What follows belongs to an exercise in optimizing a design on an open flow for small area and a short achievable clock period; a production flow would make more cautious choices.
The RTL was checked by simulation tests, not by an equivalence proof against the original design.
Some runs may be left out. An edit can pass the tests and still lose a function that they never use.
Power figures rest on the tool's default switching activity, not on a simulated workload.

Figure 1. Signal metal coverage by tile (run 1).
The die is cut into 37 by 37 equal tiles; dark purple is low, yellow is high, scaled to the fullest tile. Values are wire area over tile area, all layers added.
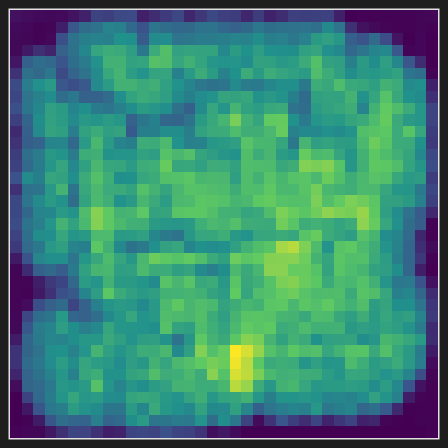
Figure 2. Final layout (run 1).
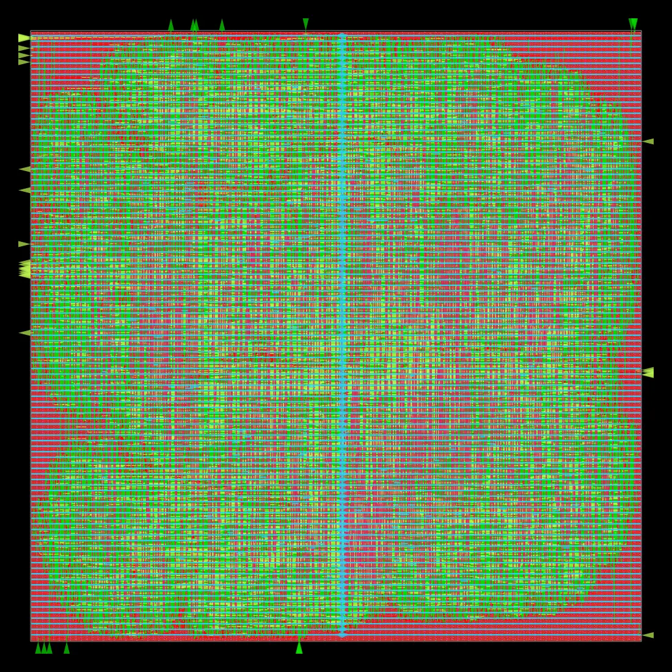
Figure 3. Critical path on the layout (run 1).
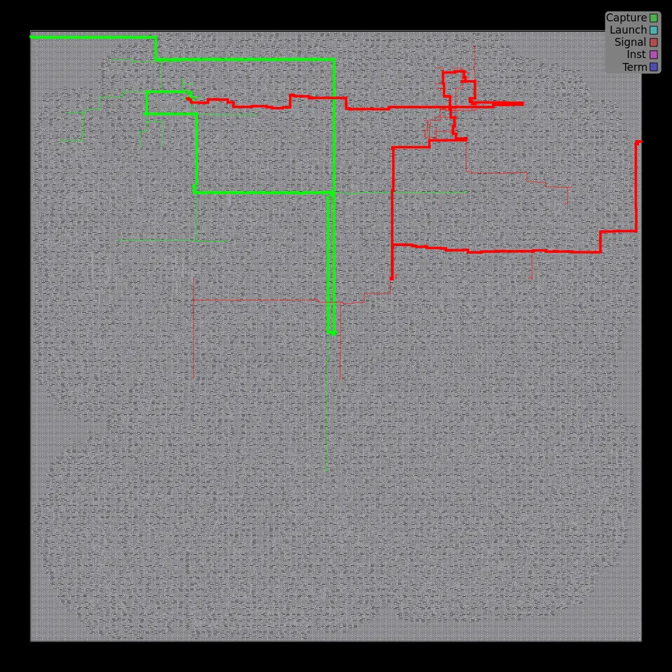
### flow/run.sh
#!/bin/bash
# synth_recipe.tcl (not shown) runs the flow's synth.tcl, then flattens the netlist and writes it again
# the make line also repeats each setting of config.mk as NAME=value (left out here)
make -C /OpenROAD-flow-scripts/flow DESIGN_CONFIG=/design/flow/config.mk WORK_HOME=/design/flow/orfs CLKGATE_MAP_FILE= SYNTH_SCRIPT=/design/flow/synth_recipe.tcl finish
### flow/config.mk
export PLATFORM = sky130hd
export DESIGN_NAME = memory_bulk_4
export DESIGN_NICKNAME = memory_bulk_4
export VERILOG_FILES = /design/flow/design.v
export SDC_FILE = /design/flow/constraint.sdc
export NUM_CORES = 8
export LEC_CHECK = 0
export CAP_MARGIN = 40
export CORE_MARGIN = 2
export CORE_UTILIZATION = 30
export PLACE_DENSITY = 0.35
export SETUP_SLACK_MARGIN = 0.5
export SLEW_MARGIN = 40
### flow/constraint.sdc
create_clock -name core_clock -period 8.0 [get_ports {clk}]
set_input_delay 1.6000 -clock core_clock [delete_from_list [all_inputs] [get_ports {clk}]]
set_output_delay 1.6000 -clock core_clock [all_outputs]
set_load 0.01 [all_outputs]
### flow/design.v
module address_decode_4_2
(
input wire[3:0] addr_raw,
input wire selector_enabled,
output wire[15:0] addr_selector
);
wire[4:0] r_0_addr;
wire[4:0] r_1_addr;
assign r_0_addr[0] = (addr_raw[1:0]==2'b00) ?1'b1:1'b0;
assign r_0_addr[1] = (addr_raw[1:0]==2'b01) ?1'b1:1'b0;
assign r_0_addr[2] = (addr_raw[1:0]==2'b10) ?1'b1:1'b0;
assign r_0_addr[3] = (addr_raw[1:0]==2'b11) ?1'b1:1'b0;
assign r_1_addr[0] = (addr_raw[3:2]==2'b00) ?1'b1:1'b0;
assign r_1_addr[1] = (addr_raw[3:2]==2'b01) ?1'b1:1'b0;
assign r_1_addr[2] = (addr_raw[3:2]==2'b10) ?1'b1:1'b0;
assign r_1_addr[3] = (addr_raw[3:2]==2'b11) ?1'b1:1'b0;
assign addr_selector = {r_1_addr[3]&r_0_addr[3]&selector_enabled,
r_1_addr[3]&r_0_addr[2]&selector_enabled,
r_1_addr[3]&r_0_addr[1]&selector_enabled,
r_1_addr[3]&r_0_addr[0]&selector_enabled,
r_1_addr[2]&r_0_addr[3]&selector_enabled,
r_1_addr[2]&r_0_addr[2]&selector_enabled,
r_1_addr[2]&r_0_addr[1]&selector_enabled,
r_1_addr[2]&r_0_addr[0]&selector_enabled,
r_1_addr[1]&r_0_addr[3]&selector_enabled,
r_1_addr[1]&r_0_addr[2]&selector_enabled,
r_1_addr[1]&r_0_addr[1]&selector_enabled,
r_1_addr[1]&r_0_addr[0]&selector_enabled,
r_1_addr[0]&r_0_addr[3]&selector_enabled,
r_1_addr[0]&r_0_addr[2]&selector_enabled,
r_1_addr[0]&r_0_addr[1]&selector_enabled,
r_1_addr[0]&r_0_addr[0]&selector_enabled};
endmodule
module memory_4
(input wire clk,
input wire write_en,
input wire[15:0] addr_selector_1,
input wire[15:0] addr_selector_2,
input wire[15:0] data_in,
output reg[15:0] data_out
);
reg[15:0] r_0_0;
reg[15:0] r_0_1;
reg[15:0] r_0_2;
reg[15:0] r_0_3;
reg[15:0] r_0_4;
reg[15:0] r_0_5;
reg[15:0] r_0_6;
reg[15:0] r_0_7;
reg[15:0] r_0_8;
reg[15:0] r_0_9;
reg[15:0] r_0_10;
reg[15:0] r_0_11;
reg[15:0] r_0_12;
reg[15:0] r_0_13;
reg[15:0] r_0_14;
reg[15:0] r_0_15;
reg[15:0] r_1_0;
reg[15:0] r_1_1;
reg[15:0] r_1_2;
reg[15:0] r_1_3;
reg[15:0] r_1_4;
reg[15:0] r_1_5;
reg[15:0] r_1_6;
reg[15:0] r_1_7;
reg[15:0] r_1_8;
reg[15:0] r_1_9;
reg[15:0] r_1_10;
reg[15:0] r_1_11;
reg[15:0] r_1_12;
reg[15:0] r_1_13;
reg[15:0] r_1_14;
reg[15:0] r_1_15;
reg[15:0] r_2_0;
reg[15:0] r_2_1;
reg[15:0] r_2_2;
reg[15:0] r_2_3;
reg[15:0] r_2_4;
reg[15:0] r_2_5;
reg[15:0] r_2_6;
reg[15:0] r_2_7;
reg[15:0] r_2_8;
reg[15:0] r_2_9;
reg[15:0] r_2_10;
reg[15:0] r_2_11;
reg[15:0] r_2_12;
reg[15:0] r_2_13;
reg[15:0] r_2_14;
reg[15:0] r_2_15;
reg[15:0] r_3_0;
reg[15:0] r_3_1;
reg[15:0] r_3_2;
reg[15:0] r_3_3;
reg[15:0] r_3_4;
reg[15:0] r_3_5;
reg[15:0] r_3_6;
reg[15:0] r_3_7;
reg[15:0] r_3_8;
reg[15:0] r_3_9;
reg[15:0] r_3_10;
reg[15:0] r_3_11;
reg[15:0] r_3_12;
reg[15:0] r_3_13;
reg[15:0] r_3_14;
reg[15:0] r_3_15;
reg[15:0] r_4_0;
reg[15:0] r_4_1;
reg[15:0] r_4_2;
reg[15:0] r_4_3;
reg[15:0] r_4_4;
reg[15:0] r_4_5;
reg[15:0] r_4_6;
reg[15:0] r_4_7;
reg[15:0] r_4_8;
reg[15:0] r_4_9;
reg[15:0] r_4_10;
reg[15:0] r_4_11;
reg[15:0] r_4_12;
reg[15:0] r_4_13;
reg[15:0] r_4_14;
reg[15:0] r_4_15;
reg[15:0] r_5_0;
reg[15:0] r_5_1;
reg[15:0] r_5_2;
reg[15:0] r_5_3;
reg[15:0] r_5_4;
reg[15:0] r_5_5;
reg[15:0] r_5_6;
reg[15:0] r_5_7;
reg[15:0] r_5_8;
reg[15:0] r_5_9;
reg[15:0] r_5_10;
reg[15:0] r_5_11;
reg[15:0] r_5_12;
reg[15:0] r_5_13;
reg[15:0] r_5_14;
reg[15:0] r_5_15;
reg[15:0] r_6_0;
reg[15:0] r_6_1;
reg[15:0] r_6_2;
reg[15:0] r_6_3;
reg[15:0] r_6_4;
reg[15:0] r_6_5;
reg[15:0] r_6_6;
reg[15:0] r_6_7;
reg[15:0] r_6_8;
reg[15:0] r_6_9;
reg[15:0] r_6_10;
reg[15:0] r_6_11;
reg[15:0] r_6_12;
reg[15:0] r_6_13;
reg[15:0] r_6_14;
reg[15:0] r_6_15;
reg[15:0] r_7_0;
reg[15:0] r_7_1;
reg[15:0] r_7_2;
reg[15:0] r_7_3;
reg[15:0] r_7_4;
reg[15:0] r_7_5;
reg[15:0] r_7_6;
reg[15:0] r_7_7;
reg[15:0] r_7_8;
reg[15:0] r_7_9;
reg[15:0] r_7_10;
reg[15:0] r_7_11;
reg[15:0] r_7_12;
reg[15:0] r_7_13;
reg[15:0] r_7_14;
reg[15:0] r_7_15;
reg[15:0] r_8_0;
reg[15:0] r_8_1;
reg[15:0] r_8_2;
reg[15:0] r_8_3;
reg[15:0] r_8_4;
reg[15:0] r_8_5;
reg[15:0] r_8_6;
reg[15:0] r_8_7;
reg[15:0] r_8_8;
reg[15:0] r_8_9;
reg[15:0] r_8_10;
reg[15:0] r_8_11;
reg[15:0] r_8_12;
reg[15:0] r_8_13;
reg[15:0] r_8_14;
reg[15:0] r_8_15;
reg[15:0] r_9_0;
reg[15:0] r_9_1;
reg[15:0] r_9_2;
reg[15:0] r_9_3;
reg[15:0] r_9_4;
reg[15:0] r_9_5;
reg[15:0] r_9_6;
reg[15:0] r_9_7;
reg[15:0] r_9_8;
reg[15:0] r_9_9;
reg[15:0] r_9_10;
reg[15:0] r_9_11;
reg[15:0] r_9_12;
reg[15:0] r_9_13;
reg[15:0] r_9_14;
reg[15:0] r_9_15;
reg[15:0] r_10_0;
reg[15:0] r_10_1;
reg[15:0] r_10_2;
reg[15:0] r_10_3;
reg[15:0] r_10_4;
reg[15:0] r_10_5;
reg[15:0] r_10_6;
reg[15:0] r_10_7;
reg[15:0] r_10_8;
reg[15:0] r_10_9;
reg[15:0] r_10_10;
reg[15:0] r_10_11;
reg[15:0] r_10_12;
reg[15:0] r_10_13;
reg[15:0] r_10_14;
reg[15:0] r_10_15;
reg[15:0] r_11_0;
reg[15:0] r_11_1;
reg[15:0] r_11_2;
reg[15:0] r_11_3;
reg[15:0] r_11_4;
reg[15:0] r_11_5;
reg[15:0] r_11_6;
reg[15:0] r_11_7;
reg[15:0] r_11_8;
reg[15:0] r_11_9;
reg[15:0] r_11_10;
reg[15:0] r_11_11;
reg[15:0] r_11_12;
reg[15:0] r_11_13;
reg[15:0] r_11_14;
reg[15:0] r_11_15;
reg[15:0] r_12_0;
reg[15:0] r_12_1;
reg[15:0] r_12_2;
reg[15:0] r_12_3;
reg[15:0] r_12_4;
reg[15:0] r_12_5;
reg[15:0] r_12_6;
reg[15:0] r_12_7;
reg[15:0] r_12_8;
reg[15:0] r_12_9;
reg[15:0] r_12_10;
reg[15:0] r_12_11;
reg[15:0] r_12_12;
reg[15:0] r_12_13;
reg[15:0] r_12_14;
reg[15:0] r_12_15;
reg[15:0] r_13_0;
reg[15:0] r_13_1;
reg[15:0] r_13_2;
reg[15:0] r_13_3;
reg[15:0] r_13_4;
reg[15:0] r_13_5;
reg[15:0] r_13_6;
reg[15:0] r_13_7;
reg[15:0] r_13_8;
reg[15:0] r_13_9;
reg[15:0] r_13_10;
reg[15:0] r_13_11;
reg[15:0] r_13_12;
reg[15:0] r_13_13;
reg[15:0] r_13_14;
reg[15:0] r_13_15;
reg[15:0] r_14_0;
reg[15:0] r_14_1;
reg[15:0] r_14_2;
reg[15:0] r_14_3;
reg[15:0] r_14_4;
reg[15:0] r_14_5;
reg[15:0] r_14_6;
reg[15:0] r_14_7;
reg[15:0] r_14_8;
reg[15:0] r_14_9;
reg[15:0] r_14_10;
reg[15:0] r_14_11;
reg[15:0] r_14_12;
reg[15:0] r_14_13;
reg[15:0] r_14_14;
reg[15:0] r_14_15;
reg[15:0] r_15_0;
reg[15:0] r_15_1;
reg[15:0] r_15_2;
reg[15:0] r_15_3;
reg[15:0] r_15_4;
reg[15:0] r_15_5;
reg[15:0] r_15_6;
reg[15:0] r_15_7;
reg[15:0] r_15_8;
reg[15:0] r_15_9;
reg[15:0] r_15_10;
reg[15:0] r_15_11;
reg[15:0] r_15_12;
reg[15:0] r_15_13;
reg[15:0] r_15_14;
reg[15:0] r_15_15;
always@(posedge clk)
begin
	data_out <= 16'd0;
	if (addr_selector_1[0]&addr_selector_2[0])
	begin
		data_out <= r_0_0;
		if (write_en==1'b1)
			r_0_0 <= data_in;
	end
	if (addr_selector_1[0]&addr_selector_2[1])
	begin
		data_out <= r_0_1;
		if (write_en==1'b1)
			r_0_1 <= data_in;
	end
	if (addr_selector_1[0]&addr_selector_2[2])
	begin
		data_out <= r_0_2;
		if (write_en==1'b1)
			r_0_2 <= data_in;
	end
	if (addr_selector_1[0]&addr_selector_2[3])
	begin
		data_out <= r_0_3;
		if (write_en==1'b1)
			r_0_3 <= data_in;
	end
	if (addr_selector_1[0]&addr_selector_2[4])
	begin
		data_out <= r_0_4;
		if (write_en==1'b1)
			r_0_4 <= data_in;
	end
	if (addr_selector_1[0]&addr_selector_2[5])
	begin
		data_out <= r_0_5;
		if (write_en==1'b1)
			r_0_5 <= data_in;
	end
	if (addr_selector_1[0]&addr_selector_2[6])
	begin
		data_out <= r_0_6;
		if (write_en==1'b1)
			r_0_6 <= data_in;
	end
	if (addr_selector_1[0]&addr_selector_2[7])
	begin
		data_out <= r_0_7;
		if (write_en==1'b1)
			r_0_7 <= data_in;
	end
	if (addr_selector_1[0]&addr_selector_2[8])
	begin
		data_out <= r_0_8;
		if (write_en==1'b1)
			r_0_8 <= data_in;
	end
	if (addr_selector_1[0]&addr_selector_2[9])
	begin
		data_out <= r_0_9;
		if (write_en==1'b1)
			r_0_9 <= data_in;
	end
	if (addr_selector_1[0]&addr_selector_2[10])
	begin
		data_out <= r_0_10;
		if (write_en==1'b1)
			r_0_10 <= data_in;
	end
	if (addr_selector_1[0]&addr_selector_2[11])
	begin
		data_out <= r_0_11;
		if (write_en==1'b1)
			r_0_11 <= data_in;
	end
	if (addr_selector_1[0]&addr_selector_2[12])
	begin
		data_out <= r_0_12;
		if (write_en==1'b1)
			r_0_12 <= data_in;
	end
	if (addr_selector_1[0]&addr_selector_2[13])
	begin
		data_out <= r_0_13;
		if (write_en==1'b1)
			r_0_13 <= data_in;
	end
	if (addr_selector_1[0]&addr_selector_2[14])
	begin
		data_out <= r_0_14;
		if (write_en==1'b1)
			r_0_14 <= data_in;
	end
	if (addr_selector_1[0]&addr_selector_2[15])
	begin
		data_out <= r_0_15;
		if (write_en==1'b1)
			r_0_15 <= data_in;
	end
	if (addr_selector_1[1]&addr_selector_2[0])
	begin
		data_out <= r_1_0;
		if (write_en==1'b1)
			r_1_0 <= data_in;
	end
	if (addr_selector_1[1]&addr_selector_2[1])
	begin
		data_out <= r_1_1;
		if (write_en==1'b1)
			r_1_1 <= data_in;
	end
	if (addr_selector_1[1]&addr_selector_2[2])
	begin
		data_out <= r_1_2;
		if (write_en==1'b1)
			r_1_2 <= data_in;
	end
	if (addr_selector_1[1]&addr_selector_2[3])
	begin
		data_out <= r_1_3;
		if (write_en==1'b1)
			r_1_3 <= data_in;
	end
	if (addr_selector_1[1]&addr_selector_2[4])
	begin
		data_out <= r_1_4;
		if (write_en==1'b1)
			r_1_4 <= data_in;
	end
	if (addr_selector_1[1]&addr_selector_2[5])
	begin
		data_out <= r_1_5;
		if (write_en==1'b1)
			r_1_5 <= data_in;
	end
	if (addr_selector_1[1]&addr_selector_2[6])
	begin
		data_out <= r_1_6;
		if (write_en==1'b1)
			r_1_6 <= data_in;
	end
	if (addr_selector_1[1]&addr_selector_2[7])
	begin
		data_out <= r_1_7;
		if (write_en==1'b1)
			r_1_7 <= data_in;
	end
	if (addr_selector_1[1]&addr_selector_2[8])
	begin
		data_out <= r_1_8;
		if (write_en==1'b1)
			r_1_8 <= data_in;
	end
	if (addr_selector_1[1]&addr_selector_2[9])
	begin
		data_out <= r_1_9;
		if (write_en==1'b1)
			r_1_9 <= data_in;
	end
	if (addr_selector_1[1]&addr_selector_2[10])
	begin
		data_out <= r_1_10;
		if (write_en==1'b1)
			r_1_10 <= data_in;
	end
	if (addr_selector_1[1]&addr_selector_2[11])
	begin
		data_out <= r_1_11;
		if (write_en==1'b1)
			r_1_11 <= data_in;
	end
	if (addr_selector_1[1]&addr_selector_2[12])
	begin
		data_out <= r_1_12;
		if (write_en==1'b1)
			r_1_12 <= data_in;
	end
	if (addr_selector_1[1]&addr_selector_2[13])
	begin
		data_out <= r_1_13;
		if (write_en==1'b1)
			r_1_13 <= data_in;
	end
	if (addr_selector_1[1]&addr_selector_2[14])
	begin
		data_out <= r_1_14;
		if (write_en==1'b1)
			r_1_14 <= data_in;
	end
	if (addr_selector_1[1]&addr_selector_2[15])
	begin
		data_out <= r_1_15;
		if (write_en==1'b1)
			r_1_15 <= data_in;
	end
	if (addr_selector_1[2]&addr_selector_2[0])
	begin
		data_out <= r_2_0;
		if (write_en==1'b1)
			r_2_0 <= data_in;
	end
	if (addr_selector_1[2]&addr_selector_2[1])
	begin
		data_out <= r_2_1;
		if (write_en==1'b1)
			r_2_1 <= data_in;
	end
	if (addr_selector_1[2]&addr_selector_2[2])
	begin
		data_out <= r_2_2;
		if (write_en==1'b1)
			r_2_2 <= data_in;
	end
	if (addr_selector_1[2]&addr_selector_2[3])
	begin
		data_out <= r_2_3;
		if (write_en==1'b1)
			r_2_3 <= data_in;
	end
	if (addr_selector_1[2]&addr_selector_2[4])
	begin
		data_out <= r_2_4;
		if (write_en==1'b1)
			r_2_4 <= data_in;
	end
	if (addr_selector_1[2]&addr_selector_2[5])
	begin
		data_out <= r_2_5;
		if (write_en==1'b1)
			r_2_5 <= data_in;
	end
	if (addr_selector_1[2]&addr_selector_2[6])
	begin
		data_out <= r_2_6;
		if (write_en==1'b1)
			r_2_6 <= data_in;
	end
	if (addr_selector_1[2]&addr_selector_2[7])
	begin
		data_out <= r_2_7;
		if (write_en==1'b1)
			r_2_7 <= data_in;
	end
	if (addr_selector_1[2]&addr_selector_2[8])
	begin
		data_out <= r_2_8;
		if (write_en==1'b1)
			r_2_8 <= data_in;
	end
	if (addr_selector_1[2]&addr_selector_2[9])
	begin
		data_out <= r_2_9;
		if (write_en==1'b1)
			r_2_9 <= data_in;
	end
	if (addr_selector_1[2]&addr_selector_2[10])
	begin
		data_out <= r_2_10;
		if (write_en==1'b1)
			r_2_10 <= data_in;
	end
	if (addr_selector_1[2]&addr_selector_2[11])
	begin
		data_out <= r_2_11;
		if (write_en==1'b1)
			r_2_11 <= data_in;
	end
	if (addr_selector_1[2]&addr_selector_2[12])
	begin
		data_out <= r_2_12;
		if (write_en==1'b1)
			r_2_12 <= data_in;
	end
	if (addr_selector_1[2]&addr_selector_2[13])
	begin
		data_out <= r_2_13;
		if (write_en==1'b1)
			r_2_13 <= data_in;
	end
	if (addr_selector_1[2]&addr_selector_2[14])
	begin
		data_out <= r_2_14;
		if (write_en==1'b1)
			r_2_14 <= data_in;
	end
	if (addr_selector_1[2]&addr_selector_2[15])
	begin
		data_out <= r_2_15;
		if (write_en==1'b1)
			r_2_15 <= data_in;
	end
	if (addr_selector_1[3]&addr_selector_2[0])
	begin
		data_out <= r_3_0;
		if (write_en==1'b1)
			r_3_0 <= data_in;
	end
	if (addr_selector_1[3]&addr_selector_2[1])
	begin
		data_out <= r_3_1;
		if (write_en==1'b1)
			r_3_1 <= data_in;
	end
	if (addr_selector_1[3]&addr_selector_2[2])
	begin
		data_out <= r_3_2;
		if (write_en==1'b1)
			r_3_2 <= data_in;
	end
	if (addr_selector_1[3]&addr_selector_2[3])
	begin
		data_out <= r_3_3;
		if (write_en==1'b1)
			r_3_3 <= data_in;
	end
	if (addr_selector_1[3]&addr_selector_2[4])
	begin
		data_out <= r_3_4;
		if (write_en==1'b1)
			r_3_4 <= data_in;
	end
	if (addr_selector_1[3]&addr_selector_2[5])
	begin
		data_out <= r_3_5;
		if (write_en==1'b1)
			r_3_5 <= data_in;
	end
	if (addr_selector_1[3]&addr_selector_2[6])
	begin
		data_out <= r_3_6;
		if (write_en==1'b1)
			r_3_6 <= data_in;
	end
	if (addr_selector_1[3]&addr_selector_2[7])
	begin
		data_out <= r_3_7;
		if (write_en==1'b1)
			r_3_7 <= data_in;
	end
	if (addr_selector_1[3]&addr_selector_2[8])
	begin
		data_out <= r_3_8;
		if (write_en==1'b1)
			r_3_8 <= data_in;
	end
	if (addr_selector_1[3]&addr_selector_2[9])
	begin
		data_out <= r_3_9;
		if (write_en==1'b1)
			r_3_9 <= data_in;
	end
	if (addr_selector_1[3]&addr_selector_2[10])
	begin
		data_out <= r_3_10;
		if (write_en==1'b1)
			r_3_10 <= data_in;
	end
	if (addr_selector_1[3]&addr_selector_2[11])
	begin
		data_out <= r_3_11;
		if (write_en==1'b1)
			r_3_11 <= data_in;
	end
	if (addr_selector_1[3]&addr_selector_2[12])
	begin
		data_out <= r_3_12;
		if (write_en==1'b1)
			r_3_12 <= data_in;
	end
	if (addr_selector_1[3]&addr_selector_2[13])
	begin
		data_out <= r_3_13;
		if (write_en==1'b1)
			r_3_13 <= data_in;
	end
	if (addr_selector_1[3]&addr_selector_2[14])
	begin
		data_out <= r_3_14;
		if (write_en==1'b1)
			r_3_14 <= data_in;
	end
	if (addr_selector_1[3]&addr_selector_2[15])
	begin
		data_out <= r_3_15;
		if (write_en==1'b1)
			r_3_15 <= data_in;
	end
	if (addr_selector_1[4]&addr_selector_2[0])
	begin
		data_out <= r_4_0;
		if (write_en==1'b1)
			r_4_0 <= data_in;
	end
	if (addr_selector_1[4]&addr_selector_2[1])
	begin
		data_out <= r_4_1;
		if (write_en==1'b1)
			r_4_1 <= data_in;
	end
	if (addr_selector_1[4]&addr_selector_2[2])
	begin
		data_out <= r_4_2;
		if (write_en==1'b1)
			r_4_2 <= data_in;
	end
	if (addr_selector_1[4]&addr_selector_2[3])
	begin
		data_out <= r_4_3;
		if (write_en==1'b1)
			r_4_3 <= data_in;
	end
	if (addr_selector_1[4]&addr_selector_2[4])
	begin
		data_out <= r_4_4;
		if (write_en==1'b1)
			r_4_4 <= data_in;
	end
	if (addr_selector_1[4]&addr_selector_2[5])
	begin
		data_out <= r_4_5;
		if (write_en==1'b1)
			r_4_5 <= data_in;
	end
	if (addr_selector_1[4]&addr_selector_2[6])
	begin
		data_out <= r_4_6;
		if (write_en==1'b1)
			r_4_6 <= data_in;
	end
	if (addr_selector_1[4]&addr_selector_2[7])
	begin
		data_out <= r_4_7;
		if (write_en==1'b1)
			r_4_7 <= data_in;
	end
	if (addr_selector_1[4]&addr_selector_2[8])
	begin
		data_out <= r_4_8;
		if (write_en==1'b1)
			r_4_8 <= data_in;
	end
	if (addr_selector_1[4]&addr_selector_2[9])
	begin
		data_out <= r_4_9;
		if (write_en==1'b1)
			r_4_9 <= data_in;
	end
	if (addr_selector_1[4]&addr_selector_2[10])
	begin
		data_out <= r_4_10;
		if (write_en==1'b1)
			r_4_10 <= data_in;
	end
	if (addr_selector_1[4]&addr_selector_2[11])
	begin
		data_out <= r_4_11;
		if (write_en==1'b1)
			r_4_11 <= data_in;
	end
	if (addr_selector_1[4]&addr_selector_2[12])
	begin
		data_out <= r_4_12;
		if (write_en==1'b1)
			r_4_12 <= data_in;
	end
	if (addr_selector_1[4]&addr_selector_2[13])
	begin
		data_out <= r_4_13;
		if (write_en==1'b1)
			r_4_13 <= data_in;
	end
	if (addr_selector_1[4]&addr_selector_2[14])
	begin
		data_out <= r_4_14;
		if (write_en==1'b1)
			r_4_14 <= data_in;
	end
	if (addr_selector_1[4]&addr_selector_2[15])
	begin
		data_out <= r_4_15;
		if (write_en==1'b1)
			r_4_15 <= data_in;
	end
	if (addr_selector_1[5]&addr_selector_2[0])
	begin
		data_out <= r_5_0;
		if (write_en==1'b1)
			r_5_0 <= data_in;
	end
	if (addr_selector_1[5]&addr_selector_2[1])
	begin
		data_out <= r_5_1;
		if (write_en==1'b1)
			r_5_1 <= data_in;
	end
	if (addr_selector_1[5]&addr_selector_2[2])
	begin
		data_out <= r_5_2;
		if (write_en==1'b1)
			r_5_2 <= data_in;
	end
	if (addr_selector_1[5]&addr_selector_2[3])
	begin
		data_out <= r_5_3;
		if (write_en==1'b1)
			r_5_3 <= data_in;
	end
	if (addr_selector_1[5]&addr_selector_2[4])
	begin
		data_out <= r_5_4;
		if (write_en==1'b1)
			r_5_4 <= data_in;
	end
	if (addr_selector_1[5]&addr_selector_2[5])
	begin
		data_out <= r_5_5;
		if (write_en==1'b1)
			r_5_5 <= data_in;
	end
	if (addr_selector_1[5]&addr_selector_2[6])
	begin
		data_out <= r_5_6;
		if (write_en==1'b1)
			r_5_6 <= data_in;
	end
	if (addr_selector_1[5]&addr_selector_2[7])
	begin
		data_out <= r_5_7;
		if (write_en==1'b1)
			r_5_7 <= data_in;
	end
	if (addr_selector_1[5]&addr_selector_2[8])
	begin
		data_out <= r_5_8;
		if (write_en==1'b1)
			r_5_8 <= data_in;
	end
	if (addr_selector_1[5]&addr_selector_2[9])
	begin
		data_out <= r_5_9;
		if (write_en==1'b1)
			r_5_9 <= data_in;
	end
	if (addr_selector_1[5]&addr_selector_2[10])
	begin
		data_out <= r_5_10;
		if (write_en==1'b1)
			r_5_10 <= data_in;
	end
	if (addr_selector_1[5]&addr_selector_2[11])
	begin
		data_out <= r_5_11;
		if (write_en==1'b1)
			r_5_11 <= data_in;
	end
	if (addr_selector_1[5]&addr_selector_2[12])
	begin
		data_out <= r_5_12;
		if (write_en==1'b1)
			r_5_12 <= data_in;
	end
	if (addr_selector_1[5]&addr_selector_2[13])
	begin
		data_out <= r_5_13;
		if (write_en==1'b1)
			r_5_13 <= data_in;
	end
	if (addr_selector_1[5]&addr_selector_2[14])
	begin
		data_out <= r_5_14;
		if (write_en==1'b1)
			r_5_14 <= data_in;
	end
	if (addr_selector_1[5]&addr_selector_2[15])
	begin
		data_out <= r_5_15;
		if (write_en==1'b1)
			r_5_15 <= data_in;
	end
	if (addr_selector_1[6]&addr_selector_2[0])
	begin
		data_out <= r_6_0;
		if (write_en==1'b1)
			r_6_0 <= data_in;
	end
	if (addr_selector_1[6]&addr_selector_2[1])
	begin
		data_out <= r_6_1;
		if (write_en==1'b1)
			r_6_1 <= data_in;
	end
	if (addr_selector_1[6]&addr_selector_2[2])
	begin
		data_out <= r_6_2;
		if (write_en==1'b1)
			r_6_2 <= data_in;
	end
	if (addr_selector_1[6]&addr_selector_2[3])
	begin
		data_out <= r_6_3;
		if (write_en==1'b1)
			r_6_3 <= data_in;
	end
	if (addr_selector_1[6]&addr_selector_2[4])
	begin
		data_out <= r_6_4;
		if (write_en==1'b1)
			r_6_4 <= data_in;
	end
	if (addr_selector_1[6]&addr_selector_2[5])
	begin
		data_out <= r_6_5;
		if (write_en==1'b1)
			r_6_5 <= data_in;
	end
	if (addr_selector_1[6]&addr_selector_2[6])
	begin
		data_out <= r_6_6;
		if (write_en==1'b1)
			r_6_6 <= data_in;
	end
	if (addr_selector_1[6]&addr_selector_2[7])
	begin
		data_out <= r_6_7;
		if (write_en==1'b1)
			r_6_7 <= data_in;
	end
	if (addr_selector_1[6]&addr_selector_2[8])
	begin
		data_out <= r_6_8;
		if (write_en==1'b1)
			r_6_8 <= data_in;
	end
	if (addr_selector_1[6]&addr_selector_2[9])
	begin
		data_out <= r_6_9;
		if (write_en==1'b1)
			r_6_9 <= data_in;
	end
	if (addr_selector_1[6]&addr_selector_2[10])
	begin
		data_out <= r_6_10;
		if (write_en==1'b1)
			r_6_10 <= data_in;
	end
	if (addr_selector_1[6]&addr_selector_2[11])
	begin
		data_out <= r_6_11;
		if (write_en==1'b1)
			r_6_11 <= data_in;
	end
	if (addr_selector_1[6]&addr_selector_2[12])
	begin
		data_out <= r_6_12;
		if (write_en==1'b1)
			r_6_12 <= data_in;
	end
	if (addr_selector_1[6]&addr_selector_2[13])
	begin
		data_out <= r_6_13;
		if (write_en==1'b1)
			r_6_13 <= data_in;
	end
	if (addr_selector_1[6]&addr_selector_2[14])
	begin
		data_out <= r_6_14;
		if (write_en==1'b1)
			r_6_14 <= data_in;
	end
	if (addr_selector_1[6]&addr_selector_2[15])
	begin
		data_out <= r_6_15;
		if (write_en==1'b1)
			r_6_15 <= data_in;
	end
	if (addr_selector_1[7]&addr_selector_2[0])
	begin
		data_out <= r_7_0;
		if (write_en==1'b1)
			r_7_0 <= data_in;
	end
	if (addr_selector_1[7]&addr_selector_2[1])
	begin
		data_out <= r_7_1;
		if (write_en==1'b1)
			r_7_1 <= data_in;
	end
	if (addr_selector_1[7]&addr_selector_2[2])
	begin
		data_out <= r_7_2;
		if (write_en==1'b1)
			r_7_2 <= data_in;
	end
	if (addr_selector_1[7]&addr_selector_2[3])
	begin
		data_out <= r_7_3;
		if (write_en==1'b1)
			r_7_3 <= data_in;
	end
	if (addr_selector_1[7]&addr_selector_2[4])
	begin
		data_out <= r_7_4;
		if (write_en==1'b1)
			r_7_4 <= data_in;
	end
	if (addr_selector_1[7]&addr_selector_2[5])
	begin
		data_out <= r_7_5;
		if (write_en==1'b1)
			r_7_5 <= data_in;
	end
	if (addr_selector_1[7]&addr_selector_2[6])
	begin
		data_out <= r_7_6;
		if (write_en==1'b1)
			r_7_6 <= data_in;
	end
	if (addr_selector_1[7]&addr_selector_2[7])
	begin
		data_out <= r_7_7;
		if (write_en==1'b1)
			r_7_7 <= data_in;
	end
	if (addr_selector_1[7]&addr_selector_2[8])
	begin
		data_out <= r_7_8;
		if (write_en==1'b1)
			r_7_8 <= data_in;
	end
	if (addr_selector_1[7]&addr_selector_2[9])
	begin
		data_out <= r_7_9;
		if (write_en==1'b1)
			r_7_9 <= data_in;
	end
	if (addr_selector_1[7]&addr_selector_2[10])
	begin
		data_out <= r_7_10;
		if (write_en==1'b1)
			r_7_10 <= data_in;
	end
	if (addr_selector_1[7]&addr_selector_2[11])
	begin
		data_out <= r_7_11;
		if (write_en==1'b1)
			r_7_11 <= data_in;
	end
	if (addr_selector_1[7]&addr_selector_2[12])
	begin
		data_out <= r_7_12;
		if (write_en==1'b1)
			r_7_12 <= data_in;
	end
	if (addr_selector_1[7]&addr_selector_2[13])
	begin
		data_out <= r_7_13;
		if (write_en==1'b1)
			r_7_13 <= data_in;
	end
	if (addr_selector_1[7]&addr_selector_2[14])
	begin
		data_out <= r_7_14;
		if (write_en==1'b1)
			r_7_14 <= data_in;
	end
	if (addr_selector_1[7]&addr_selector_2[15])
	begin
		data_out <= r_7_15;
		if (write_en==1'b1)
			r_7_15 <= data_in;
	end
	if (addr_selector_1[8]&addr_selector_2[0])
	begin
		data_out <= r_8_0;
		if (write_en==1'b1)
			r_8_0 <= data_in;
	end
	if (addr_selector_1[8]&addr_selector_2[1])
	begin
		data_out <= r_8_1;
		if (write_en==1'b1)
			r_8_1 <= data_in;
	end
	if (addr_selector_1[8]&addr_selector_2[2])
	begin
		data_out <= r_8_2;
		if (write_en==1'b1)
			r_8_2 <= data_in;
	end
	if (addr_selector_1[8]&addr_selector_2[3])
	begin
		data_out <= r_8_3;
		if (write_en==1'b1)
			r_8_3 <= data_in;
	end
	if (addr_selector_1[8]&addr_selector_2[4])
	begin
		data_out <= r_8_4;
		if (write_en==1'b1)
			r_8_4 <= data_in;
	end
	if (addr_selector_1[8]&addr_selector_2[5])
	begin
		data_out <= r_8_5;
		if (write_en==1'b1)
			r_8_5 <= data_in;
	end
	if (addr_selector_1[8]&addr_selector_2[6])
	begin
		data_out <= r_8_6;
		if (write_en==1'b1)
			r_8_6 <= data_in;
	end
	if (addr_selector_1[8]&addr_selector_2[7])
	begin
		data_out <= r_8_7;
		if (write_en==1'b1)
			r_8_7 <= data_in;
	end
	if (addr_selector_1[8]&addr_selector_2[8])
	begin
		data_out <= r_8_8;
		if (write_en==1'b1)
			r_8_8 <= data_in;
	end
	if (addr_selector_1[8]&addr_selector_2[9])
	begin
		data_out <= r_8_9;
		if (write_en==1'b1)
			r_8_9 <= data_in;
	end
	if (addr_selector_1[8]&addr_selector_2[10])
	begin
		data_out <= r_8_10;
		if (write_en==1'b1)
			r_8_10 <= data_in;
	end
	if (addr_selector_1[8]&addr_selector_2[11])
	begin
		data_out <= r_8_11;
		if (write_en==1'b1)
			r_8_11 <= data_in;
	end
	if (addr_selector_1[8]&addr_selector_2[12])
	begin
		data_out <= r_8_12;
		if (write_en==1'b1)
			r_8_12 <= data_in;
	end
	if (addr_selector_1[8]&addr_selector_2[13])
	begin
		data_out <= r_8_13;
		if (write_en==1'b1)
			r_8_13 <= data_in;
	end
	if (addr_selector_1[8]&addr_selector_2[14])
	begin
		data_out <= r_8_14;
		if (write_en==1'b1)
			r_8_14 <= data_in;
	end
	if (addr_selector_1[8]&addr_selector_2[15])
	begin
		data_out <= r_8_15;
		if (write_en==1'b1)
			r_8_15 <= data_in;
	end
	if (addr_selector_1[9]&addr_selector_2[0])
	begin
		data_out <= r_9_0;
		if (write_en==1'b1)
			r_9_0 <= data_in;
	end
	if (addr_selector_1[9]&addr_selector_2[1])
	begin
		data_out <= r_9_1;
		if (write_en==1'b1)
			r_9_1 <= data_in;
	end
	if (addr_selector_1[9]&addr_selector_2[2])
	begin
		data_out <= r_9_2;
		if (write_en==1'b1)
			r_9_2 <= data_in;
	end
	if (addr_selector_1[9]&addr_selector_2[3])
	begin
		data_out <= r_9_3;
		if (write_en==1'b1)
			r_9_3 <= data_in;
	end
	if (addr_selector_1[9]&addr_selector_2[4])
	begin
		data_out <= r_9_4;
		if (write_en==1'b1)
			r_9_4 <= data_in;
	end
	if (addr_selector_1[9]&addr_selector_2[5])
	begin
		data_out <= r_9_5;
		if (write_en==1'b1)
			r_9_5 <= data_in;
	end
	if (addr_selector_1[9]&addr_selector_2[6])
	begin
		data_out <= r_9_6;
		if (write_en==1'b1)
			r_9_6 <= data_in;
	end
	if (addr_selector_1[9]&addr_selector_2[7])
	begin
		data_out <= r_9_7;
		if (write_en==1'b1)
			r_9_7 <= data_in;
	end
	if (addr_selector_1[9]&addr_selector_2[8])
	begin
		data_out <= r_9_8;
		if (write_en==1'b1)
			r_9_8 <= data_in;
	end
	if (addr_selector_1[9]&addr_selector_2[9])
	begin
		data_out <= r_9_9;
		if (write_en==1'b1)
			r_9_9 <= data_in;
	end
	if (addr_selector_1[9]&addr_selector_2[10])
	begin
		data_out <= r_9_10;
		if (write_en==1'b1)
			r_9_10 <= data_in;
	end
	if (addr_selector_1[9]&addr_selector_2[11])
	begin
		data_out <= r_9_11;
		if (write_en==1'b1)
			r_9_11 <= data_in;
	end
	if (addr_selector_1[9]&addr_selector_2[12])
	begin
		data_out <= r_9_12;
		if (write_en==1'b1)
			r_9_12 <= data_in;
	end
	if (addr_selector_1[9]&addr_selector_2[13])
	begin
		data_out <= r_9_13;
		if (write_en==1'b1)
			r_9_13 <= data_in;
	end
	if (addr_selector_1[9]&addr_selector_2[14])
	begin
		data_out <= r_9_14;
		if (write_en==1'b1)
			r_9_14 <= data_in;
	end
	if (addr_selector_1[9]&addr_selector_2[15])
	begin
		data_out <= r_9_15;
		if (write_en==1'b1)
			r_9_15 <= data_in;
	end
	if (addr_selector_1[10]&addr_selector_2[0])
	begin
		data_out <= r_10_0;
		if (write_en==1'b1)
			r_10_0 <= data_in;
	end
	if (addr_selector_1[10]&addr_selector_2[1])
	begin
		data_out <= r_10_1;
		if (write_en==1'b1)
			r_10_1 <= data_in;
	end
	if (addr_selector_1[10]&addr_selector_2[2])
	begin
		data_out <= r_10_2;
		if (write_en==1'b1)
			r_10_2 <= data_in;
	end
	if (addr_selector_1[10]&addr_selector_2[3])
	begin
		data_out <= r_10_3;
		if (write_en==1'b1)
			r_10_3 <= data_in;
	end
	if (addr_selector_1[10]&addr_selector_2[4])
	begin
		data_out <= r_10_4;
		if (write_en==1'b1)
			r_10_4 <= data_in;
	end
	if (addr_selector_1[10]&addr_selector_2[5])
	begin
		data_out <= r_10_5;
		if (write_en==1'b1)
			r_10_5 <= data_in;
	end
	if (addr_selector_1[10]&addr_selector_2[6])
	begin
		data_out <= r_10_6;
		if (write_en==1'b1)
			r_10_6 <= data_in;
	end
	if (addr_selector_1[10]&addr_selector_2[7])
	begin
		data_out <= r_10_7;
		if (write_en==1'b1)
			r_10_7 <= data_in;
	end
	if (addr_selector_1[10]&addr_selector_2[8])
	begin
		data_out <= r_10_8;
		if (write_en==1'b1)
			r_10_8 <= data_in;
	end
	if (addr_selector_1[10]&addr_selector_2[9])
	begin
		data_out <= r_10_9;
		if (write_en==1'b1)
			r_10_9 <= data_in;
	end
	if (addr_selector_1[10]&addr_selector_2[10])
	begin
		data_out <= r_10_10;
		if (write_en==1'b1)
			r_10_10 <= data_in;
	end
	if (addr_selector_1[10]&addr_selector_2[11])
	begin
		data_out <= r_10_11;
		if (write_en==1'b1)
			r_10_11 <= data_in;
	end
	if (addr_selector_1[10]&addr_selector_2[12])
	begin
		data_out <= r_10_12;
		if (write_en==1'b1)
			r_10_12 <= data_in;
	end
	if (addr_selector_1[10]&addr_selector_2[13])
	begin
		data_out <= r_10_13;
		if (write_en==1'b1)
			r_10_13 <= data_in;
	end
	if (addr_selector_1[10]&addr_selector_2[14])
	begin
		data_out <= r_10_14;
		if (write_en==1'b1)
			r_10_14 <= data_in;
	end
	if (addr_selector_1[10]&addr_selector_2[15])
	begin
		data_out <= r_10_15;
		if (write_en==1'b1)
			r_10_15 <= data_in;
	end
	if (addr_selector_1[11]&addr_selector_2[0])
	begin
		data_out <= r_11_0;
		if (write_en==1'b1)
			r_11_0 <= data_in;
	end
	if (addr_selector_1[11]&addr_selector_2[1])
	begin
		data_out <= r_11_1;
		if (write_en==1'b1)
			r_11_1 <= data_in;
	end
	if (addr_selector_1[11]&addr_selector_2[2])
	begin
		data_out <= r_11_2;
		if (write_en==1'b1)
			r_11_2 <= data_in;
	end
	if (addr_selector_1[11]&addr_selector_2[3])
	begin
		data_out <= r_11_3;
		if (write_en==1'b1)
			r_11_3 <= data_in;
	end
	if (addr_selector_1[11]&addr_selector_2[4])
	begin
		data_out <= r_11_4;
		if (write_en==1'b1)
			r_11_4 <= data_in;
	end
	if (addr_selector_1[11]&addr_selector_2[5])
	begin
		data_out <= r_11_5;
		if (write_en==1'b1)
			r_11_5 <= data_in;
	end
	if (addr_selector_1[11]&addr_selector_2[6])
	begin
		data_out <= r_11_6;
		if (write_en==1'b1)
			r_11_6 <= data_in;
	end
	if (addr_selector_1[11]&addr_selector_2[7])
	begin
		data_out <= r_11_7;
		if (write_en==1'b1)
			r_11_7 <= data_in;
	end
	if (addr_selector_1[11]&addr_selector_2[8])
	begin
		data_out <= r_11_8;
		if (write_en==1'b1)
			r_11_8 <= data_in;
	end
	if (addr_selector_1[11]&addr_selector_2[9])
	begin
		data_out <= r_11_9;
		if (write_en==1'b1)
			r_11_9 <= data_in;
	end
	if (addr_selector_1[11]&addr_selector_2[10])
	begin
		data_out <= r_11_10;
		if (write_en==1'b1)
			r_11_10 <= data_in;
	end
	if (addr_selector_1[11]&addr_selector_2[11])
	begin
		data_out <= r_11_11;
		if (write_en==1'b1)
			r_11_11 <= data_in;
	end
	if (addr_selector_1[11]&addr_selector_2[12])
	begin
		data_out <= r_11_12;
		if (write_en==1'b1)
			r_11_12 <= data_in;
	end
	if (addr_selector_1[11]&addr_selector_2[13])
	begin
		data_out <= r_11_13;
		if (write_en==1'b1)
			r_11_13 <= data_in;
	end
	if (addr_selector_1[11]&addr_selector_2[14])
	begin
		data_out <= r_11_14;
		if (write_en==1'b1)
			r_11_14 <= data_in;
	end
	if (addr_selector_1[11]&addr_selector_2[15])
	begin
		data_out <= r_11_15;
		if (write_en==1'b1)
			r_11_15 <= data_in;
	end
	if (addr_selector_1[12]&addr_selector_2[0])
	begin
		data_out <= r_12_0;
		if (write_en==1'b1)
			r_12_0 <= data_in;
	end
	if (addr_selector_1[12]&addr_selector_2[1])
	begin
		data_out <= r_12_1;
		if (write_en==1'b1)
			r_12_1 <= data_in;
	end
	if (addr_selector_1[12]&addr_selector_2[2])
	begin
		data_out <= r_12_2;
		if (write_en==1'b1)
			r_12_2 <= data_in;
	end
	if (addr_selector_1[12]&addr_selector_2[3])
	begin
		data_out <= r_12_3;
		if (write_en==1'b1)
			r_12_3 <= data_in;
	end
	if (addr_selector_1[12]&addr_selector_2[4])
	begin
		data_out <= r_12_4;
		if (write_en==1'b1)
			r_12_4 <= data_in;
	end
	if (addr_selector_1[12]&addr_selector_2[5])
	begin
		data_out <= r_12_5;
		if (write_en==1'b1)
			r_12_5 <= data_in;
	end
	if (addr_selector_1[12]&addr_selector_2[6])
	begin
		data_out <= r_12_6;
		if (write_en==1'b1)
			r_12_6 <= data_in;
	end
	if (addr_selector_1[12]&addr_selector_2[7])
	begin
		data_out <= r_12_7;
		if (write_en==1'b1)
			r_12_7 <= data_in;
	end
	if (addr_selector_1[12]&addr_selector_2[8])
	begin
		data_out <= r_12_8;
		if (write_en==1'b1)
			r_12_8 <= data_in;
	end
	if (addr_selector_1[12]&addr_selector_2[9])
	begin
		data_out <= r_12_9;
		if (write_en==1'b1)
			r_12_9 <= data_in;
	end
	if (addr_selector_1[12]&addr_selector_2[10])
	begin
		data_out <= r_12_10;
		if (write_en==1'b1)
			r_12_10 <= data_in;
	end
	if (addr_selector_1[12]&addr_selector_2[11])
	begin
		data_out <= r_12_11;
		if (write_en==1'b1)
			r_12_11 <= data_in;
	end
	if (addr_selector_1[12]&addr_selector_2[12])
	begin
		data_out <= r_12_12;
		if (write_en==1'b1)
			r_12_12 <= data_in;
	end
	if (addr_selector_1[12]&addr_selector_2[13])
	begin
		data_out <= r_12_13;
		if (write_en==1'b1)
			r_12_13 <= data_in;
	end
	if (addr_selector_1[12]&addr_selector_2[14])
	begin
		data_out <= r_12_14;
		if (write_en==1'b1)
			r_12_14 <= data_in;
	end
	if (addr_selector_1[12]&addr_selector_2[15])
	begin
		data_out <= r_12_15;
		if (write_en==1'b1)
			r_12_15 <= data_in;
	end
	if (addr_selector_1[13]&addr_selector_2[0])
	begin
		data_out <= r_13_0;
		if (write_en==1'b1)
			r_13_0 <= data_in;
	end
	if (addr_selector_1[13]&addr_selector_2[1])
	begin
		data_out <= r_13_1;
		if (write_en==1'b1)
			r_13_1 <= data_in;
	end
	if (addr_selector_1[13]&addr_selector_2[2])
	begin
		data_out <= r_13_2;
		if (write_en==1'b1)
			r_13_2 <= data_in;
	end
	if (addr_selector_1[13]&addr_selector_2[3])
	begin
		data_out <= r_13_3;
		if (write_en==1'b1)
			r_13_3 <= data_in;
	end
	if (addr_selector_1[13]&addr_selector_2[4])
	begin
		data_out <= r_13_4;
		if (write_en==1'b1)
			r_13_4 <= data_in;
	end
	if (addr_selector_1[13]&addr_selector_2[5])
	begin
		data_out <= r_13_5;
		if (write_en==1'b1)
			r_13_5 <= data_in;
	end
	if (addr_selector_1[13]&addr_selector_2[6])
	begin
		data_out <= r_13_6;
		if (write_en==1'b1)
			r_13_6 <= data_in;
	end
	if (addr_selector_1[13]&addr_selector_2[7])
	begin
		data_out <= r_13_7;
		if (write_en==1'b1)
			r_13_7 <= data_in;
	end
	if (addr_selector_1[13]&addr_selector_2[8])
	begin
		data_out <= r_13_8;
		if (write_en==1'b1)
			r_13_8 <= data_in;
	end
	if (addr_selector_1[13]&addr_selector_2[9])
	begin
		data_out <= r_13_9;
		if (write_en==1'b1)
			r_13_9 <= data_in;
	end
	if (addr_selector_1[13]&addr_selector_2[10])
	begin
		data_out <= r_13_10;
		if (write_en==1'b1)
			r_13_10 <= data_in;
	end
	if (addr_selector_1[13]&addr_selector_2[11])
	begin
		data_out <= r_13_11;
		if (write_en==1'b1)
			r_13_11 <= data_in;
	end
	if (addr_selector_1[13]&addr_selector_2[12])
	begin
		data_out <= r_13_12;
		if (write_en==1'b1)
			r_13_12 <= data_in;
	end
	if (addr_selector_1[13]&addr_selector_2[13])
	begin
		data_out <= r_13_13;
		if (write_en==1'b1)
			r_13_13 <= data_in;
	end
	if (addr_selector_1[13]&addr_selector_2[14])
	begin
		data_out <= r_13_14;
		if (write_en==1'b1)
			r_13_14 <= data_in;
	end
	if (addr_selector_1[13]&addr_selector_2[15])
	begin
		data_out <= r_13_15;
		if (write_en==1'b1)
			r_13_15 <= data_in;
	end
	if (addr_selector_1[14]&addr_selector_2[0])
	begin
		data_out <= r_14_0;
		if (write_en==1'b1)
			r_14_0 <= data_in;
	end
	if (addr_selector_1[14]&addr_selector_2[1])
	begin
		data_out <= r_14_1;
		if (write_en==1'b1)
			r_14_1 <= data_in;
	end
	if (addr_selector_1[14]&addr_selector_2[2])
	begin
		data_out <= r_14_2;
		if (write_en==1'b1)
			r_14_2 <= data_in;
	end
	if (addr_selector_1[14]&addr_selector_2[3])
	begin
		data_out <= r_14_3;
		if (write_en==1'b1)
			r_14_3 <= data_in;
	end
	if (addr_selector_1[14]&addr_selector_2[4])
	begin
		data_out <= r_14_4;
		if (write_en==1'b1)
			r_14_4 <= data_in;
	end
	if (addr_selector_1[14]&addr_selector_2[5])
	begin
		data_out <= r_14_5;
		if (write_en==1'b1)
			r_14_5 <= data_in;
	end
	if (addr_selector_1[14]&addr_selector_2[6])
	begin
		data_out <= r_14_6;
		if (write_en==1'b1)
			r_14_6 <= data_in;
	end
	if (addr_selector_1[14]&addr_selector_2[7])
	begin
		data_out <= r_14_7;
		if (write_en==1'b1)
			r_14_7 <= data_in;
	end
	if (addr_selector_1[14]&addr_selector_2[8])
	begin
		data_out <= r_14_8;
		if (write_en==1'b1)
			r_14_8 <= data_in;
	end
	if (addr_selector_1[14]&addr_selector_2[9])
	begin
		data_out <= r_14_9;
		if (write_en==1'b1)
			r_14_9 <= data_in;
	end
	if (addr_selector_1[14]&addr_selector_2[10])
	begin
		data_out <= r_14_10;
		if (write_en==1'b1)
			r_14_10 <= data_in;
	end
	if (addr_selector_1[14]&addr_selector_2[11])
	begin
		data_out <= r_14_11;
		if (write_en==1'b1)
			r_14_11 <= data_in;
	end
	if (addr_selector_1[14]&addr_selector_2[12])
	begin
		data_out <= r_14_12;
		if (write_en==1'b1)
			r_14_12 <= data_in;
	end
	if (addr_selector_1[14]&addr_selector_2[13])
	begin
		data_out <= r_14_13;
		if (write_en==1'b1)
			r_14_13 <= data_in;
	end
	if (addr_selector_1[14]&addr_selector_2[14])
	begin
		data_out <= r_14_14;
		if (write_en==1'b1)
			r_14_14 <= data_in;
	end
	if (addr_selector_1[14]&addr_selector_2[15])
	begin
		data_out <= r_14_15;
		if (write_en==1'b1)
			r_14_15 <= data_in;
	end
	if (addr_selector_1[15]&addr_selector_2[0])
	begin
		data_out <= r_15_0;
		if (write_en==1'b1)
			r_15_0 <= data_in;
	end
	if (addr_selector_1[15]&addr_selector_2[1])
	begin
		data_out <= r_15_1;
		if (write_en==1'b1)
			r_15_1 <= data_in;
	end
	if (addr_selector_1[15]&addr_selector_2[2])
	begin
		data_out <= r_15_2;
		if (write_en==1'b1)
			r_15_2 <= data_in;
	end
	if (addr_selector_1[15]&addr_selector_2[3])
	begin
		data_out <= r_15_3;
		if (write_en==1'b1)
			r_15_3 <= data_in;
	end
	if (addr_selector_1[15]&addr_selector_2[4])
	begin
		data_out <= r_15_4;
		if (write_en==1'b1)
			r_15_4 <= data_in;
	end
	if (addr_selector_1[15]&addr_selector_2[5])
	begin
		data_out <= r_15_5;
		if (write_en==1'b1)
			r_15_5 <= data_in;
	end
	if (addr_selector_1[15]&addr_selector_2[6])
	begin
		data_out <= r_15_6;
		if (write_en==1'b1)
			r_15_6 <= data_in;
	end
	if (addr_selector_1[15]&addr_selector_2[7])
	begin
		data_out <= r_15_7;
		if (write_en==1'b1)
			r_15_7 <= data_in;
	end
	if (addr_selector_1[15]&addr_selector_2[8])
	begin
		data_out <= r_15_8;
		if (write_en==1'b1)
			r_15_8 <= data_in;
	end
	if (addr_selector_1[15]&addr_selector_2[9])
	begin
		data_out <= r_15_9;
		if (write_en==1'b1)
			r_15_9 <= data_in;
	end
	if (addr_selector_1[15]&addr_selector_2[10])
	begin
		data_out <= r_15_10;
		if (write_en==1'b1)
			r_15_10 <= data_in;
	end
	if (addr_selector_1[15]&addr_selector_2[11])
	begin
		data_out <= r_15_11;
		if (write_en==1'b1)
			r_15_11 <= data_in;
	end
	if (addr_selector_1[15]&addr_selector_2[12])
	begin
		data_out <= r_15_12;
		if (write_en==1'b1)
			r_15_12 <= data_in;
	end
	if (addr_selector_1[15]&addr_selector_2[13])
	begin
		data_out <= r_15_13;
		if (write_en==1'b1)
			r_15_13 <= data_in;
	end
	if (addr_selector_1[15]&addr_selector_2[14])
	begin
		data_out <= r_15_14;
		if (write_en==1'b1)
			r_15_14 <= data_in;
	end
	if (addr_selector_1[15]&addr_selector_2[15])
	begin
		data_out <= r_15_15;
		if (write_en==1'b1)
			r_15_15 <= data_in;
	end
end
endmodule
module block_address_decode_2
(
input wire[1:0] addr_raw,
output wire[3:0] addr_selector
);
wire[4:0] r_0_addr;
assign r_0_addr[0] = (addr_raw[1:0]==2'b00) ?1'b1:1'b0;
assign r_0_addr[1] = (addr_raw[1:0]==2'b01) ?1'b1:1'b0;
assign r_0_addr[2] = (addr_raw[1:0]==2'b10) ?1'b1:1'b0;
assign r_0_addr[3] = (addr_raw[1:0]==2'b11) ?1'b1:1'b0;
assign addr_selector = {r_0_addr[3],
r_0_addr[2],
r_0_addr[1],
r_0_addr[0]};
endmodule
module memory_bulk_4
(input wire clk,
input wire write_en,
input wire[9:0] addr_selector,
input wire[15:0] data_in,
output wire[15:0] data_out
);
wire[1:0] block_addr = addr_selector[9:8];
wire[3:0] addr_1 = addr_selector[7:4];
wire[3:0] addr_2 = addr_selector[3:0];
wire[3:0] block_addr_sel;
wire[15:0] addr_sel_1_0;
wire[15:0] addr_sel_1_1;
wire[15:0] addr_sel_1_2;
wire[15:0] addr_sel_1_3;
wire[15:0] addr_sel_2;
block_address_decode_2 block_addr_decode(block_addr, block_addr_sel);
address_decode_4_2  column_addr_decode   (addr_2,1'b1,addr_sel_2);
address_decode_4_2  decod_0 (addr_1,block_addr_sel[0],addr_sel_1_0);
address_decode_4_2  decod_1 (addr_1,block_addr_sel[1],addr_sel_1_1);
address_decode_4_2  decod_2 (addr_1,block_addr_sel[2],addr_sel_1_2);
address_decode_4_2  decod_3 (addr_1,block_addr_sel[3],addr_sel_1_3);
wire[15:0] data_out_0;
wire[15:0] data_out_1;
wire[15:0] data_out_2;
wire[15:0] data_out_3;
memory_4 mem_0 (clk, write_en,addr_sel_1_0,addr_sel_2, data_in, data_out_0);
memory_4 mem_1 (clk, write_en,addr_sel_1_1,addr_sel_2, data_in, data_out_1);
memory_4 mem_2 (clk, write_en,addr_sel_1_2,addr_sel_2, data_in, data_out_2);
memory_4 mem_3 (clk, write_en,addr_sel_1_3,addr_sel_2, data_in, data_out_3);
assign data_out = {data_out_0[15]|data_out_1[15]|data_out_2[15]|data_out_3[15],
data_out_0[14]|data_out_1[14]|data_out_2[14]|data_out_3[14],
data_out_0[13]|data_out_1[13]|data_out_2[13]|data_out_3[13],
data_out_0[12]|data_out_1[12]|data_out_2[12]|data_out_3[12],
data_out_0[11]|data_out_1[11]|data_out_2[11]|data_out_3[11],
data_out_0[10]|data_out_1[10]|data_out_2[10]|data_out_3[10],
data_out_0[9]|data_out_1[9]|data_out_2[9]|data_out_3[9],
data_out_0[8]|data_out_1[8]|data_out_2[8]|data_out_3[8],
data_out_0[7]|data_out_1[7]|data_out_2[7]|data_out_3[7],
data_out_0[6]|data_out_1[6]|data_out_2[6]|data_out_3[6],
data_out_0[5]|data_out_1[5]|data_out_2[5]|data_out_3[5],
data_out_0[4]|data_out_1[4]|data_out_2[4]|data_out_3[4],
data_out_0[3]|data_out_1[3]|data_out_2[3]|data_out_3[3],
data_out_0[2]|data_out_1[2]|data_out_2[2]|data_out_3[2],
data_out_0[1]|data_out_1[1]|data_out_2[1]|data_out_3[1],
data_out_0[0]|data_out_1[0]|data_out_2[0]|data_out_3[0]};
endmodule
==> notes.md, run 1 <==
CP max FO=35; minimum clock period=7.27 ns; CP Launch Point=addr_selector[5]; Worst path slowest cell=o221ai_2; Clock H-tree levels=8; Reg power frac=0.476; total power=200 mW; uppermost layer routed=met5; n_taps=29700; YS warnings=1; initial core utilization=0.301; DR WL met3=445000 µm; first-pass GRT wire length=5490000 µm; drt initial violations=97000; port buffer count=43; number of multi-input logic gates=26700; Antenna diodes=914; Worst Hold Launch=data_in[7]; cell count after synthesis=46400; Die W=1500 µm; CP required=9.57 ns; Placement Setup Slack=-0.804 ns; Post-Syn Nets=46400; drt first pass iters=8; P_sw=50.3 mW; RSZ-0062 raised after global routing=no; pwr dens=246 mW/mm²; Reg area=0.493 mm²; CP delay by family, top=buffers and inverters; main combinational cell family by area after synthesis=compound AO/OA/AOI/OAI gates; worst r2r path cells=14; global routing usage on met2=0.559; buffering overhead=0.0600; multi-input gate share of total cell area=0.206; Cell Area, Placed=0.746 mm²; met1 Use GR=0.498; clk tree area frac=0.0786; Max stage delay on crit path=0.76 ns; slew margin rel.=0.135; syn_area_per_cell=14.4 µm²; CP Cell Sequence=clkdlybuf4s50_1, buf_4, nand2_4, buf_4, nor2_4, buf_4, nand2_1, o22a_1, nand4_1, inv_1, a21oi_1, o2111ai_2, o221ai_2, buf_4, nor3b_2, buf_4, a211o_1; Leading cell kind=sequential cells; nets=50300; TritonCTS clock tree=done; Clock group=92.1 mW; Top Consumer=registers; Clk pwr share=0.461; Tcrit/Tclk final=0.909; Gate power share=0.063; startpoint type of the worst setup path=input pin; GR Layer Usage met3=0.0906; post-detailed-route count of antenna-violating nets=0; # DRC=0; commonest non-fill, non-tap cells in the layout=edfxtp_1 (16400), buf_4 (4091), o21ai_0 (3260); DP Wirelength=3010000 µm; Synth area leaders=edfxtp_1 (74%), o21ai_0 (2.5%), a21oi_1 (2.2%), nor2_1 (1.9%), o22ai_1 (1.8%); count of different cell masters after synthesis=115; fillcell total=213000; Post-Synth Adder-Cell Area=0; Crit Reg-Reg Startpoint=mem_3.r_2_6[12]; layout cells sized above 1=0.190; gr ovfl total=0; vias in the first global route=490000; commonest non-fill, non-tap cell in the layout=edfxtp_1; mux contribution to synthesized area=0.0127; instance count on the critical path=17; Setup Buffers After CTS=0; Worst Path Arrival=8.85 ns; Yosys reg bits=16400; core area=2.23 mm²; sequential cell count=16400; fin. max-slew vios=0; Seq. pwr=95.1 mW; Logic power comb=12.5 mW; Area Growth Syn to Fin=21.5%; share of the synthesized area in the top cell type=0.735; sw frac=0.252; Post-Synth Simple-Gate Area=0.0712; f_max=0.137 GHz; P_leak=261 nW; Multi-input gate area=0.168 mm²; clock buffer count=2684; mapped cell area=0.669 mm²; Pint=149 mW; num ports=44; WP buf/inv=7; HP Class=input pin to flop; GR peak layer=met2; MaxCap Viol Count=0; WHS=0.342 ns; Synth top cells by count=edfxtp_1 (16400), nor2_1 (3418), o21ai_0 (3373); hold-critical path depth=1; Seq/Total Area, Yosys=0.737; Root Buffer=clkbuf_16; Via-to-Cell Ratio=6.44; count of flip-flops with a built-in enable after synthesis=16400; placed insts=77900; die area=2.24 mm²; Clock Skew=0.0910 ns; R2R Path End=mem_3.data_out[12]; leading area contributor after synthesis=edfxtp_1; cell mode on critical path=buf_4; clk latency of the worst-skew pair=1.67 ns; status=timing/DRC/antenna clean; initial antenna violation count=843; r2r setup slk=2.55 ns; cts hold-fix bufs=0; CTS clock-pin slew for the worst setup and hold paths=0.06 ns; top-count cell post-synth=edfxtp_1; Hold Path Sink=mem_1.r_14_2[7]; CP Capture Point=mem_0.data_out[9]; largest net degree at the start of global routing=123; Synth Flop Type=edfxtp_1; complex-gate fraction of the synthesized area=0.157; Seq area share=0.607; cts bufs inserted=2072; WL met1=1730000 µm; WL met2=1910000 µm; Setup TNS=0 ns; GPL Wtd Cong=0.942; CTS sink cnt=16400; xor-xnor portion of the synthesized cell area=0.0000374; Critical Path End Type=flop; Longest Clk Path Bufs=6; crit path kind=input pin to flop; worst slew pin tran=1.30 ns; setup violators final=0; VDD IR max=0.260 mV; endpoints failing hold=0; Signal buffers=5022; CTS-repair resized insts=0; Synth async-reset ratio=0; Inverters, non-clock=42
Notes on Figure 1 above:
densest ninth of the die	center
mean over tiles	0.33
fullest tile	0.68
tiles over half the peak	59%
WL final: 4350000 µm
DR WL/cell: 52.8 µm
total track usage: 0.372
routed vias: 531000

Notes on Figure 2 above:
die height: 1500 µm
fin area: 0.813 mm²
Post-Layout Cell Count: 82400
cell row count: 548

Notes on Figure 3 above:
final core occ: 0.365
fin worst setup slack: 0.725 ns

Figure 4. Port wiring (run 1).
Drawn at 0.5 px/µm.
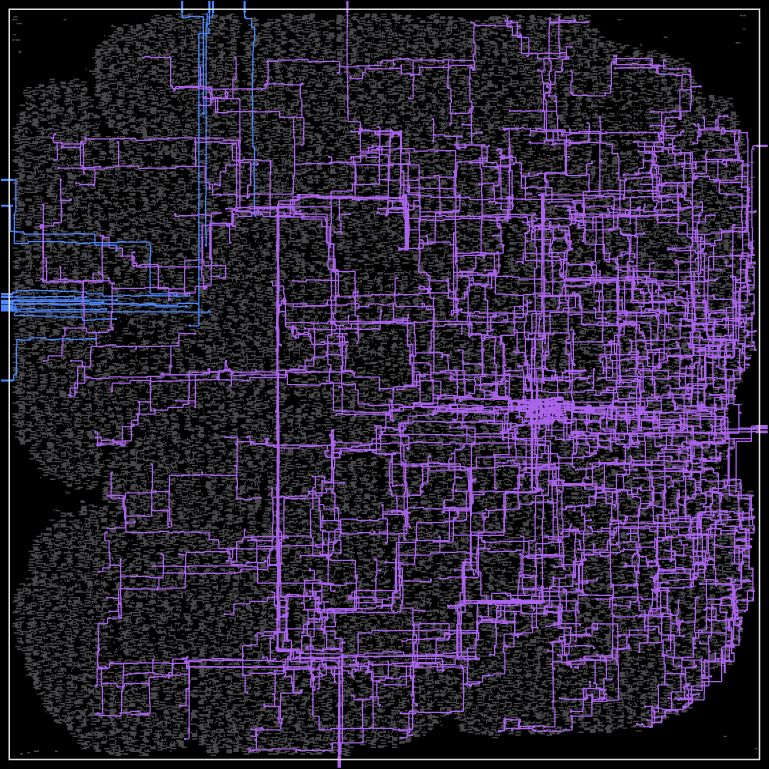

--- run 2 (changed files replaced; the others as in run 1) ---
==> flow/design.v <==
module mb_ao22 (input wire a1, input wire a2, input wire b1, input wire b2, output wire y);
  assign y = (a1 & a2) | (b1 & b2);
endmodule
module mb_hold16 (input wire [15:0] a1, input wire a2, input wire [15:0] b1, input wire b2, output wire [15:0] y);
  genvar i;
  generate for (i = 0; i < 16; i = i + 1) begin : h
    mb_ao22 u (a1[i], a2, b1[i], b2, y[i]);
  end endgenerate
endmodule
module mb_wdec (input wire a, input wire b, input wire a_n, input wire b_n, output wire y, output wire y_n);
  assign y = ~(a_n | b_n);
  assign y_n = ~(a & b);
endmodule
module mb_dec5 (input wire [4:0] a, output wire [31:0] y);
  assign y = 32'd1 << a;
endmodule
module mb_aoi222 (input wire a1, input wire a2, input wire b1, input wire b2,
                  input wire c1, input wire c2, output wire y);
  assign y = ~((a1 & a2) | (b1 & b2) | (c1 & c2));
endmodule
module mb_aoi22 (input wire a1, input wire a2, input wire b1, input wire b2, output wire y);
  assign y = ~((a1 & a2) | (b1 & b2));
endmodule
module mb_nand4 (input wire a, input wire b, input wire c, input wire d, output wire y);
  assign y = ~(a & b & c & d);
endmodule
module mb_nand3 (input wire a, input wire b, input wire c, output wire y);
  assign y = ~(a & b & c);
endmodule
module mb_nand2 (input wire a, input wire b, output wire y);
  assign y = ~(a & b);
endmodule
module mb_nor2 (input wire a, input wire b, output wire y);
  assign y = ~(a | b);
endmodule
module mb_oai31 (input wire a1, input wire a2, input wire a3, input wire b1, output wire y);
  assign y = ~((a1 | a2 | a3) & b1);
endmodule
module mb_rowbit (input wire [31:0] d, input wire [31:0] col, input wire row, output wire y_n);
  wire [10:0] g;
  genvar i;
  generate for (i = 0; i < 10; i = i + 1) begin : t
    mb_aoi222 u (d[3*i], col[3*i], d[3*i+1], col[3*i+1], d[3*i+2], col[3*i+2], g[i]);
  end endgenerate
  mb_aoi22 u10 (d[30], col[30], d[31], col[31], g[10]);
  wire p0, p1, p2;
  mb_nand4 n0 (g[0], g[1], g[2], g[3], p0);
  mb_nand4 n1 (g[4], g[5], g[6], g[7], p1);
  mb_nand3 n2 (g[8], g[9], g[10], p2);
  mb_oai31 o (p0, p1, p2, row, y_n);
endmodule
module mb_or32n (input wire [31:0] x_n, output wire y);
  wire [15:0] l1;
  wire [7:0] l2;
  wire [3:0] l3;
  wire [1:0] l4;
  genvar i;
  generate
    for (i = 0; i < 16; i = i + 1) begin : a mb_nand2 u (x_n[2*i], x_n[2*i+1], l1[i]); end
    for (i = 0; i < 8; i = i + 1) begin : b mb_nor2 u (l1[2*i], l1[2*i+1], l2[i]); end
    for (i = 0; i < 4; i = i + 1) begin : c mb_nand2 u (l2[2*i], l2[2*i+1], l3[i]); end
    for (i = 0; i < 2; i = i + 1) begin : d mb_nor2 u (l3[2*i], l3[2*i+1], l4[i]); end
  endgenerate
  mb_nand2 e (l4[0], l4[1], y);
endmodule
module memory_bulk_4
(input wire clk,
input wire write_en,
input wire[9:0] addr_selector,
input wire[15:0] data_in,
output wire[15:0] data_out
);
wire [31:0] row;
mb_dec5 rdec (addr_selector[9:5], row);
wire [31:0] colq [0:3];
genvar q4;
generate for (q4 = 0; q4 < 4; q4 = q4 + 1) begin : cd
  mb_dec5 u (addr_selector[4:0], colq[q4]);
end endgenerate
wire [31:0] wrow_d, wcol;
mb_dec5 wrdec (addr_selector[9:5], wrow_d);
mb_dec5 wcdec (addr_selector[4:0], wcol);
wire [31:0] wrow = {32{write_en}} & wrow_d;
wire [16*1024-1:0] flat;
genvar r, c, b;
generate for (r = 0; r < 32; r = r + 1) begin : wr
  for (c = 0; c < 32; c = c + 1) begin : wc
    wire wsel, wsel_n;
    mb_wdec s (wrow[r], wcol[c], ~wrow[r], ~wcol[c], wsel, wsel_n);
    reg [15:0] q;
    wire [15:0] d;
    mb_hold16 h (data_in, wsel, q, wsel_n, d);
    always @(posedge clk) q <= d;
    assign flat[16*(32*r+c) +: 16] = q;
  end
end endgenerate
wire [15:0] rd;
generate for (b = 0; b < 16; b = b + 1) begin : rb
  wire [31:0] rowterm_n;
  for (r = 0; r < 32; r = r + 1) begin : rr
    wire [31:0] dv;
    for (c = 0; c < 32; c = c + 1) begin : rc
      assign dv[c] = flat[16*(32*r+c) + b];
    end
    mb_rowbit u (dv, colq[r/8], row[r], rowterm_n[r]);
  end
  mb_or32n t (rowterm_n, rd[b]);
end endgenerate
reg [15:0] dout;
always @(posedge clk) dout <= rd;
assign data_out = dout;
endmodule
==> flow/config.mk <==
export PLATFORM = sky130hd
export DESIGN_NAME = memory_bulk_4
export DESIGN_NICKNAME = memory_bulk_4
export VERILOG_FILES = /design/flow/design.v
export SDC_FILE = /design/flow/constraint.sdc
export NUM_CORES = 8
export LEC_CHECK = 0
export CAP_MARGIN = 20
export CORE_MARGIN = 2
export CORE_UTILIZATION = 40
export CTS_CLUSTER_DIAMETER = 80
export CTS_CLUSTER_SIZE = 24
export PLACE_DENSITY = 0.5
export SETUP_SLACK_MARGIN = 4.6
export SLEW_MARGIN = 20
export SYNTH_HIERARCHICAL = 1
export SYNTH_MINIMUM_KEEP_SIZE = 0
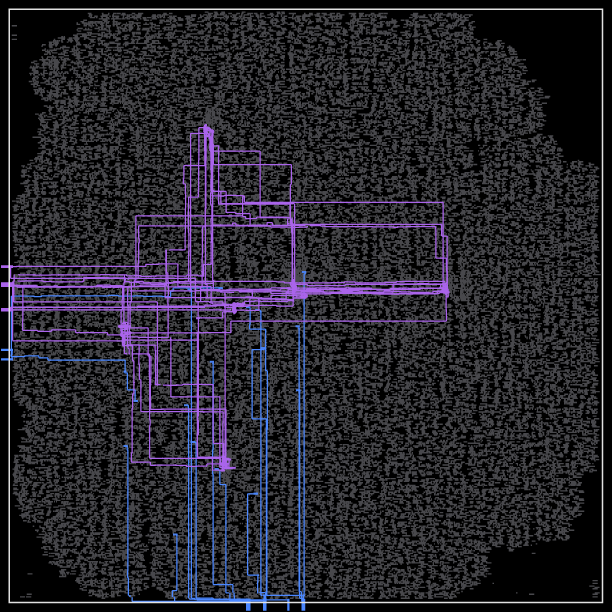
Figure 5: run 2, port wiring.
Drawn at 0.5 px/µm.
color	port	bits	direction	edge	end cells	buffers	wire
blue	`data_out`	16	output	14 bottom, 2 left	16	19	8210 µm
purple	`addr_selector`	10	input	left	84	55	24.1 mm
port buffer count: 43
num ports: 44

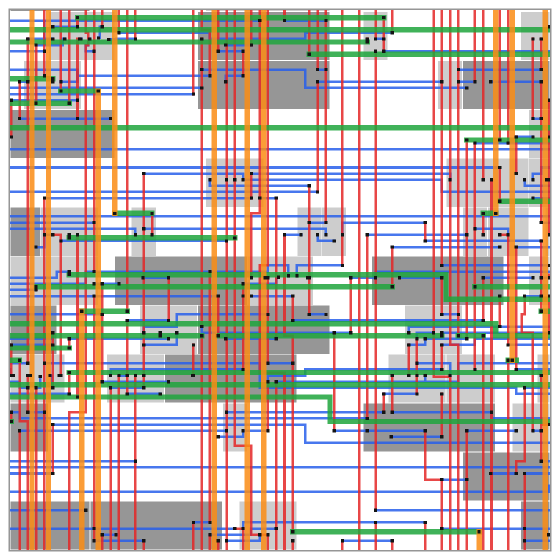
Figure 6: run 2, layout detail.
Window x 577 to 607, y 340 to 370 µm. Cells in gray, sequential cells in the stronger gray; small squares are vias.
color	layer
green	met3
red	met2
orange	met4
blue	met1
sequential cells in the window	12
netlist names of flops here include	`wr.wc.q` (12)
most frequent	dfxtp_1 (12), a22o_1 (8), nand2_1 (6)
cells with their middle in the window	37

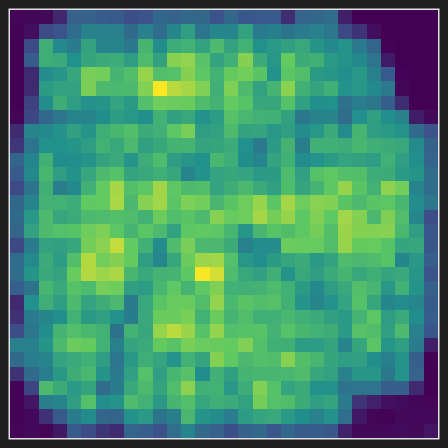
Figure 7: run 2, signal metal coverage by tile.
The die is cut into 30 by 30 equal tiles; dark purple is low, yellow is high, scaled to the fullest tile. Values are wire area over tile area, all layers added.
tiles over half the peak	66%
nearly empty tiles	5.1%
mean over tiles	0.37
fullest tile	0.69
emptiest ninth of the die	upper right
total track usage: 0.384
DR WL/cell: 43.7 µm
WL final: 2890000 µm

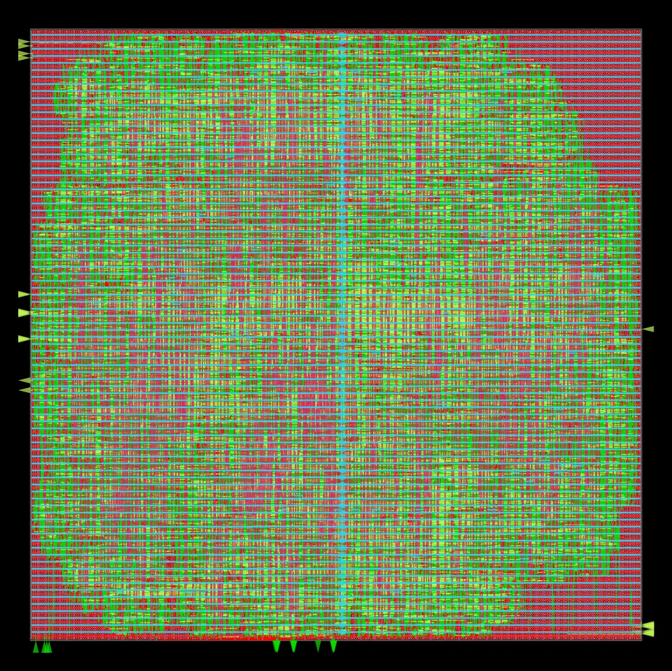
Figure 8: run 2, final layout.
Die W: 1180 µm
Post-Layout Cell Count: 66100

==> notes.md, run 2 <==
status=timing/DRC/antenna clean; cell count after synthesis=43400; vias in the first global route=454000; sw frac=0.245; CTS sink cnt=16400; post-detailed-route count of antenna-violating nets=0; GR Layer Usage met3=0.122; met1 Use GR=0.508; worst slew pin tran=1.44 ns; WP buf/inv=4; MaxCap Viol Count=0; final core occ=0.467; Gate power share=0.043; hold-critical path depth=1; Multi-input gate area=0.238 mm²; pwr dens=215 mW/mm²; xor-xnor portion of the synthesized cell area=0; count of flip-flops with a built-in enable after synthesis=0; Synth area leaders=dfxtp_1 (59%), a22o_1 (26%), a222oi_1 (9.2%), a22oi_2 (1.2%), nand4_1 (1.2%); Cell Area, Placed=0.601 mm²; main combinational cell family by area after synthesis=compound AO/OA/AOI/OAI gates; P_leak=237 nW; Clk pwr share=0.356; cell row count=433; CP Capture Point=dout[15]; CP max FO=61; Seq area share=0.507; startpoint type of the worst setup path=input pin; drt initial violations=99700; CP delay by family, top=simple AND/OR/NAND/NOR gates; layout cells sized above 1=0.147; core area=1.39 mm²; Longest Clk Path Bufs=5; Pint=105 mW; Root Buffer=clkbuf_16; mapped cell area=0.556 mm²; number of multi-input logic gates=27000; Leading cell kind=sequential cells; instance count on the critical path=14; cts bufs inserted=813; TritonCTS clock tree=done; minimum clock period=4.89 ns; Post-Synth Adder-Cell Area=0; syn_area_per_cell=12.8 µm²; Hold Path Sink=wr[9].wc[3].q[2]; leading area contributor after synthesis=dfxtp_1; WL met2=1180000 µm; Reg area=0.328 mm²; Worst Hold Launch=wr[9].wc[3].q[2]; HP Class=flop to flop; first-pass GRT wire length=3880000 µm; clock buffer count=923; CP required=9.18 ns; Setup Buffers After CTS=408; CTS clock-pin slew for the worst setup and hold paths=0.10 ns; Max stage delay on crit path=0.69 ns; clk latency of the worst-skew pair=1.30 ns; n_taps=18500; uppermost layer routed=met5; CP Launch Point=addr_selector[2]; DR WL met3=376000 µm; Inverters, non-clock=36; nets=47100; WL met1=1120000 µm; total power=139 mW; complex-gate fraction of the synthesized area=0.373; YS warnings=7; Seq/Total Area, Yosys=0.590; DP Wirelength=1670000 µm; Synth Flop Type=dfxtp_1; Post-Synth Simple-Gate Area=0.0364; RSZ-0062 raised after global routing=yes; global routing usage on met2=0.534; Post-Syn Nets=43500; fin worst setup slack=3.11 ns; mux contribution to synthesized area=0; Seq. pwr=83.6 mW; Synth async-reset ratio=0; Reg power frac=0.601; Synth top cells by count=dfxtp_1 (16400), a22o_1 (16400), a222oi_1 (5120); clk tree area frac=0.0378

-- port drivers added, routing unchanged --
The results above use ideal ports. As a check the final layouts listed here were re-extracted and re-timed, cells and wires unchanged. Step 1, drivers: a clkbuf_16 drives clk and a buf_2 each remaining input, both assumed. Step 2 moves the port delays by t, midway between the first and last clock arrival at a register: inputs arrive t later, outputs are due t later. That takes back most of the time a late clock gives input paths. Three values: ideal, step 1, step 2; two values: the first two.
| run | t (ns) | setup slack, ns | pins driven straight from the clock port |
|---|---|---|---|
| run 1 | 1.865 | 0.725 / 0.929 / -0.936 | 1 |
| run 2 | 1.473 | 3.114 / 2.945 / 1.473 | 1 |
Met with ideal ports but missed after step 2: setup timing in run 1. The setup slack of run 1, which loses most, moves by +0.204 ns with the drivers and by -1.661 ns with both steps.
